This design comes from an exercise in tuning for small area, a short achievable clock period and few clock cycles per item on the open sky130 flow, not from production work.
The RTL was checked by simulation tests, not by an equivalence proof against the original design.
Not every run is shown, and edits may drop behaviour that the tests do not exercise.
In runs 1 to 3 the design's own scripts or RTL, not TritonCTS, make the clock network.
The clock input has no modelled driver; a real chip could not lean on it and would need a root buffer or a full tree.
No activity file was given, so power comes from the tool's default toggle rates.

`flow/config.mk`:
```
export PLATFORM = sky130hd
export DESIGN_NAME = Packet_router
export DESIGN_NICKNAME = Packet_router
export VERILOG_FILES = /design/flow/design.v
export SDC_FILE = /design/flow/constraint.sdc
export NUM_CORES = 4
export LEC_CHECK = 0
export CAP_MARGIN = 20
export CORE_AREA = 2.3 2.72 59.8 59.84
export DIE_AREA = 0 0 62.1 62.56
export SLEW_MARGIN = 20
```
`flow/constraint.sdc`:
```
create_clock -name core_clock -period 5.0 [get_ports {clk}]
set_input_delay 1.0000 -clock core_clock [delete_from_list [all_inputs] [get_ports {clk}]]
set_output_delay 1.0000 -clock core_clock [all_outputs]
set_load 0.01 [all_outputs]
```
`flow/design.v`:
```
`timescale 1ns / 1ps
module Packet_router(
input wire clk,
input wire rst,
input wire packet_valid,
input wire [19:0] Data_packet,
output wire Busy,
output wire port_valid_1,
output wire port_valid_2,
output wire port_valid_3,
output wire port_valid_4,
output wire [15:0] Packet_out_1,
output wire [15:0] Packet_out_2,
output wire [15:0] Packet_out_3,
output wire [15:0] Packet_out_4,
output wire out_valid
    );
reg        s1_valid;
reg [17:0] s1_data;
reg        s2_valid;
reg [3:0]  s2_port_valid;
reg [15:0] s2_payload;
always @(posedge clk or negedge rst) begin
    if (!rst) begin
        s1_valid <= 1'b0;
        s2_valid <= 1'b0;
    end else begin
        s1_valid <= packet_valid;
        s2_valid <= s1_valid;
    end
end
always @(posedge clk) begin
    s1_data    <= Data_packet[17:0];
    s2_port_valid <= {4{s1_valid}} & (4'b0001 << s1_data[17:16]);
    s2_payload <= s1_data[15:0];
end
assign Busy      = s1_valid;
assign out_valid = s2_valid;
assign port_valid_1 = s2_port_valid[0];
assign port_valid_2 = s2_port_valid[1];
assign port_valid_3 = s2_port_valid[2];
assign port_valid_4 = s2_port_valid[3];
assign Packet_out_1 = s2_payload;
assign Packet_out_2 = s2_payload;
assign Packet_out_3 = s2_payload;
assign Packet_out_4 = s2_payload;
endmodule
```
`flow/flow/run.sh`:
```
#!/bin/bash
# Standard ORFS layout with two changes:
#  - every port is buffered by the smallest buffer (buf_1);
#  - after CTS, clock_tree.tcl rebuilds the clock tree as four clkbuf_8
#    driven straight from the clock port, one per quarter of the flip-flops.
# All tool output goes to flow.log; ORFS's per-step logs stay under orfs/logs.
set -euo pipefail
export CLKFIX_NBUF=4
export CLKFIX_CELL=sky130_fd_sc_hd__clkbuf_8
bash standard.sh \
  BUFFER_PORTS_ARGS="-buffer_cell sky130_fd_sc_hd__buf_1" \
  POST_CTS_TCL="$(pwd)/flow/clock_tree.tcl" \
  finish > flow.log 2>&1
```
`flow/flow/clock_tree.tcl`:
```
# POST_CTS hook: replace the clock tree CTS built with CLKFIX_NBUF clock
# buffers (CLKFIX_CELL) that the clock port drives directly, each driving
# the flip-flops of one region of the core. Every flip-flop gets the same
# one-buffer clock path, so no register is skewed against the others.
set block [ord::get_db_block]
set db [ord::get_db]
set nbuf 1
if {[info exists ::env(CLKFIX_NBUF)]} { set nbuf $::env(CLKFIX_NBUF) }
set cell sky130_fd_sc_hd__clkbuf_16
if {[info exists ::env(CLKFIX_CELL)]} { set cell $::env(CLKFIX_CELL) }
set master [$db findMaster $cell]
set clk_net [[$block findBTerm clk] getNet]

# Walk the tree from the port: flip-flop clock pins are sinks, every
# buffer or inverter on the way (and CTS's dummy loads) goes.
set sinks {}
set doomed {}
set todo [list $clk_net]
while {[llength $todo]} {
  set net [lindex $todo 0]
  set todo [lrange $todo 1 end]
  foreach it [$net getITerms] {
    if {![$it isInputSignal] && [[$it getMTerm] getIoType] ne "INPUT"} { continue }
    set inst [$it getInst]
    set mname [[$inst getMaster] getName]
    if {[string match "*__df*" $mname]} {
      lappend sinks $it
    } elseif {[string match "*buf*" $mname] || [string match "*inv*" $mname]} {
      lappend doomed $inst
      foreach o [$inst getITerms] {
        if {[$o isOutputSignal] && [$o getNet] ne "NULL"} { lappend todo [$o getNet] }
      }
    } else {
      error "clock_tree.tcl: unexpected clock load $mname"
    }
  }
}
puts "clock_tree.tcl: [llength $sinks] sinks, removing [llength $doomed] tree cells"
foreach inst $doomed {
  set outs {}
  foreach o [$inst getITerms] {
    if {[$o isOutputSignal] && [$o getNet] ne "NULL"} { lappend outs [$o getNet] }
  }
  odb::dbInst_destroy $inst
  foreach n $outs { if {$n ne $clk_net} { odb::dbNet_destroy $n } }
}

# Split the sinks into nbuf groups by position (halves in x, then in y).
proc sink_xy {it} {
  set b [[$it getInst] getBBox]
  return [list [expr {([$b xMin] + [$b xMax]) / 2}] [expr {([$b yMin] + [$b yMax]) / 2}]]
}
proc split_groups {sinks n axis} {
  if {$n <= 1} { return [list $sinks] }
  set keyed {}
  foreach s $sinks { lappend keyed [list [lindex [sink_xy $s] $axis] $s] }
  set sorted {}
  foreach k [lsort -integer -index 0 $keyed] { lappend sorted [lindex $k 1] }
  set half [expr {[llength $sorted] / 2}]
  set n1 [expr {$n / 2}]
  set n2 [expr {$n - $n1}]
  set other [expr {1 - $axis}]
  return [concat [split_groups [lrange $sorted 0 [expr {$half - 1}]] $n1 $other] \
                 [split_groups [lrange $sorted $half end] $n2 $other]]
}
set groups [split_groups $sinks $nbuf 0]

set i 0
foreach g $groups {
  set net [odb::dbNet_create $block "clknet_fix_$i"]
  $net setSigType CLOCK
  set buf [odb::dbInst_create $block $master "clkbuf_fix_$i"]
  [$buf findITerm A] connect $clk_net
  [$buf findITerm X] connect $net
  set sx 0; set sy 0
  foreach it $g {
    $it disconnect
    $it connect $net
    lassign [sink_xy $it] x y
    incr sx $x; incr sy $y
  }
  set n [llength $g]
  $buf setLocation [expr {$sx / $n}] [expr {$sy / $n}]
  $buf setPlacementStatus PLACED
  puts "clock_tree.tcl: clkbuf_fix_$i ($cell) drives $n sinks"
  incr i
}
detailed_placement
check_placement -verbose
estimate_parasitics -placement
report_clock_skew
```
`flow/standard.sh`:
```
#!/bin/bash
# synth_recipe.tcl (not shown) runs the flow's synth.tcl, then flattens the netlist and writes it again
# the make line also repeats each setting of config.mk as NAME=value (left out here)
make -C /OpenROAD-flow-scripts/flow DESIGN_CONFIG=/design/flow/config.mk WORK_HOME=/design/flow/orfs CLKGATE_MAP_FILE= SYNTH_SCRIPT=/design/flow/synth_recipe.tcl "${@:-finish}"
```
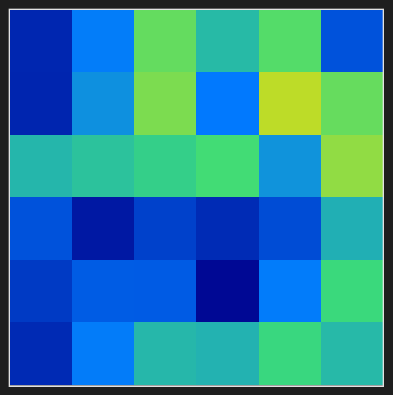
Figure 1: run 1, local utilization.
Drawn at 6 px/um. The die is cut into 6 by 6 equal tiles; dark blue is low, red is high, 0 to 100% covered.
mean over tiles: 32%
fullest tile: 67%
nearly empty tiles: 2.8%
effective utilization at floorplan: 36.8%
total core area: 3280 um^2
share of the core filled with cells: 39.5%

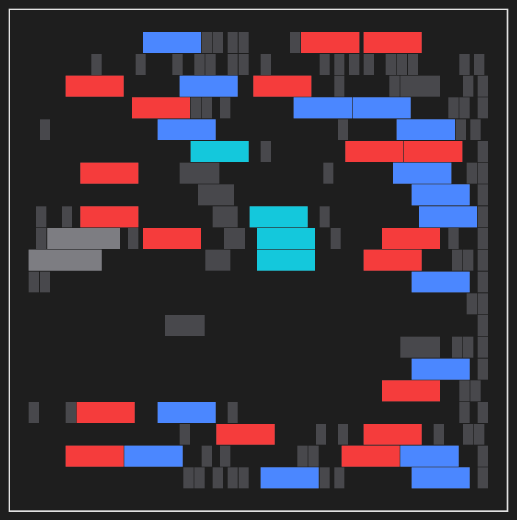
Figure 2: run 1, where the registers sit.
Drawn at 8 px/um. Other sequential cells in the stronger gray, the rest of the logic in the fainter gray.
| color | netlist name | sequential cells |
|---|---|---|
| red | `s1_data` | 18 |
| cyan | `s2_port_valid` | 4 |
| blue | `s2_payload` | 16 |
flip-flop and latch area: 811 um^2
share of cell area taken by flip-flops and latches: 62.4%
power in sequential cells: 344 uW

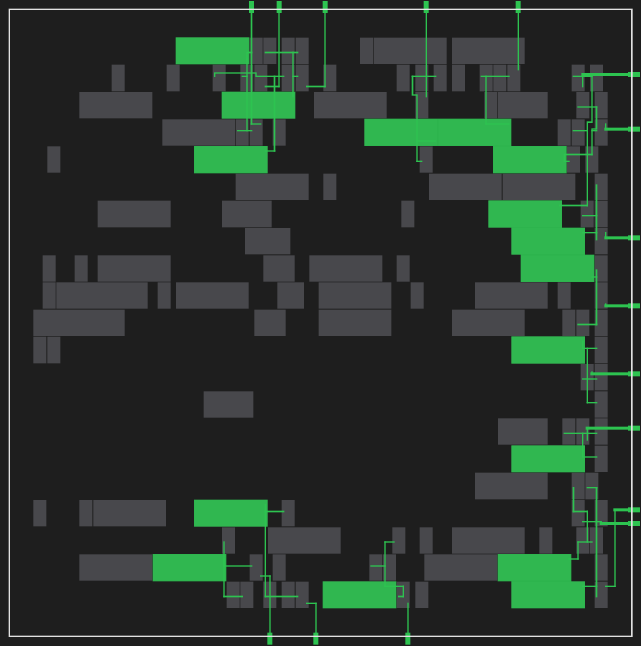
Figure 3: run 1, nets reached from selected ports.
Drawn at 10 px/um.
| color | port | bits | direction | edge | end cells | buffers | wire |
|---|---|---|---|---|---|---|---|
| green | `Packet_out_2` | 16 | output | 8 right, 5 top, 3 bottom | 16 | 16 | 274 um |
I/O Pins: 93
count of buffers from port buffering: 90

==> impl_metrics.csv, run 1 <==
group,metric,value,unit
run_status,outcome,"finished clean",
detailed_routing,drt-pass1-iter-count,4,
floorplanning,area_of_the_die,3880,um^2
yosys,synth_nets,115,
yosys,cell_area_after_synthesis,1210,um^2
setup_path,critical_path.cell_chain,"buf_1",
finish,filler_cells,343,
detailed_routing,detailedRoute.firstIterationViolations,25,
yosys,synthDominantAreaCellType,"sky130_fd_sc_hd__dfxtp_1",
power_and_ir_drop,pwr-share-comb,7.9,%
global_routing,first_global_vias,535,
yosys,yosys_warnings,1,
yosys,synth_cell_types,6,
sta,final.hold.worst_slack,326,ps
setup_path,timing.critical_path.buf_inv,1,
global_routing,pin_count_of_the_biggest_net_entering_global_routing,11,
finish,net_count_final,163,
finish,proportion_of_layout_cells_with_a_drive_suffix_above_1,4.35,%
sta,setup_total_negative_slack,0,ps
min_path,kind_of_path_behind_the_tightest_hold_check,"reg2reg",
job,cap_viol_max_count,0,
yosys,synth_top_area_share,62.9,%
power_and_ir_drop,power_density,411,nW/um^2
setup_path,arr_time_crit_path,700,ps
sta,final_min_period_over_clock_period,34.1,%
setup_path,timing.critical_path.slowest_stage_cell,"sky130_fd_sc_hd__dfrtp_1",
power_and_ir_drop,switching_share,20.5,%
yosys,avgSynthCellArea,13.1,um^2
yosys,synth_area_leaders,"sky130_fd_sc_hd__dfxtp_1 (63%), sky130_fd_sc_hd__buf_4 (30%), sky130_fd_sc_hd__dfrtp_1 (4.1%), sky130_fd_sc_hd__and3b_1 (1.4%), sky130_fd_sc_hd__nor3b_2 (1.0%)",
power_and_ir_drop,power.share.sequential,64.5,%
sta,max_slew_margin,88.4,%
cts,cts.reportedPaths.clkPinSlew,70,ps
finish,insertedDiodeCount,0,
sta,slew_at_the_pin_with_the_worst_max_slew_slack,175,ps
setup_path,criticalPathCategory,"reg2out",
power_and_ir_drop,vdd.ir_drop.worst,0.112,mV
sta,worst_clock_skew,4.08,ps
cts,numClockSinks,40,
power_and_ir_drop,power.internal,424,uW
detailed_routing,detail-route-antenna-nets,0,
power_and_ir_drop,report.power.total,534,uW
sta,final_hold_viol_count,0,
detailed_routing,route.detailed.drc,0,
yosys,ys_seq_elements,40,
finish,final_cell_count_no_fill,184,
setup_path,critPathMaxFanout,6,
setup_path,worst_setup_path_start_kind,"register",
power_and_ir_drop,static-leakage-power,0.000501,uW
detailed_routing,vias,652,
global_routing,antenna_violations_before_repair,0,
detailed_routing,post_drt_via_cell_ratio,3.54,
floorplanning,fp.dieH,62.6,um
sta,final-setup-viol-count,0,
yosys,synth_sequential_area_ratio,67.1,%
setup_path,critical_path.top_delay_family,"flip-flops",
floorplanning,die_w,62.1,um
global_routing,grtUsageTotal,8.63,%
yosys,synth_instances,92,
detailed_routing,routed_wirelength,1590,um
place,dp.final_hpwl,1250,um
global_routing,grt_remaining_overflow,0,
sta,max_freq,587,MHz
place,place_congestion,0.605,
finish,syn_to_final_growth,7.45,%
power_and_ir_drop,net-switching-power,110,uW
global_routing,first_pass_grt_wire_length,2440,um
sta,number_of_max_slew_violations_in_the_final_report,0,
setup_path,setup.worst_path.end_class,"primary output",
sta,unrepaired_setup_endpoints_after_global_routing,"false",
power_and_ir_drop,share_clk_of_total_power,27.6,%
place,placed_cells_incl_taps,180,
sta,finalWorstPathRequiredPeriod,1700,ps
detailed_routing,routedWlPerCell,8.61,um
floorplanning,rows,21,
setup_path,worst_path_largest_cell_delay,410,ps
cts,worst_skew_pair.late_latency,130,ps
setup_path,cp_data_required_time,4000,ps
Testbench counts for the RTL of run 1, summed over its fixed seeds: cycles 3,216, items 3,200.
==> run 1: cell families (layout without fill, tap and decap cells) <==
| kind of cell | after synthesis | in the layout | synth area share (%) |
|---|---|---|---|
| flops | 40 | 40 | 67.1 |
| simple gates | 4 | 4 | 3.11 |
| buf+inv | 48 | 94 | 29.8 |
==> run 1: Yosys cell counts (all sizes together) <==
master   n
dfxtp   38
and3     1
nor3b    1
dfrtp    2
buf     48
and3b    2
==> run 1: final timing paths <==
path | from | slack [ps] | cells after the start | to
hold reg to reg | s1_data[2]$_DFF_P_ | 330 | 0 | s2_payload[2]$_DFF_P_
min in group asynchronous | rst | 640 | 1 | s2_valid$_DFF_PN0_
hold / removal | s1_data[2]$_DFF_P_ | 330 | 0 | s2_payload[2]$_DFF_P_
setup / recovery | s1_valid$_DFF_PN0_ | 3300 | 1 | Busy
max in group asynchronous | rst | 4240 | 1 | s1_valid$_DFF_PN0_
setup reg to reg | s1_valid$_DFF_PN0_ | 4260 | 1 | s2_port_valid[3]$_DFF_P_
==> run 1: through the flow <==
step	area, um^2	worst slack (ps)
after floorplan	1210	3470
after global placement	1240	3440
after detailed placement	1240	3440
after global routing	1300	3240
final	1300	3300
==> run 1: power groups by stage <==
stage	Clock [uW]	Combinational [uW]	Sequential (uW)
floorplan	0	39.9	355
global placement	0	43.0	351
detailed placement	0	42.6	352
global route	165	45.4	346
finish	147	41.9	344
==> run 1: registers in the layout, summed over array words and instances, names as in the netlist <==
name           count
s1_data           18
s2_valid           1
s1_valid           1
s2_payload        16
s2_port_valid      4
==> run 1: routing by layer <==
metal  vias to the layer above  share of wire [%]  track usage, %
met5                         -                  0               0
met2                        52                 49            14.3
li1                        324                  -               -
met3                         3                 12            6.13
met4                         0                2.5            5.00
met1                       273                 37            7.67
==> run 1: final cells by class <==
| class | instances | area (um^2) | share of cell area (%) |
|---|---|---|---|
| Sequential cell | 40 | 811 | 62.4 |
| Timing Repair Buffer | 90 | 338 | 26.0 |
| Tap cell | 46 | 57.6 | 4.43 |
| Buffer | 4 | 55.1 | 4.24 |
| Multi-Input combinational cell | 4 | 37.5 | 2.89 |
==> run 1: cells in the final DEF, fill, tap and decap left out <==
cell type | Yosys | layout
sky130_fd_sc_hd__dfxtp_1 | 38 | 38
sky130_fd_sc_hd__dfrtp_1 | 2 | 2
sky130_fd_sc_hd__buf_1 | 0 | 90
sky130_fd_sc_hd__and3b_1 | 2 | 2
sky130_fd_sc_hd__clkbuf_8 | 0 | 4
sky130_fd_sc_hd__nor3b_2 | 1 | 1
sky130_fd_sc_hd__and3_2 | 1 | 1
Figure 4. Congestion heat map (run 1).
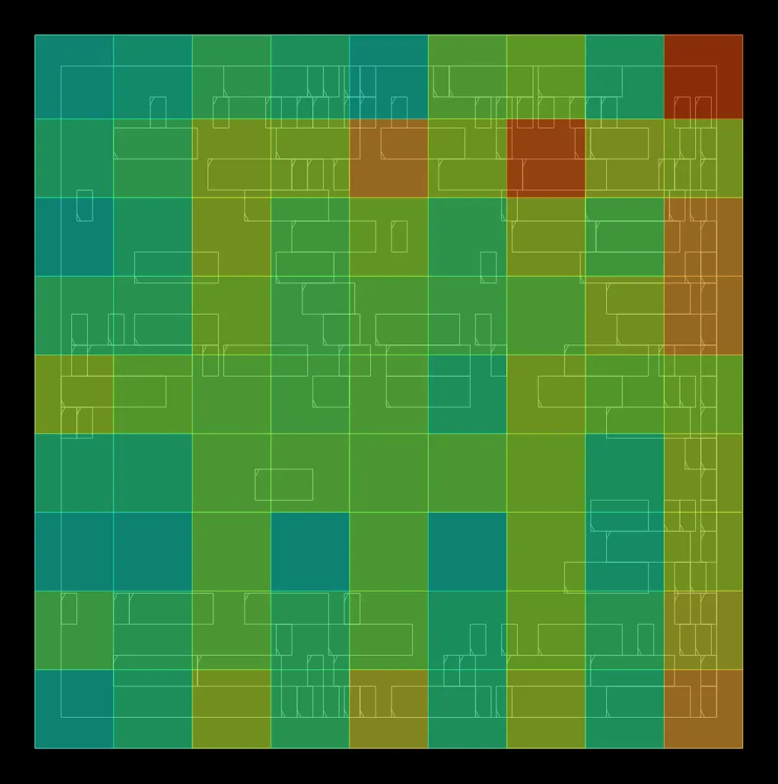

==> run 1 -> run 2 <==
--- a/flow/design.v
+++ b/flow/design.v
@@ -33,3 +33,3 @@
     s1_data    <= Data_packet[17:0];
-    s2_port_valid <= {4{s1_valid}} & (4'b0001 << s1_data[17:16]);
+    s2_port_valid <= 4'b0001 << s1_data[17:16];
     s2_payload <= s1_data[15:0];
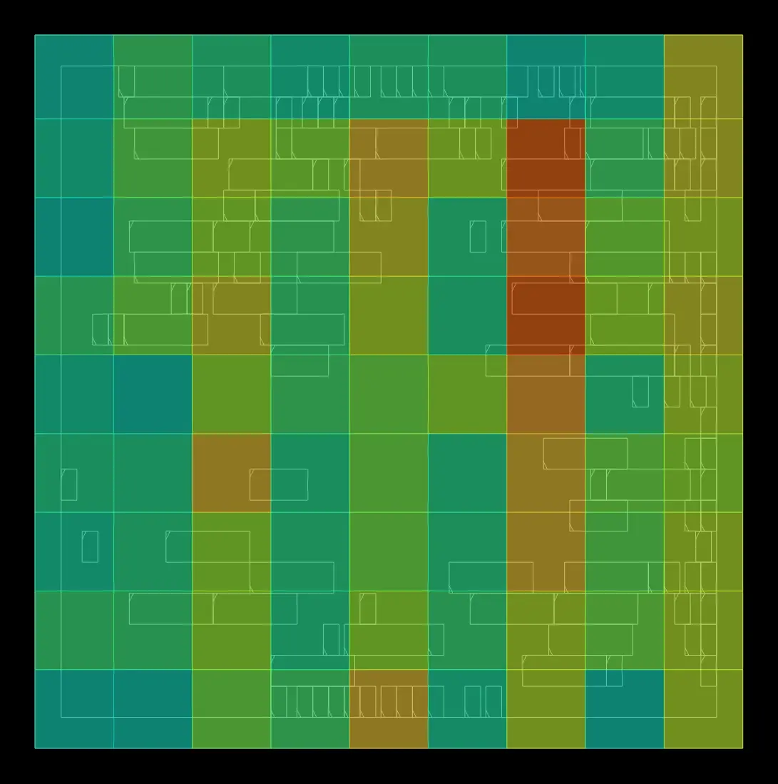
Figure 5: run 2, congestion heat map.
global routing met3 resource utilization: 3.60%
average detailed-routed wire length per instance: 8.43 um
grt peak-use layer: met2

==> run 2 against run 1 <==
  * Worst hold slack got worse by 0.88 ps
  * Design area decreased by 0.87%
  * Flip-flop and latch count unchanged
  * Global-route usage decreased by 0.50 points
  * Largest power group unchanged
  * Still clean
==> impl_metrics.csv, run 2 <==
group,metric,value,unit
floorplanning,fp.dieH,62.6,um
min_path,min_delay_path_depth,0,
global_routing,antenna_violations_before_repair,0,
yosys,adder_cell_share_of_the_synthesized_area,0,%
finish,syn_to_final_growth,7.52,%
sta,max_freq,601,MHz
setup_path,worst_setup_path_start_kind,"register",
floorplanning,floorplan.io_pins,93,
detailed_routing,drt-pass1-iter-count,2,
finish,filler_cells,321,
yosys,synth_nets,115,
yosys,synth_area_leaders,"sky130_fd_sc_hd__dfxtp_1 (64%), sky130_fd_sc_hd__buf_4 (30%), sky130_fd_sc_hd__dfrtp_1 (4.2%), sky130_fd_sc_hd__and2b_2 (0.73%), sky130_fd_sc_hd__and2_2 (0.63%)",
min_path,hold_path.startpoint,"s1_data[3]$_DFF_P_",
sta,setup_total_negative_slack,0,ps
floorplanning,die_w,62.1,um
setup_path,critical_path.cell_chain,"buf_1",
setup_path,criticalPathCategory,"reg2out",
yosys,yosysMostFrequentCell,"sky130_fd_sc_hd__buf_4",
global_routing,grtUsageTotal,8.12,%
yosys,synth_simple_gate_area_share,2.19,%
sta,final_min_period_over_clock_period,33.3,%
yosys,synthDominantAreaCellType,"sky130_fd_sc_hd__dfxtp_1",
finish,registers.top_by_ff_count,"s1_data",
power_and_ir_drop,static-leakage-power,0.000491,uW
global_routing,pin_count_of_the_biggest_net_entering_global_routing,11,
cts,cts.reportedPaths.clkPinSlew,60,ps
sta,final.hold.worst_slack,326,ps
finish,final_area,1290,um^2
finish,proportion_of_layout_cells_with_a_drive_suffix_above_1,4.35,%
finish,layout_top_registers,"s1_data x18, s2_payload x16, s2_port_valid x4",
yosys,synth_xor_area_share,0,%
setup_path,critPathMaxFanout,4,
sta,final_hold_viol_count,0,
detailed_routing,route.detailed.drc,0,
setup_path,critical_path.top_delay_family,"flip-flops",
global_routing,grt_remaining_overflow,0,
floorplanning,rows,21,
global_routing,first_global_vias,540,
power_and_ir_drop,power_density,413,nW/um^2
setup_path,timing.critical_path.buf_inv,1,
yosys,synth_cell_types,7,
setup_path,arr_time_crit_path,660,ps
setup_path,worst_path_largest_cell_delay,360,ps
yosys,yosys-top-cells-count,"sky130_fd_sc_hd__buf_4 (48), sky130_fd_sc_hd__dfxtp_1 (38), sky130_fd_sc_hd__dfrtp_1 (2)",
setup_path,regToRegSetupSlack,4330,ps
sta,final-setup-viol-count,0,
floorplanning,coreArea,3280,um^2
detailed_routing,routed_wirelength,1550,um
yosys,synth_sequential_area_ratio,67.7,%
place,placement.io_buffers,90,
sta,unrepaired_setup_endpoints_after_global_routing,"false",
yosys,cell_area_after_synthesis,1200,um^2
sta,number_of_max_slew_violations_in_the_final_report,0,
job,cap_viol_max_count,0,
power_and_ir_drop,vdd.ir_drop.worst,0.104,mV
sta,worst_clock_skew,0.505,ps
detailed_routing,detail-route-antenna-nets,0,
yosys,synth.area.mux_share,0,%
place,place_congestion,0.630,
yosys,synth_instances,92,
cts,worst_skew_pair.late_latency,130,ps
place,dp.final_hpwl,1280,um
global_routing,first_pass_grt_wire_length,2420,um
setup_path,endpoint_of_the_worst_slack_reg_to_reg_timing_path,"s2_port_valid[2]$_SDFF_PN0_",
detailed_routing,detailedRoute.firstIterationViolations,16,
setup_path,timing.critical_path.slowest_stage_cell,"sky130_fd_sc_hd__dfxtp_1",
sta,slew_at_the_pin_with_the_worst_max_slew_slack,148,ps
setup_path,worst_r2r_path_depth,1,
place,placedInstanceArea,1230,um^2
floorplanning,area_of_the_die,3880,um^2
setup_path,setup.worst_path.end_class,"primary output",
min_path,kind_of_path_behind_the_tightest_hold_check,"reg2reg",
setup_path,cp_data_required_time,4000,ps
yosys,largest_family_of_logic_cells_by_synthesized_area,"buffers and inverters",
finish,layout_common_cells,"sky130_fd_sc_hd__buf_1 (90), sky130_fd_sc_hd__dfxtp_1 (38), sky130_fd_sc_hd__clkbuf_8 (4)",
yosys,ys_seq_elements,40,
yosys,synth_top_area_share,63.5,%
finish,net_count_final,163,
detailed_routing,vias,649,
finish,insertedDiodeCount,0,
cts,numClockSinks,40,
yosys,avgSynthCellArea,13.0,um^2
yosys,yosys_warnings,1,
finish,mostFrequentLayoutCell,"sky130_fd_sc_hd__buf_1",
min_path,min_to,"s2_payload[3]$_DFF_P_",
sta,max_slew_margin,90.1,%
setup_path,worstReg2RegStart,"s1_data[16]$_DFF_P_",
finish,largest_reg_flops,18,
run_status,outcome,"finished clean",
yosys,synth_enable_flop_cells,0,
detailed_routing,post_drt_via_cell_ratio,3.53,
sta,finalWorstPathRequiredPeriod,1660,ps
yosys,synth-async-reset-ratio,5.00,%
yosys,synth-compound-area-share,0,%
yosys,synth-main-ff-cell,"sky130_fd_sc_hd__dfxtp_1",
Testbench counts for the RTL of run 2, summed over its fixed seeds: cycles 3,216, items 3,200.
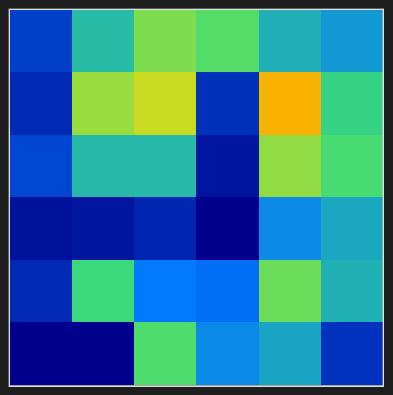
Figure 6: run 2, local utilization.
Drawn at 6 px/um. The die is cut into 6 by 6 equal tiles; dark blue is low, red is high, 0 to 100% covered.
fullest tile: 80%
mean over tiles: 32%
nearly empty tiles: 8.3%
tiles over 75% full: 2.8%
effective utilization at floorplan: 36.5%
share of the core filled with cells: 39.2%

## run 2: changes by cell type in the layout (fill, tap and decap cells not counted)
cell / previous run / this run
sky130_fd_sc_hd__and3b_1: 2 / 0
sky130_fd_sc_hd__and2_2: 0 / 1
sky130_fd_sc_hd__and2b_2: 0 / 1
sky130_fd_sc_hd__and3_2: 1 / 0
sky130_fd_sc_hd__nor2_1: 0 / 1
sky130_fd_sc_hd__nor2b_1: 0 / 1
sky130_fd_sc_hd__nor3b_2: 1 / 0
## run 2: final cells by class
cell class / count / area (um^2) / share of cell area [%]
Sequential cell: 40 / 811 / 63.0
Multi-Input combinational cell: 4 / 26.3 / 2.04
Tap cell: 46 / 57.6 / 4.47
Timing Repair Buffer: 90 / 338 / 26.2
Buffer: 4 / 55.1 / 4.28
## run 2: kinds of logic (layout without fill, tap and decap cells)
group         Yosys count  count (layout)
flops                  40              40
buf+inv                48              94
simple gates            4               4
## run 2: per-stage QoR
step / power (uW) / setup slack (ps) / utilization, % / std cells
floorplan: 396 / 3470 / - / 92
global placement: 394 / 3490 / 37.5 / 180
detailed placement: 395 / 3470 / 37.5 / 180
global route: 558 / 3280 / 39.2 / 184
finish: 532 / 3340 / 39.2 / 184
## run 2: metal layers
metal / routed length (um) / vias up / GRT usage (%)
met1: 484 / 277 / 6.51
met2: 836 / 48 / 15.4
li1: - / 320 / -
met5: 0 / - / 0
met3: 189 / 4 / 3.60
met4: 41 / 0 / 5.83
## run 2: report_power, final
part	total (uW)	internal (uW)	switching, uW
clock	145	72.6	72.1
combinational	42.3	15.6	26.7
sequential	344	336	8.23
## run 2: worst max-delay path by stage
stage,start,end,depth (start not counted)
after global routing,s2_payload[0]$_DFF_P_,Packet_out_3[0],1
final,s2_payload[1]$_DFF_P_,Packet_out_1[1],1
after floorplan,s2_payload[0]$_DFF_P_,Packet_out_2[0],1
after global placement,s2_payload[6]$_DFF_P_,Packet_out_4[6],1
after detailed placement,s2_payload[0]$_DFF_P_,Packet_out_3[0],1
Figure 7. Where the registers sit (run 2).
Drawn at 8 px/um. Other sequential cells in the stronger gray, the rest of the logic in the fainter gray.
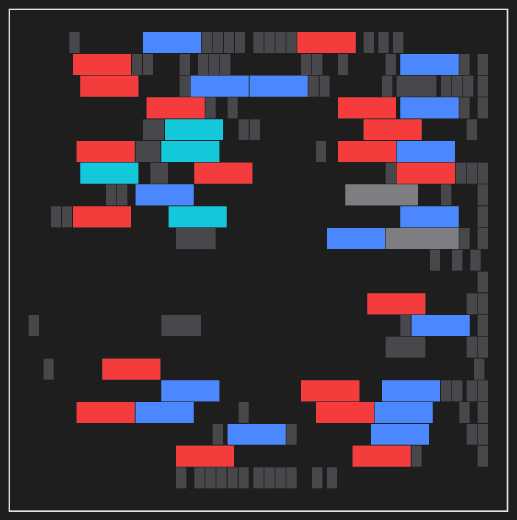

==> run 2 -> run 3 <==
--- a/flow/flow/run.sh
+++ b/flow/flow/run.sh
@@ -3,3 +3,3 @@
 #  - every port is buffered by the smallest buffer (buf_1);
-#  - after CTS, clock_tree.tcl rebuilds the clock tree as four clkbuf_8
+#  - after CTS, clock_tree.tcl rebuilds the clock tree as four clkbuf_4
 #    driven straight from the clock port, one per quarter of the flip-flops.
@@ -8,3 +8,3 @@
 export CLKFIX_NBUF=4
-export CLKFIX_CELL=sky130_fd_sc_hd__clkbuf_8
+export CLKFIX_CELL=sky130_fd_sc_hd__clkbuf_4
 bash standard.sh \
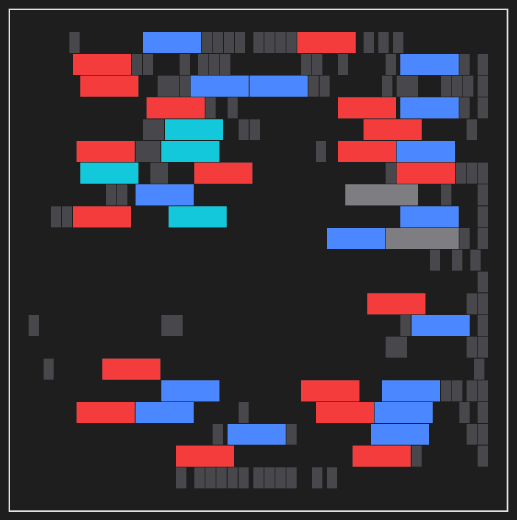
Figure 8: run 3, where the registers sit.
Drawn at 8 px/um. Other sequential cells in the stronger gray, the rest of the logic in the fainter gray.
| color | netlist name | sequential cells |
|---|---|---|
| red | `s1_data` | 18 |
| cyan | `s2_port_valid` | 4 |
| blue | `s2_payload` | 16 |
not colored: 2

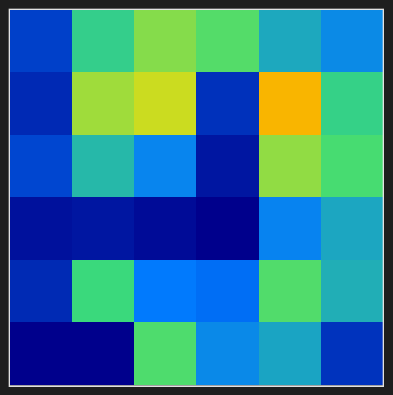
Figure 9: run 3, local utilization.
Drawn at 6 px/um. The die is cut into 6 by 6 equal tiles; dark blue is low, red is high, 0 to 100% covered.
fullest tile: 79%
emptiest ninth of the die: center
mean over tiles: 31%
tiles over 75% full: 2.8%
share of the core filled with cells: 38.4%

==> run 3 against run 2 <==
  * First-iteration DRC count decreased by 13%
  * Core utilization is 0.76 points lower
  * Synthesized area unchanged
  * Power down 6.8%
  * Clock skew is 4.1 ps higher
  * Sequential share of layout area up 1.2 points
  * Highest routed layer unchanged
==> impl_metrics.csv, run 3 <==
group,metric,value,unit
detailed_routing,routed_wirelength,1550,um
yosys,yosys-top-cells-count,"sky130_fd_sc_hd__buf_4 (48), sky130_fd_sc_hd__dfxtp_1 (38), sky130_fd_sc_hd__dfrtp_1 (2)",
global_routing,antenna_violations_before_repair,0,
yosys,synth.area.mux_share,0,%
setup_path,arr_time_crit_path,710,ps
detailed_routing,post_drt_via_cell_ratio,3.53,
place,placement.io_buffers,90,
sta,finalWorstPathRequiredPeriod,1710,ps
setup_path,critical_path.top_delay_family,"flip-flops",
cts,cts.reportedPaths.clkPinSlew,100,ps
min_path,kind_of_path_behind_the_tightest_hold_check,"reg2reg",
detailed_routing,drt-pass1-iter-count,2,
floorplanning,rows,21,
yosys,synth_cell_types,7,
finish,net_count_final,163,
sta,unrepaired_setup_endpoints_after_global_routing,"false",
yosys,synth_nets,115,
floorplanning,die_w,62.1,um
power_and_ir_drop,static-leakage-power,0.000481,uW
floorplanning,area_of_the_die,3880,um^2
yosys,synth_xor_area_share,0,%
setup_path,worst_setup_path_start_kind,"register",
global_routing,first_global_vias,533,
setup_path,setup.worst_path.end_class,"primary output",
sta,max_slew_margin,90.1,%
global_routing,pin_count_of_the_biggest_net_entering_global_routing,11,
floorplanning,effective_utilization_at_floorplan,36.5,%
yosys,adder_cell_share_of_the_synthesized_area,0,%
sta,setup_total_negative_slack,0,ps
yosys,synth_area_leaders,"sky130_fd_sc_hd__dfxtp_1 (64%), sky130_fd_sc_hd__buf_4 (30%), sky130_fd_sc_hd__dfrtp_1 (4.2%), sky130_fd_sc_hd__and2b_2 (0.73%), sky130_fd_sc_hd__and2_2 (0.63%)",
yosys,synth_enable_flop_cells,0,
yosys,synthDominantAreaCellType,"sky130_fd_sc_hd__dfxtp_1",
detailed_routing,vias,649,
yosys,synth-compound-area-share,0,%
cts,numClockSinks,40,
finish,insertedDiodeCount,0,
finish,largest_reg_flops,18,
power_and_ir_drop,vdd.ir_drop.worst,0.155,mV
detailed_routing,route.detailed.drc,0,
sta,final-setup-viol-count,0,
finish,syn_to_final_growth,5.43,%
yosys,largest_family_of_logic_cells_by_synthesized_area,"buffers and inverters",
setup_path,worst_path_largest_cell_delay,380,ps
detailed_routing,detailedRoute.firstIterationViolations,14,
power_and_ir_drop,power_density,393,nW/um^2
setup_path,critical_path.cell_chain,"buf_1",
yosys,synth_instances,92,
sta,final_min_period_over_clock_period,34.1,%
floorplanning,fp.dieH,62.6,um
sta,worst_clock_skew,4.56,ps
cts,worst_skew_pair.late_latency,160,ps
finish,layout_common_cells,"sky130_fd_sc_hd__buf_1 (90), sky130_fd_sc_hd__dfxtp_1 (38), sky130_fd_sc_hd__clkbuf_4 (4)",
setup_path,timing.critical_path.slowest_stage_cell,"sky130_fd_sc_hd__dfxtp_1",
yosys,cell_area_after_synthesis,1200,um^2
finish,proportion_of_layout_cells_with_a_drive_suffix_above_1,4.35,%
floorplanning,coreArea,3280,um^2
sta,max_freq,586,MHz
detailed_routing,routedWlPerCell,8.45,um
setup_path,criticalPathCategory,"reg2out",
global_routing,grtUsageTotal,8.31,%
setup_path,critPathMaxFanout,4,
job,cap_viol_max_count,0,
yosys,synth_top_area_share,63.5,%
yosys,yosysMostFrequentCell,"sky130_fd_sc_hd__buf_4",
run_status,outcome,"finished clean",
detailed_routing,detail-route-antenna-nets,0,
yosys,yosys_warnings,1,
finish,mostFrequentLayoutCell,"sky130_fd_sc_hd__buf_1",
power_and_ir_drop,report.power.total,496,uW
yosys,synth-async-reset-ratio,5.00,%
place,place_congestion,0.630,
yosys,synth_simple_gate_area_share,2.19,%
setup_path,timing.critical_path.buf_inv,1,
place,dp.final_hpwl,1280,um
yosys,synth_sequential_area_ratio,67.7,%
finish,layout_top_registers,"s1_data x18, s2_payload x16, s2_port_valid x4",
global_routing,first_pass_grt_wire_length,2380,um
yosys,synth-main-ff-cell,"sky130_fd_sc_hd__dfxtp_1",
sta,slew_at_the_pin_with_the_worst_max_slew_slack,149,ps
setup_path,cp_data_required_time,4000,ps
floorplanning,floorplan.io_pins,93,
yosys,avgSynthCellArea,13.0,um^2
finish,registers.top_by_ff_count,"s1_data",
yosys,ys_seq_elements,40,
sta,final_hold_viol_count,0,
sta,number_of_max_slew_violations_in_the_final_report,0,
global_routing,grt_remaining_overflow,0,
-- run 3: changes by cell type in the layout (fill, tap and decap cells not counted) --
cell	delta
sky130_fd_sc_hd__clkbuf_4	+4
sky130_fd_sc_hd__clkbuf_8	-4
-- run 3: metrics by stage --
step,hold slack (ps),std cells,worst slack (ps),util [%],area (um^2)
2_1_floorplan,310,92,3470,-,1200
3_3_place_gp,310,180,3490,37.5,1230
3_5_place_dp,312,180,3470,37.5,1230
5_1_grt,339,184,3230,38.4,1260
6_report,333,184,3290,38.4,1260
-- run 3: logic make-up (layout without fill, tap and decap cells) --
| kind of cell | after synthesis | after routing |
|---|---|---|
| buffers and inverters | 48 | 94 |
| AND/OR/NAND/NOR | 4 | 4 |
| flip-flops | 40 | 40 |
-- run 3: layer usage --
metal  wire length [um]  up-vias  GRT usage [%]
met5                  0        -              0
met4                 39        0           5.00
met3                219        3           5.77
met2                819       49           14.9
met1                476      277           6.40
li1                   -      320              -
-- run 3: final cells by class --
cell class | instances | area [um^2]
Timing Repair Buffer | 90 | 338
Multi-Input combinational cell | 4 | 26.3
Buffer | 4 | 30.0
Sequential cell | 40 | 811
Tap cell | 46 | 57.6
Fill cell | 321 | 2020
-- run 3: where the power goes --
group / switching [uW] / internal [uW] / total, uW
sequential: 8.22 / 336 / 344
combinational: 26.7 / 15.6 / 42.3
clock: 70.8 / 38.3 / 109
-- run 3: path summary, 6_finish.rpt --
path / endpoint / start / cells after the start / slack, ps
worst max-delay path: Packet_out_1[1] / s2_payload[1]$_DFF_P_ / 1 / 3290
worst min-delay path: s2_payload[3]$_DFF_P_ / s1_data[3]$_DFF_P_ / 0 / 330
worst max register to register: s2_port_valid[2]$_SDFF_PN0_ / s1_data[16]$_DFF_P_ / 1 / 4330
worst min register to register: s2_payload[3]$_DFF_P_ / s1_data[3]$_DFF_P_ / 0 / 330
max in group asynchronous: s1_valid$_DFF_PN0_ / rst / 1 / 4270
min in group asynchronous: s2_valid$_DFF_PN0_ / rst / 1 / 610
Figure 10. Cells colored by class (run 3).
Drawn at 10 px/um.
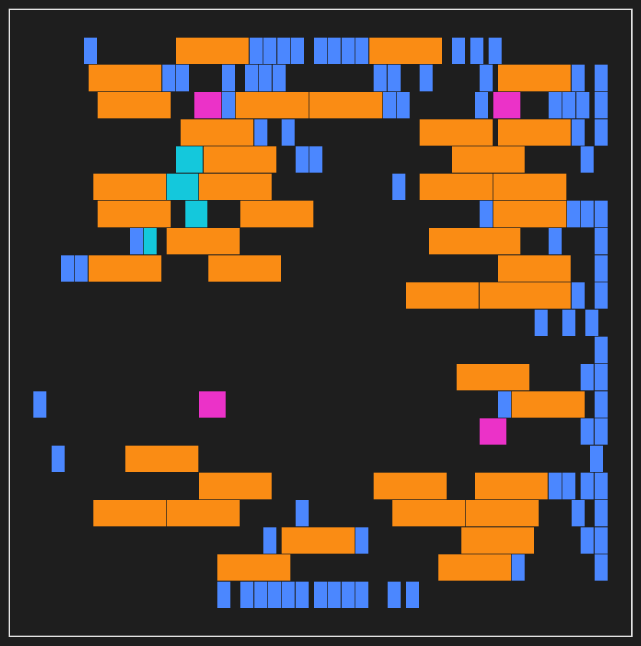

==> run 3 -> run 4 <==
--- a/flow/design.v
+++ b/flow/design.v
@@ -33,3 +33,3 @@
     s1_data    <= Data_packet[17:0];
-    s2_port_valid <= 4'b0001 << s1_data[17:16];
+    s2_port_valid <= {4{s1_valid}} & (4'b0001 << s1_data[17:16]);
     s2_payload <= s1_data[15:0];
==> flow/flow/run.sh (replaced) <==
#!/bin/bash
# Standard ORFS layout with every port buffered by the smallest buffer
# (buf_1) instead of the default choice. All tool output goes to flow.log;
# ORFS's per-step logs stay under orfs/logs.
set -euo pipefail
bash standard.sh BUFFER_PORTS_ARGS="-buffer_cell sky130_fd_sc_hd__buf_1" finish > flow.log 2>&1
removed: flow/flow/clock_tree.tcl
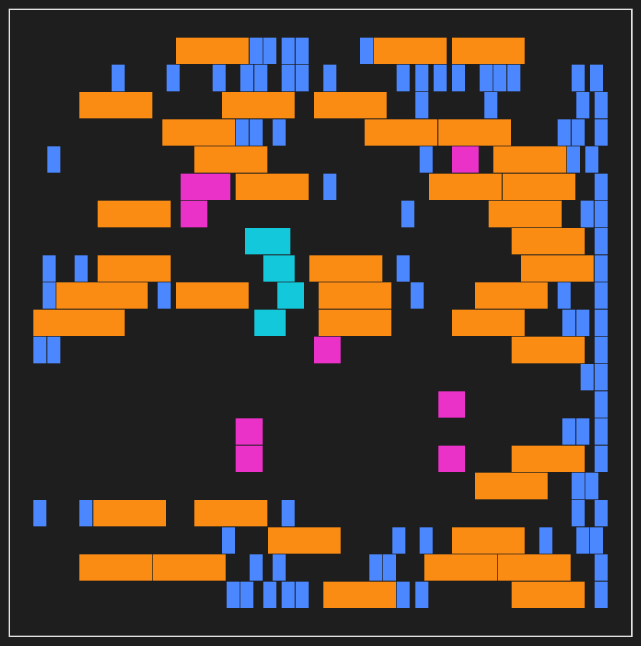
Figure 11: run 4, cells colored by class.
Drawn at 10 px/um.
| color | class | cells | share of their area |
|---|---|---|---|
| magenta | clock drivers and dummy loads | 8 | 5.3% |
| cyan | all other logic | 4 | 3.0% |
| blue | other buffers and delay cells | 90 | 27% |
| orange | flip-flops | 40 | 65% |
Final Cell Area: 1310 um^2
share of the core filled with cells: 39.9%
share of cell area taken by flip-flops and latches: 61.9%

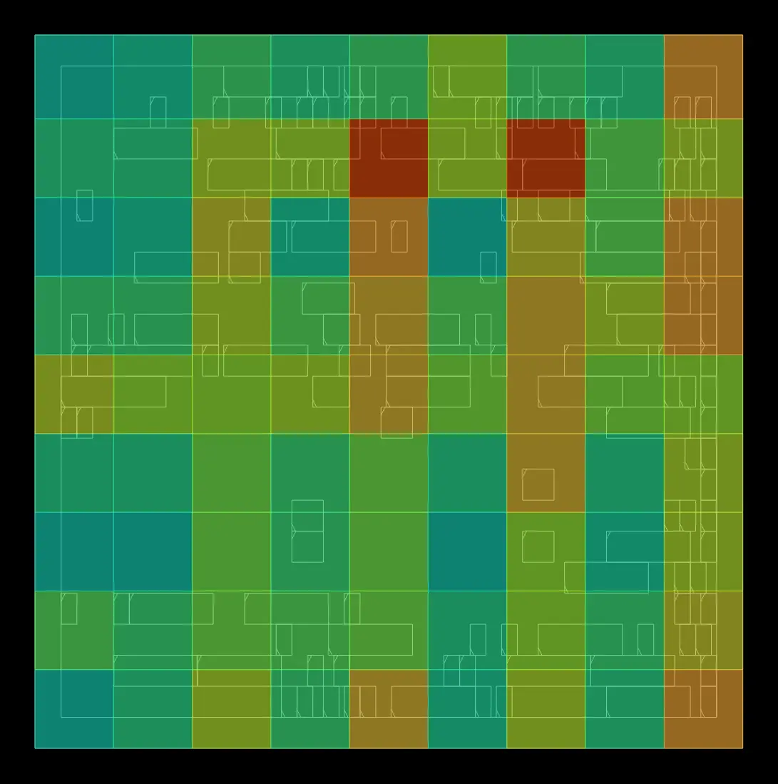
Figure 12: run 4, congestion heat map.
global routing met3 resource utilization: 3.96%
M1 GR Usage: 7.21%
average detailed-routed wire length per instance: 8.68 um

==> run 4 against run 3 <==
  * Global-route usage rose by 0.70 points
  * Core utilization rose by 1.4 points
  * Final cell count rose by 2.2%
  * Clock power rose by 56%
  * Combinational power barely moved
  * Power rose by 12%
  * Clock skew fell by 3.2 ps
  * Via count rose by 3.2%
  * Critical endpoint is now Busy
  * Worst hold slack improved by 3.4 ps
  * Die area did not move
==> impl_metrics.csv, run 4 <==
group,metric,value,unit
run_status,outcome,"finished clean",
setup_path,timing.critical_path.slowest_stage_cell,"sky130_fd_sc_hd__dfrtp_1",
setup_path,arr_time_crit_path,940,ps
cts,cts.repair.resized,0,
sta,final_min_period_over_clock_period,38.8,%
floorplanning,die_w,62.1,um
floorplanning,effective_utilization_at_floorplan,36.8,%
yosys,synth_nets,115,
sta,max_freq,515,MHz
place,placement.io_buffers,90,
yosys,synth-main-ff-cell,"sky130_fd_sc_hd__dfxtp_1",
yosys,synth_cell_types,6,
setup_path,cp_data_required_time,4000,ps
sta,worst_clock_skew,1.33,ps
yosys,synth_enable_flop_cells,0,
cts,cts-root-to-sink-buffers,2,
min_path,kind_of_path_behind_the_tightest_hold_check,"reg2reg",
setup_path,timing.critical_path.buf_inv,1,
power_and_ir_drop,vdd.ir_drop.worst,0.178,mV
setup_path,worst_path_largest_cell_delay,440,ps
finish,net_count_final,164,
global_routing,antenna_violations_before_repair,0,
place,dp.final_hpwl,1250,um
cts,tritoncts,"yes",
yosys,synth_sequential_area_ratio,67.1,%
power_and_ir_drop,power_density,425,nW/um^2
place,placed_cells_incl_taps,180,
detailed_routing,route.detailed.drc,0,
cts,worst_skew_pair.late_latency,330,ps
yosys,ys_seq_elements,40,
power_and_ir_drop,net-switching-power,137,uW
place,placedInstanceArea,1240,um^2
setup_path,critPathMaxFanout,6,
yosys,synth_area_leaders,"sky130_fd_sc_hd__dfxtp_1 (63%), sky130_fd_sc_hd__buf_4 (30%), sky130_fd_sc_hd__dfrtp_1 (4.1%), sky130_fd_sc_hd__and3b_1 (1.4%), sky130_fd_sc_hd__nor3b_2 (1.0%)",
yosys,synth_instances,92,
detailed_routing,post_drt_via_cell_ratio,3.56,
sta,unrepaired_setup_endpoints_after_global_routing,"false",
yosys,yosys_warnings,1,
cts,post_cts.repair.setup_buffers,0,
setup_path,setup.worst_path.end_class,"primary output",
detailed_routing,detailedRoute.firstIterationViolations,12,
global_routing,pin_count_of_the_biggest_net_entering_global_routing,14,
place,place_congestion,0.605,
yosys,synthDominantAreaCellType,"sky130_fd_sc_hd__dfxtp_1",
cts,cts.reportedPaths.clkPinSlew,120,ps
global_routing,first_pass_grt_wire_length,2550,um
finish,largest_reg_flops,18,
power_and_ir_drop,switching_share,24.6,%
finish,mostFrequentLayoutCell,"sky130_fd_sc_hd__buf_1",
power_and_ir_drop,power.internal,419,uW
global_routing,first_global_vias,582,
floorplanning,floorplan.io_pins,93,
finish,final_cell_count_no_fill,188,
finish,proportion_of_layout_cells_with_a_drive_suffix_above_1,7.04,%
job,cap_viol_max_count,0,
sta,final-setup-viol-count,0,
finish,registers.top_by_ff_count,"s1_data",
finish,syn_to_final_growth,8.39,%
yosys,yosysMostFrequentCell,"sky130_fd_sc_hd__buf_4",
global_routing,grt_remaining_overflow,0,
setup_path,criticalPathCategory,"reg2out",
yosys,synth-async-reset-ratio,5.00,%
setup_path,critical_path.top_delay_family,"flip-flops",
setup_path,worst_setup_path_start_kind,"register",
detailed_routing,detail-route-antenna-nets,0,
floorplanning,fp.dieH,62.6,um
detailed_routing,routed_wirelength,1630,um
floorplanning,rows,21,
sta,final_hold_viol_count,0,
sta,max_slew_margin,88.2,%
finish,insertedDiodeCount,0,
sta,setup_total_negative_slack,0,ps
power_and_ir_drop,power.share.sequential,61.8,%
detailed_routing,drt-pass1-iter-count,4,
cts,clock-root-buffer,"sky130_fd_sc_hd__clkbuf_4",
floorplanning,area_of_the_die,3880,um^2
power_and_ir_drop,static-leakage-power,0.000502,uW
yosys,synth_top_area_share,62.9,%
sta,number_of_max_slew_violations_in_the_final_report,0,
global_routing,grtUsageTotal,9.01,%
cts,cts_hold_repair.buffers,0,
yosys,yosys-top-cells-count,"sky130_fd_sc_hd__buf_4 (48), sky130_fd_sc_hd__dfxtp_1 (38), sky130_fd_sc_hd__and3b_1 (2), sky130_fd_sc_hd__dfrtp_1 (2)",
cts,numClockSinks,40,
setup_path,critical_path.cell_chain,"buf_1",
sta,finalWorstPathRequiredPeriod,1940,ps
sta,slew_at_the_pin_with_the_worst_max_slew_slack,178,ps
cts,cts_max_level,2,
finish,layout_common_cells,"sky130_fd_sc_hd__buf_1 (90), sky130_fd_sc_hd__dfxtp_1 (38), sky130_fd_sc_hd__clkbuf_4 (5)",
yosys,avgSynthCellArea,13.1,um^2
finish,layout_top_registers,"s1_data x18, s2_payload x16, s2_port_valid x4",
cts,tritoncts.num_buffers,5,
yosys,cell_area_after_synthesis,1210,um^2
detailed_routing,vias,670,
finish,filler_cells,341,
floorplanning,coreArea,3280,um^2
power_and_ir_drop,share_clk_of_total_power,30.6,%
power_and_ir_drop,pwr-share-comb,7.5,%
Testbench counts for the RTL of run 4, summed over its fixed seeds: cycles 3,216, items 3,200.
[run 4: cells by family after synthesis]
kind of cell / synth area share, %
buffers and inverters: 29.8
AND/OR/NAND/NOR: 3.11
flip-flops: 67.1
[run 4: final timing paths]
path | start | endpoint | slack (ps) | depth (start not counted)
max | s1_valid$_DFF_PN0_ | Busy | 3060 | 1
min | s1_data[2]$_DFF_P_ | s2_payload[2]$_DFF_P_ | 340 | 0
max reg2reg | s1_valid$_DFF_PN0_ | s2_port_valid[3]$_DFF_P_ | 4240 | 1
min reg2reg | s1_data[2]$_DFF_P_ | s2_payload[2]$_DFF_P_ | 340 | 0
max in group asynchronous | rst | s1_valid$_DFF_PN0_ | 4460 | 1
min in group asynchronous | rst | s2_valid$_DFF_PN0_ | 420 | 1
[run 4: metal layers]
metal  global-route usage, %  vias to the layer above  share of wire (%)
met5                       0                        -                  0
met4                    9.44                        0                2.1
met3                    3.96                        4                 12
met2                    15.6                       54                 50
met1                    7.21                      282                 36
li1                        -                      330                  -
[run 4: layout make-up]
cell class	count	area, um^2	area share (%)
clock inverter	2	15.0	1.15
tap	46	57.6	4.39
timing repair buffer	90	338	25.8
sequential	40	811	61.9
clock buffer	6	51.3	3.92
multi-input combinational	4	37.5	2.87
[run 4: power by group through the flow]
stage               Sequential, uW  Combinational (uW)  Clock [uW]
finish                         344                42.0         170
global route                   347                45.4         195
CTS                            344                42.7         183
detailed placement             352                42.6           0
global placement               351                43.0           0
floorplan                      355                39.9           0
[run 4: per-stage QoR]
stage                     hold WS [ps]  setup slack, ps  util [%]  power (uW)
after global routing               344             2980      39.9         587
after floorplan                    310             3470         -         395
after CTS                          338             3030      39.9         570
after global placement             310             3440      37.9         394
after detailed placement           312             3440      37.9         394
final                              336             3060      39.9         556
Figure 13. Where the registers sit (run 4).
Drawn at 8 px/um. Other sequential cells in the stronger gray, the rest of the logic in the fainter gray.
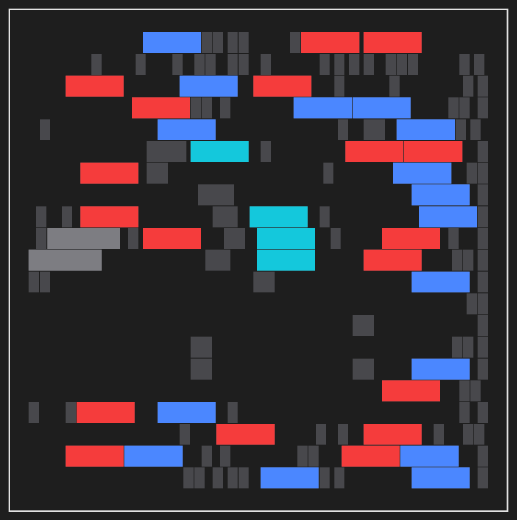

==> run 4 -> run 5 <==
==> flow/flow/run.sh (replaced) <==
#!/bin/bash
# Standard ORFS layout with buf_1 port buffers and tuned clock tree / repair settings.
# All tool output goes to flow.log; ORFS per-step logs stay under orfs/logs.
set -euo pipefail
bash standard.sh BUFFER_PORTS_ARGS=-buffer_cell\ sky130_fd_sc_hd__buf_1 CTS_ARGS=-sink_clustering_enable\ -repair_clock_nets\ -buf_list\ sky130_fd_sc_hd__clkbuf_16\ -root_buf\ sky130_fd_sc_hd__clkbuf_16\ -dont_use_dummy_load\ -sink_clustering_size\ 100\ -sink_clustering_max_diameter\ 500 finish > flow.log 2>&1
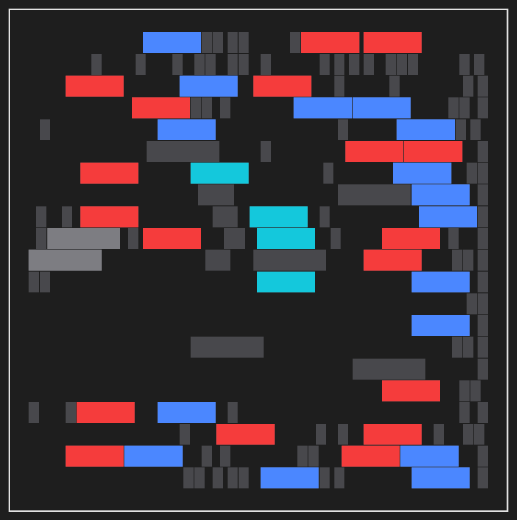
Figure 14: run 5, where the registers sit.
Drawn at 8 px/um. Other sequential cells in the stronger gray, the rest of the logic in the fainter gray.
| color | netlist name | sequential cells |
|---|---|---|
| red | `s1_data` | 18 |
| blue | `s2_payload` | 16 |
| cyan | `s2_port_valid` | 4 |
not colored: 2
share of the core filled with cells: 41.7%
power in sequential cells: 345 uW

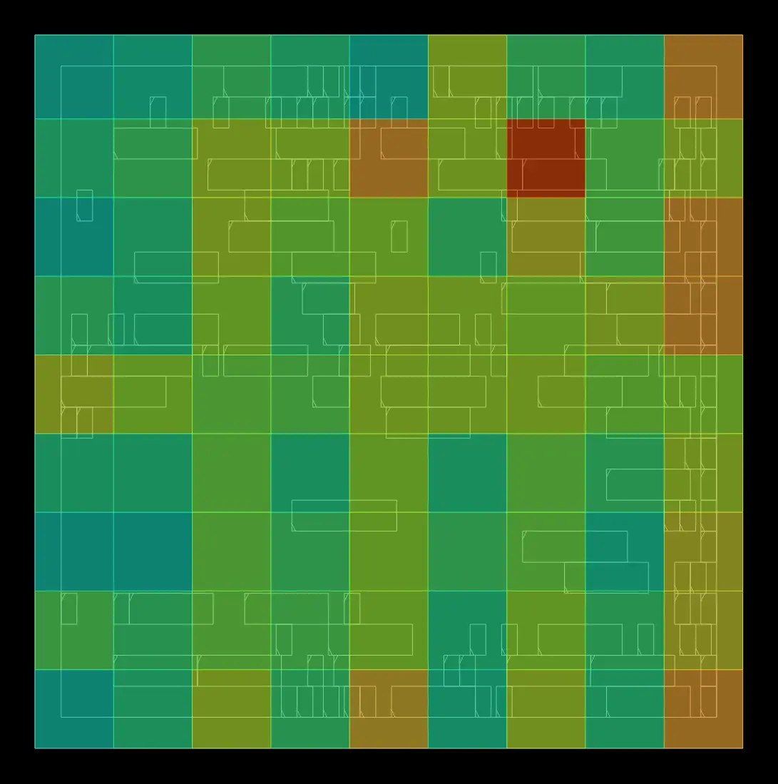
Figure 15: run 5, congestion heat map.
GRT Total Usage: 8.94%
global routing met3 resource utilization: 5.05%

==> run 5 against run 4 <==
  * Still clean on timing, DRC and antenna
  * Clock power grew 62%
  * Synthesized area is the same
  * Synthesized cell count is the same
  * Die area is the same
  * Fmax grew 5.0%
  * Global-route usage shrank 0.074 points
  * First-iteration DRC count grew 17%
  * Flip-flop and latch count is the same
  * Sequential share of layout area shrank 2.7 points
  * Count of clock-buffer cells in the layout shrank 1
  * Register-to-register slack gained 20 ps
  * Combinational power is essentially flat
  * Largest cell class unchanged
  * Largest power group unchanged
==> impl_metrics.csv, run 5 <==
group,metric,value,unit
floorplanning,rows,21,
sta,unrepaired_setup_endpoints_after_global_routing,"false",
finish,final_area,1370,um^2
cts,worst_skew_pair.late_latency,270,ps
yosys,synth-async-reset-ratio,5.00,%
yosys,yosys_warnings,1,
setup_path,timing.critical_path.buf_inv,1,
finish,syn_to_final_growth,13.3,%
global_routing,pin_count_of_the_biggest_net_entering_global_routing,14,
setup_path,worstReg2RegStart,"s1_valid$_DFF_PN0_",
power_and_ir_drop,vdd.ir_drop.worst,0.164,mV
place,place_ws,3440,ps
detailed_routing,routedWlPerCell,8.72,um
sta,final.hold.worst_slack,322,ps
sta,max_freq,541,MHz
yosys,synthDominantAreaCellType,"sky130_fd_sc_hd__dfxtp_1",
yosys,synth_instances,92,
cts,tritoncts,"yes",
cts,cts.reportedPaths.clkPinSlew,50,ps
setup_path,worst_setup_path_start_kind,"register",
floorplanning,die_w,62.1,um
finish,registers.top_by_ff_count,"s1_data",
sta,setup_total_negative_slack,0,ps
detailed_routing,drt-pass1-iter-count,4,
finish,proportion_of_layout_cells_with_a_drive_suffix_above_1,5.04,%
place,placement.io_buffers,90,
cts,cts-root-to-sink-buffers,2,
sta,number_of_max_slew_violations_in_the_final_report,0,
cts,post_cts.repair.setup_buffers,0,
detailed_routing,post_drt_via_cell_ratio,3.64,
sta,final_min_period_over_clock_period,37.0,%
yosys,yosys-top-cells-count,"sky130_fd_sc_hd__buf_4 (48), sky130_fd_sc_hd__dfxtp_1 (38), sky130_fd_sc_hd__and3b_1 (2), sky130_fd_sc_hd__dfrtp_1 (2)",
setup_path,worst_path_largest_cell_delay,410,ps
global_routing,first_global_vias,574,
detailed_routing,detail-route-antenna-nets,0,
setup_path,cp_data_required_time,4000,ps
floorplanning,area_of_the_die,3880,um^2
setup_path,arr_time_crit_path,850,ps
cts,clock-root-buffer,"sky130_fd_sc_hd__clkbuf_16",
finish,largest_reg_flops,18,
place,placedInstanceArea,1240,um^2
floorplanning,floorplan.io_pins,93,
detailed_routing,wl_met2,791,um
global_routing,antenna_violations_before_repair,0,
yosys,synth_sequential_area_ratio,67.1,%
setup_path,timing.critical_path.slowest_stage_cell,"sky130_fd_sc_hd__dfrtp_1",
detailed_routing,routed_wirelength,1610,um
yosys,synth_nets,115,
floorplanning,fp.dieH,62.6,um
sta,final-setup-viol-count,0,
min_path,min_to,"s2_payload[2]$_DFF_P_",
setup_path,setup.worst_path.end_class,"primary output",
yosys,synth_enable_flop_cells,0,
setup_path,launching_element_of_the_worst_setup_path,"s1_valid$_DFF_PN0_",
min_path,kind_of_path_behind_the_tightest_hold_check,"reg2reg",
power_and_ir_drop,static-leakage-power,0.000533,uW
yosys,cell_area_after_synthesis,1210,um^2
cts,tritoncts.num_buffers,5,
sta,finalWorstSetupSlack,3150,ps
yosys,avgSynthCellArea,13.1,um^2
yosys,synth_area_leaders,"sky130_fd_sc_hd__dfxtp_1 (63%), sky130_fd_sc_hd__buf_4 (30%), sky130_fd_sc_hd__dfrtp_1 (4.1%), sky130_fd_sc_hd__and3b_1 (1.4%), sky130_fd_sc_hd__nor3b_2 (1.0%)",
setup_path,worst_r2r_path_depth,1,
finish,filler_cells,333,
sta,final_hold_viol_count,0,
yosys,ys_seq_elements,40,
yosys,synth_cell_types,6,
detailed_routing,route.detailed.drc,0,
detailed_routing,wl_met1,575,um
setup_path,critical_path.top_delay_family,"flip-flops",
floorplanning,effective_utilization_at_floorplan,36.8,%
detailed_routing,vias,674,
global_routing,grt_remaining_overflow,0,
cts,numClockSinks,40,
yosys,synth_top_area_share,62.9,%
setup_path,criticalPathCategory,"reg2out",
power_and_ir_drop,power_density,484,nW/um^2
detailed_routing,detailedRoute.firstIterationViolations,14,
finish,net_count_final,164,
yosys,yosysMostFrequentCell,"sky130_fd_sc_hd__buf_4",
cts,cts_hold_repair.buffers,0,
yosys,synth-main-ff-cell,"sky130_fd_sc_hd__dfxtp_1",
sta,slew_at_the_pin_with_the_worst_max_slew_slack,175,ps
detailed_routing,met3_wirelength,209,um
cts,cts_max_level,2,
finish,insertedDiodeCount,0,
setup_path,endpoint_of_the_worst_slack_reg_to_reg_timing_path,"s2_port_valid[3]$_DFF_P_",
run_status,outcome,"finished clean",
detailed_routing,routed.top_layer,"met4",
setup_path,critical_path.cell_chain,"buf_1",
power_and_ir_drop,report.power.total,662,uW
finish,seqCellArea,811,um^2
place,dp.final_hpwl,1250,um
place,place_congestion,0.605,
setup_path,regToRegSetupSlack,4260,ps
finish,layout_top_registers,"s1_data x18, s2_payload x16, s2_port_valid x4",
cts,cts.repair.resized,0,
min_path,hold_path.startpoint,"s1_data[2]$_DFF_P_",
sta,max_slew_margin,88.3,%
sta,finalWorstPathRequiredPeriod,1850,ps
job,cap_viol_max_count,0,
setup_path,critPathMaxFanout,6,
finish,multiInputGateArea,37.5,um^2
finish,layout_common_cells,"sky130_fd_sc_hd__buf_1 (90), sky130_fd_sc_hd__dfxtp_1 (38), sky130_fd_sc_hd__clkbuf_16 (5)",
min_path,min_delay_path_depth,0,
sta,worst_clock_skew,6.13,ps
global_routing,first_pass_grt_wire_length,2570,um
finish,mostFrequentLayoutCell,"sky130_fd_sc_hd__buf_1",
floorplanning,coreArea,3280,um^2
-- run 5: area by class of cell --
class | count | share of cell area [%]
Multi-Input combinational cell | 4 | 2.74
Tap cell | 46 | 4.20
Timing Repair Buffer | 90 | 24.7
Sequential cell | 40 | 59.2
Clock buffer | 5 | 9.14
-- run 5: worst max path at each step --
stage                 endpoint  slack [ps]  cells past startpoint
2_1_floorplan  Packet_out_2[0]        3470                      1
3_3_place_gp              Busy        3440                      1
3_5_place_dp              Busy        3440                      1
4_1_cts                   Busy        3140                      1
5_1_grt                   Busy        3100                      1
6_report                  Busy        3150                      1
-- run 5: logic make-up after synthesis --
group	after synthesis	synth area share (%)
buf+inv	48	29.8
flops	40	67.1
simple gates	4	3.11
-- run 5: layer usage --
layer  vias up  global-route usage (%)
li1        329                       -
met1       285                    7.67
met2        55                    15.4
met3         5                    5.05
met4         0                    6.67
met5         -                       0
-- run 5: per-stage QoR --
step	std cells	util, %
2_1_floorplan	92	-
3_3_place_gp	180	37.9
3_5_place_dp	180	37.9
4_1_cts	185	41.7
5_1_grt	185	41.7
6_report	185	41.7
-- run 5: where the power goes --
group	switching (uW)	internal (uW)
clock network	100	175
logic	26.4	15.5
registers	8.37	336
total	135	527
Figure 16. Cells colored by class (run 5).
Drawn at 10 px/um.
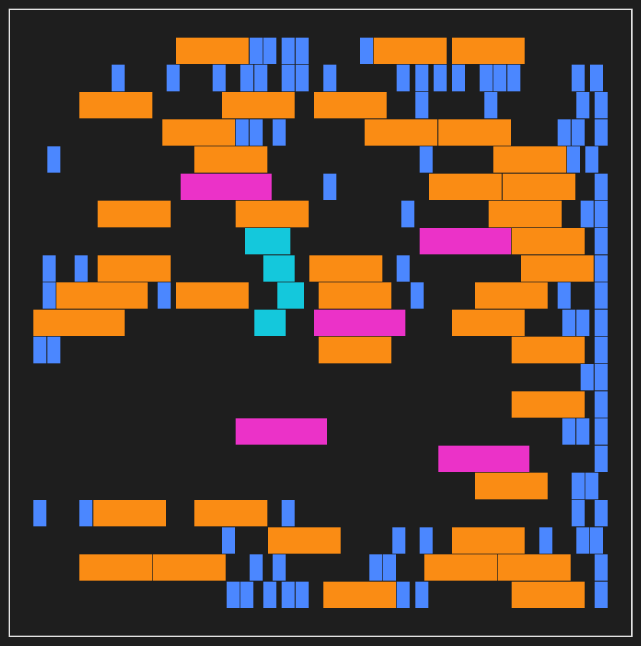

==> run 5 -> run 6 <==
==> flow/flow/run.sh (replaced) <==
#!/bin/bash
# Standard ORFS layout with buf_1 port buffers and tuned clock tree / repair settings.
# All tool output goes to flow.log; ORFS per-step logs stay under orfs/logs.
set -euo pipefail
bash standard.sh BUFFER_PORTS_ARGS=-buffer_cell\ sky130_fd_sc_hd__buf_1 CTS_ARGS=-sink_clustering_enable\ -repair_clock_nets\ -buf_list\ sky130_fd_sc_hd__clkbuf_16\ -root_buf\ sky130_fd_sc_hd__clkbuf_16\ -dont_use_dummy_load\ -sink_clustering_size\ 100\ -sink_clustering_max_diameter\ 500 SETUP_SLACK_MARGIN=3.6 finish > flow.log 2>&1
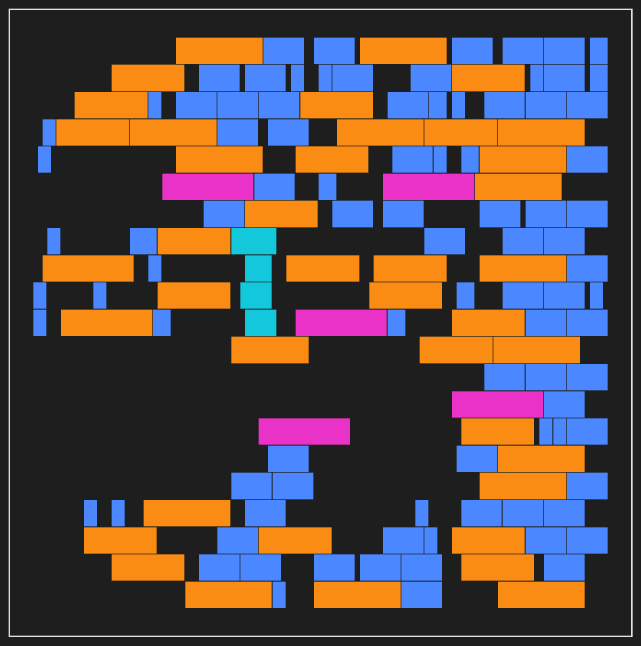
Figure 17: run 6, cells colored by class.
Drawn at 10 px/um.
| color | class | cells | share of their area |
|---|---|---|---|
| cyan | all other logic | 4 | 2.0% |
| blue | other buffers and delay cells | 91 | 44% |
| orange | flip-flops | 40 | 47% |
| magenta | cells driving clock nets | 5 | 6.8% |
share of cell area taken by flip-flops and latches: 45.8%
Final Cell Area: 1910 um^2
share of the core filled with cells: 58.0%
row cnt: 21

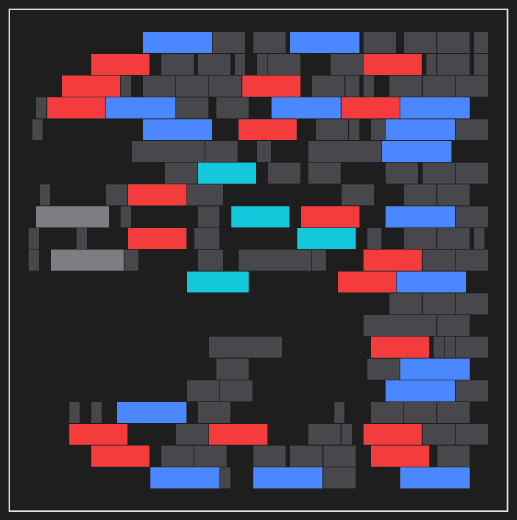
Figure 18: run 6, where the registers sit.
Drawn at 8 px/um. Other sequential cells in the stronger gray, the rest of the logic in the fainter gray.
| color | netlist name | sequential cells |
|---|---|---|
| blue | `s2_payload` | 16 |
| cyan | `s2_port_valid` | 4 |
| red | `s1_data` | 18 |
flip-flop and latch area: 872 um^2
power in sequential cells: 347 uW

==> run 6 against run 5 <==
  * Still clean
  * Routed wire length grew 36%
  * Via count up 5.3%
  * Highest routed layer unchanged
  * Power increased by 6.0%
==> impl_metrics.csv, run 6 <==
group,metric,value,unit
setup_path,endpoint_of_the_worst_slack_reg_to_reg_timing_path,"s2_port_valid[3]$_DFF_P_",
job,cap_viol_max_count,0,
detailed_routing,post_drt_via_cell_ratio,3.82,
cts,cts-root-to-sink-buffers,2,
floorplanning,floorplan.io_pins,93,
detailed_routing,met3_wirelength,248,um
finish,largest_reg_flops,18,
cts,cts_max_level,2,
cts,tritoncts.num_buffers,5,
sta,unrepaired_setup_endpoints_after_global_routing,"true",
yosys,synth_top_area_share,62.9,%
detailed_routing,detail-route-antenna-nets,0,
setup_path,setup.worst_path.end_class,"primary output",
finish,layout_common_cells,"sky130_fd_sc_hd__buf_6 (61), sky130_fd_sc_hd__buf_1 (21), sky130_fd_sc_hd__dfxtp_1 (21)",
min_path,kind_of_path_behind_the_tightest_hold_check,"reg2reg",
floorplanning,effective_utilization_at_floorplan,36.8,%
finish,proportion_of_layout_cells_with_a_drive_suffix_above_1,67.1,%
detailed_routing,routed_wirelength,2200,um
detailed_routing,drt-pass1-iter-count,4,
yosys,adder_cell_share_of_the_synthesized_area,0,%
global_routing,grt_remaining_overflow,0,
global_routing,pin_count_of_the_biggest_net_entering_global_routing,13,
min_path,min_delay_path_depth,0,
sta,final-setup-viol-count,0,
yosys,synthDominantAreaCellType,"sky130_fd_sc_hd__dfxtp_1",
setup_path,critical_path.top_delay_family,"flip-flops",
detailed_routing,wl_met2,1200,um
yosys,largest_family_of_logic_cells_by_synthesized_area,"buffers and inverters",
finish,insertedDiodeCount,0,
detailed_routing,detailedRoute.firstIterationViolations,4,
sta,final_hold_viol_count,0,
sta,finalWorstPathRequiredPeriod,1770,ps
yosys,ys_seq_elements,40,
setup_path,worstReg2RegStart,"s1_valid$_DFF_PN0_",
detailed_routing,wl_met1,721,um
floorplanning,area_of_the_die,3880,um^2
finish,layout_top_registers,"s1_data x18, s2_payload x16, s2_port_valid x4",
yosys,synth_sequential_area_ratio,67.1,%
yosys,synth_cell_types,6,
setup_path,worst_setup_path_start_kind,"register",
global_routing,grtUsageTotal,10.0,%
detailed_routing,route.detailed.drc,0,
finish,syn_to_final_growth,57.7,%
yosys,cell_area_after_synthesis,1210,um^2
yosys,yosys_warnings,1,
cts,numClockSinks,40,
sta,final.hold.worst_slack,321,ps
sta,max_freq,566,MHz
yosys,synth.area.mux_share,0,%
yosys,synth-compound-area-share,0,%
yosys,synth_simple_gate_area_share,3.11,%
floorplanning,coreArea,3280,um^2
yosys,synth_nets,115,
sta,max_slew_margin,91.2,%
setup_path,critPathMaxFanout,4,
cts,cts.reportedPaths.clkPinSlew,50,ps
yosys,synth-main-ff-cell,"sky130_fd_sc_hd__dfxtp_1",
power_and_ir_drop,static-leakage-power,0.000867,uW
sta,number_of_max_slew_violations_in_the_final_report,0,
setup_path,critical_path.cell_chain,"buf_2",
finish,mostFrequentLayoutCell,"sky130_fd_sc_hd__buf_6",
yosys,avgSynthCellArea,13.1,um^2
floorplanning,fp.dieH,62.6,um
global_routing,antenna_violations_before_repair,0,
yosys,synth_area_leaders,"sky130_fd_sc_hd__dfxtp_1 (63%), sky130_fd_sc_hd__buf_4 (30%), sky130_fd_sc_hd__dfrtp_1 (4.1%), sky130_fd_sc_hd__and3b_1 (1.4%), sky130_fd_sc_hd__nor3b_2 (1.0%)",
setup_path,arr_time_crit_path,770,ps
yosys,yosysMostFrequentCell,"sky130_fd_sc_hd__buf_4",
global_routing,first_global_vias,657,
detailed_routing,vias,710,
yosys,synth_enable_flop_cells,0,
sta,final_min_period_over_clock_period,35.4,%
detailed_routing,routed.top_layer,"met4",
yosys,yosys-top-cells-count,"sky130_fd_sc_hd__buf_4 (48), sky130_fd_sc_hd__dfxtp_1 (38), sky130_fd_sc_hd__and3b_1 (2), sky130_fd_sc_hd__dfrtp_1 (2)",
sta,worst_clock_skew,8.24,ps
cts,cts_hold_repair.buffers,0,
finish,net_count_final,165,
power_and_ir_drop,vdd.ir_drop.worst,0.191,mV
setup_path,criticalPathCategory,"reg2out",
cts,worst_skew_pair.late_latency,270,ps
min_path,hold_path.startpoint,"s1_data[8]$_DFF_P_",
setup_path,timing.critical_path.buf_inv,1,
cts,clock-root-buffer,"sky130_fd_sc_hd__clkbuf_16",
sta,setup_total_negative_slack,0,ps
cts,tritoncts,"yes",
setup_path,timing.critical_path.slowest_stage_cell,"sky130_fd_sc_hd__dfxtp_4",
place,placement.io_buffers,90,
global_routing,first_pass_grt_wire_length,2930,um
yosys,synth_instances,92,
power_and_ir_drop,power_density,368,nW/um^2
setup_path,regToRegSetupSlack,4170,ps
floorplanning,die_w,62.1,um
finish,registers.top_by_ff_count,"s1_data",
yosys,synth-async-reset-ratio,5.00,%
setup_path,cp_data_required_time,4000,ps
min_path,min_to,"s2_payload[8]$_DFF_P_",
run_status,outcome,"finished clean",
setup_path,worst_path_largest_cell_delay,360,ps
detailed_routing,routedWlPerCell,11.8,um
yosys,synth_xor_area_share,0,%
sta,slew_at_the_pin_with_the_worst_max_slew_slack,133,ps
setup_path,worst_r2r_path_depth,2,
place,place_congestion,0.544,
==> run 6: cell counts after synthesis <==
Identical to the previous run, type by type.
==> run 6: worst max path at each step <==
| stage | startpoint | endpoint | slack, ps | cells past startpoint |
|---|---|---|---|---|
| finish | s2_payload[4]$_DFF_P_ | Packet_out_3[4] | 3230 | 1 |
| global route | s1_valid$_DFF_PN0_ | Busy | 3210 | 1 |
| CTS | s1_valid$_DFF_PN0_ | Busy | 3220 | 1 |
| detailed placement | s1_valid$_DFF_PN0_ | Busy | 3440 | 1 |
| global placement | s1_valid$_DFF_PN0_ | Busy | 3450 | 1 |
| floorplan | s2_payload[10]$_DFF_P_ | Packet_out_2[10] | 3530 | 1 |
==> run 6: through the flow <==
step	setup WS [ps]	std cells	power, uW	util [%]	area [um^2]
6_report	3230	186	702	58.0	1910
5_1_grt	3210	186	732	58.0	1910
4_1_cts	3220	186	702	52.2	1710
3_5_place_dp	3440	180	396	38.6	1270
3_3_place_gp	3450	180	395	38.6	1270
2_1_floorplan	3530	92	398	-	1240
==> run 6: cells by family after synthesis <==
logic type / Yosys count
buffers and inverters: 48
flip-flops: 40
AND/OR/NAND/NOR: 4
==> run 6: area by class of cell <==
class	instances	area, um^2
sequential	40	872
multi-input combinational	4	37.5
clock buffer	5	125
tap	46	57.6
timing repair buffer	91	813
fill	259	1380
==> run 6: timing repair <==
item,4_1_cts,5_1_grt
buffers inserted,1,0
resized for setup,106,40
endpoints found under the setup margin,70,70
==> run 6: layer usage <==
layer  vias up  GRT usage, %
met5         -             0
met4         0          6.67
met3         2          5.95
met2        56          18.6
met1       318          7.53
li1        334             -
==> run 6: power breakdown <==
group          total (uW)  switching (uW)  internal, uW
registers             347            14.0           333
logic                80.9            28.8          52.1
clock network         274            98.8           175
total                 702             142           561

## Gallery

Local utilization.
Drawn at 6 px/um. The die is cut into 6 by 6 equal tiles; dark blue is low, red is high, 0 to 100% covered.
panel A
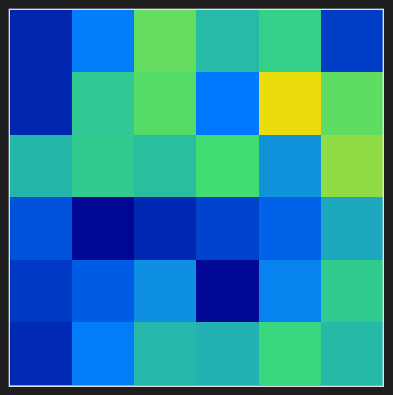
panel B
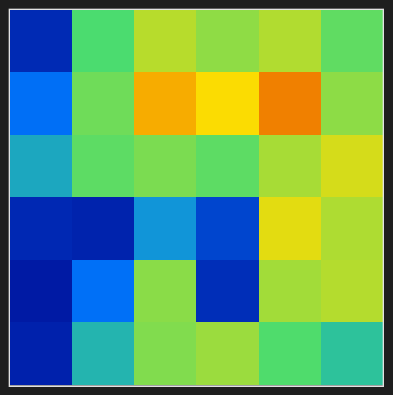
| picture | from |
|---|---|
| panel A | run 4 |
| panel B | run 6 |
Of these, highest utilization: panel B

static timing again, ports no longer ideal:
The results above use ideal ports. As a check the final layouts listed here were re-extracted and re-timed, cells and wires unchanged.
Step 1 (the two cells are an assumption about what drives the block):
set clk [get_ports {clk}]
set_driving_cell -lib_cell sky130_fd_sc_hd__clkbuf_16 $clk
set_driving_cell -lib_cell sky130_fd_sc_hd__buf_2 [delete_from_list [all_inputs] $clk]
Step 2 times the ports against the registers' clock, not the clock port: input delays grow and output delays shrink by t, the midpoint of the rising clock arrivals with the driver on.
Slacks: ideal / step 1 / step 2; pairs: ideal / step 1.
run | shift t [ns] | slack for setup (ns) | worst setup path after step 2 | slew at the worst register clock pin (ns) | worst slew at a driven data input, ns
run 1 | 0.175 | 3.295 / 3.248 / 3.423 | register to output | 0.07 / 0.07 | 0.03
run 2 | 0.173 | 3.337 / 3.290 / 3.463 | register to output | 0.06 / 0.06 | 0.04
run 3 | 0.196 | 3.294 / 3.254 / 3.450 | register to output | 0.10 / 0.10 | 0.04
run 4 | 0.350 | 3.059 / 3.037 / 3.387 | register to output | 0.12 / 0.12 | 0.03
run 5 | 0.294 | 3.151 / 3.123 / 3.417 | register to output | 0.06 / 0.06 | 0.03
run 6 | 0.294 | 3.232 / 3.204 / 3.498 | register to output | 0.05 / 0.05 | 0.04
After both steps every run listed still meets setup and hold.
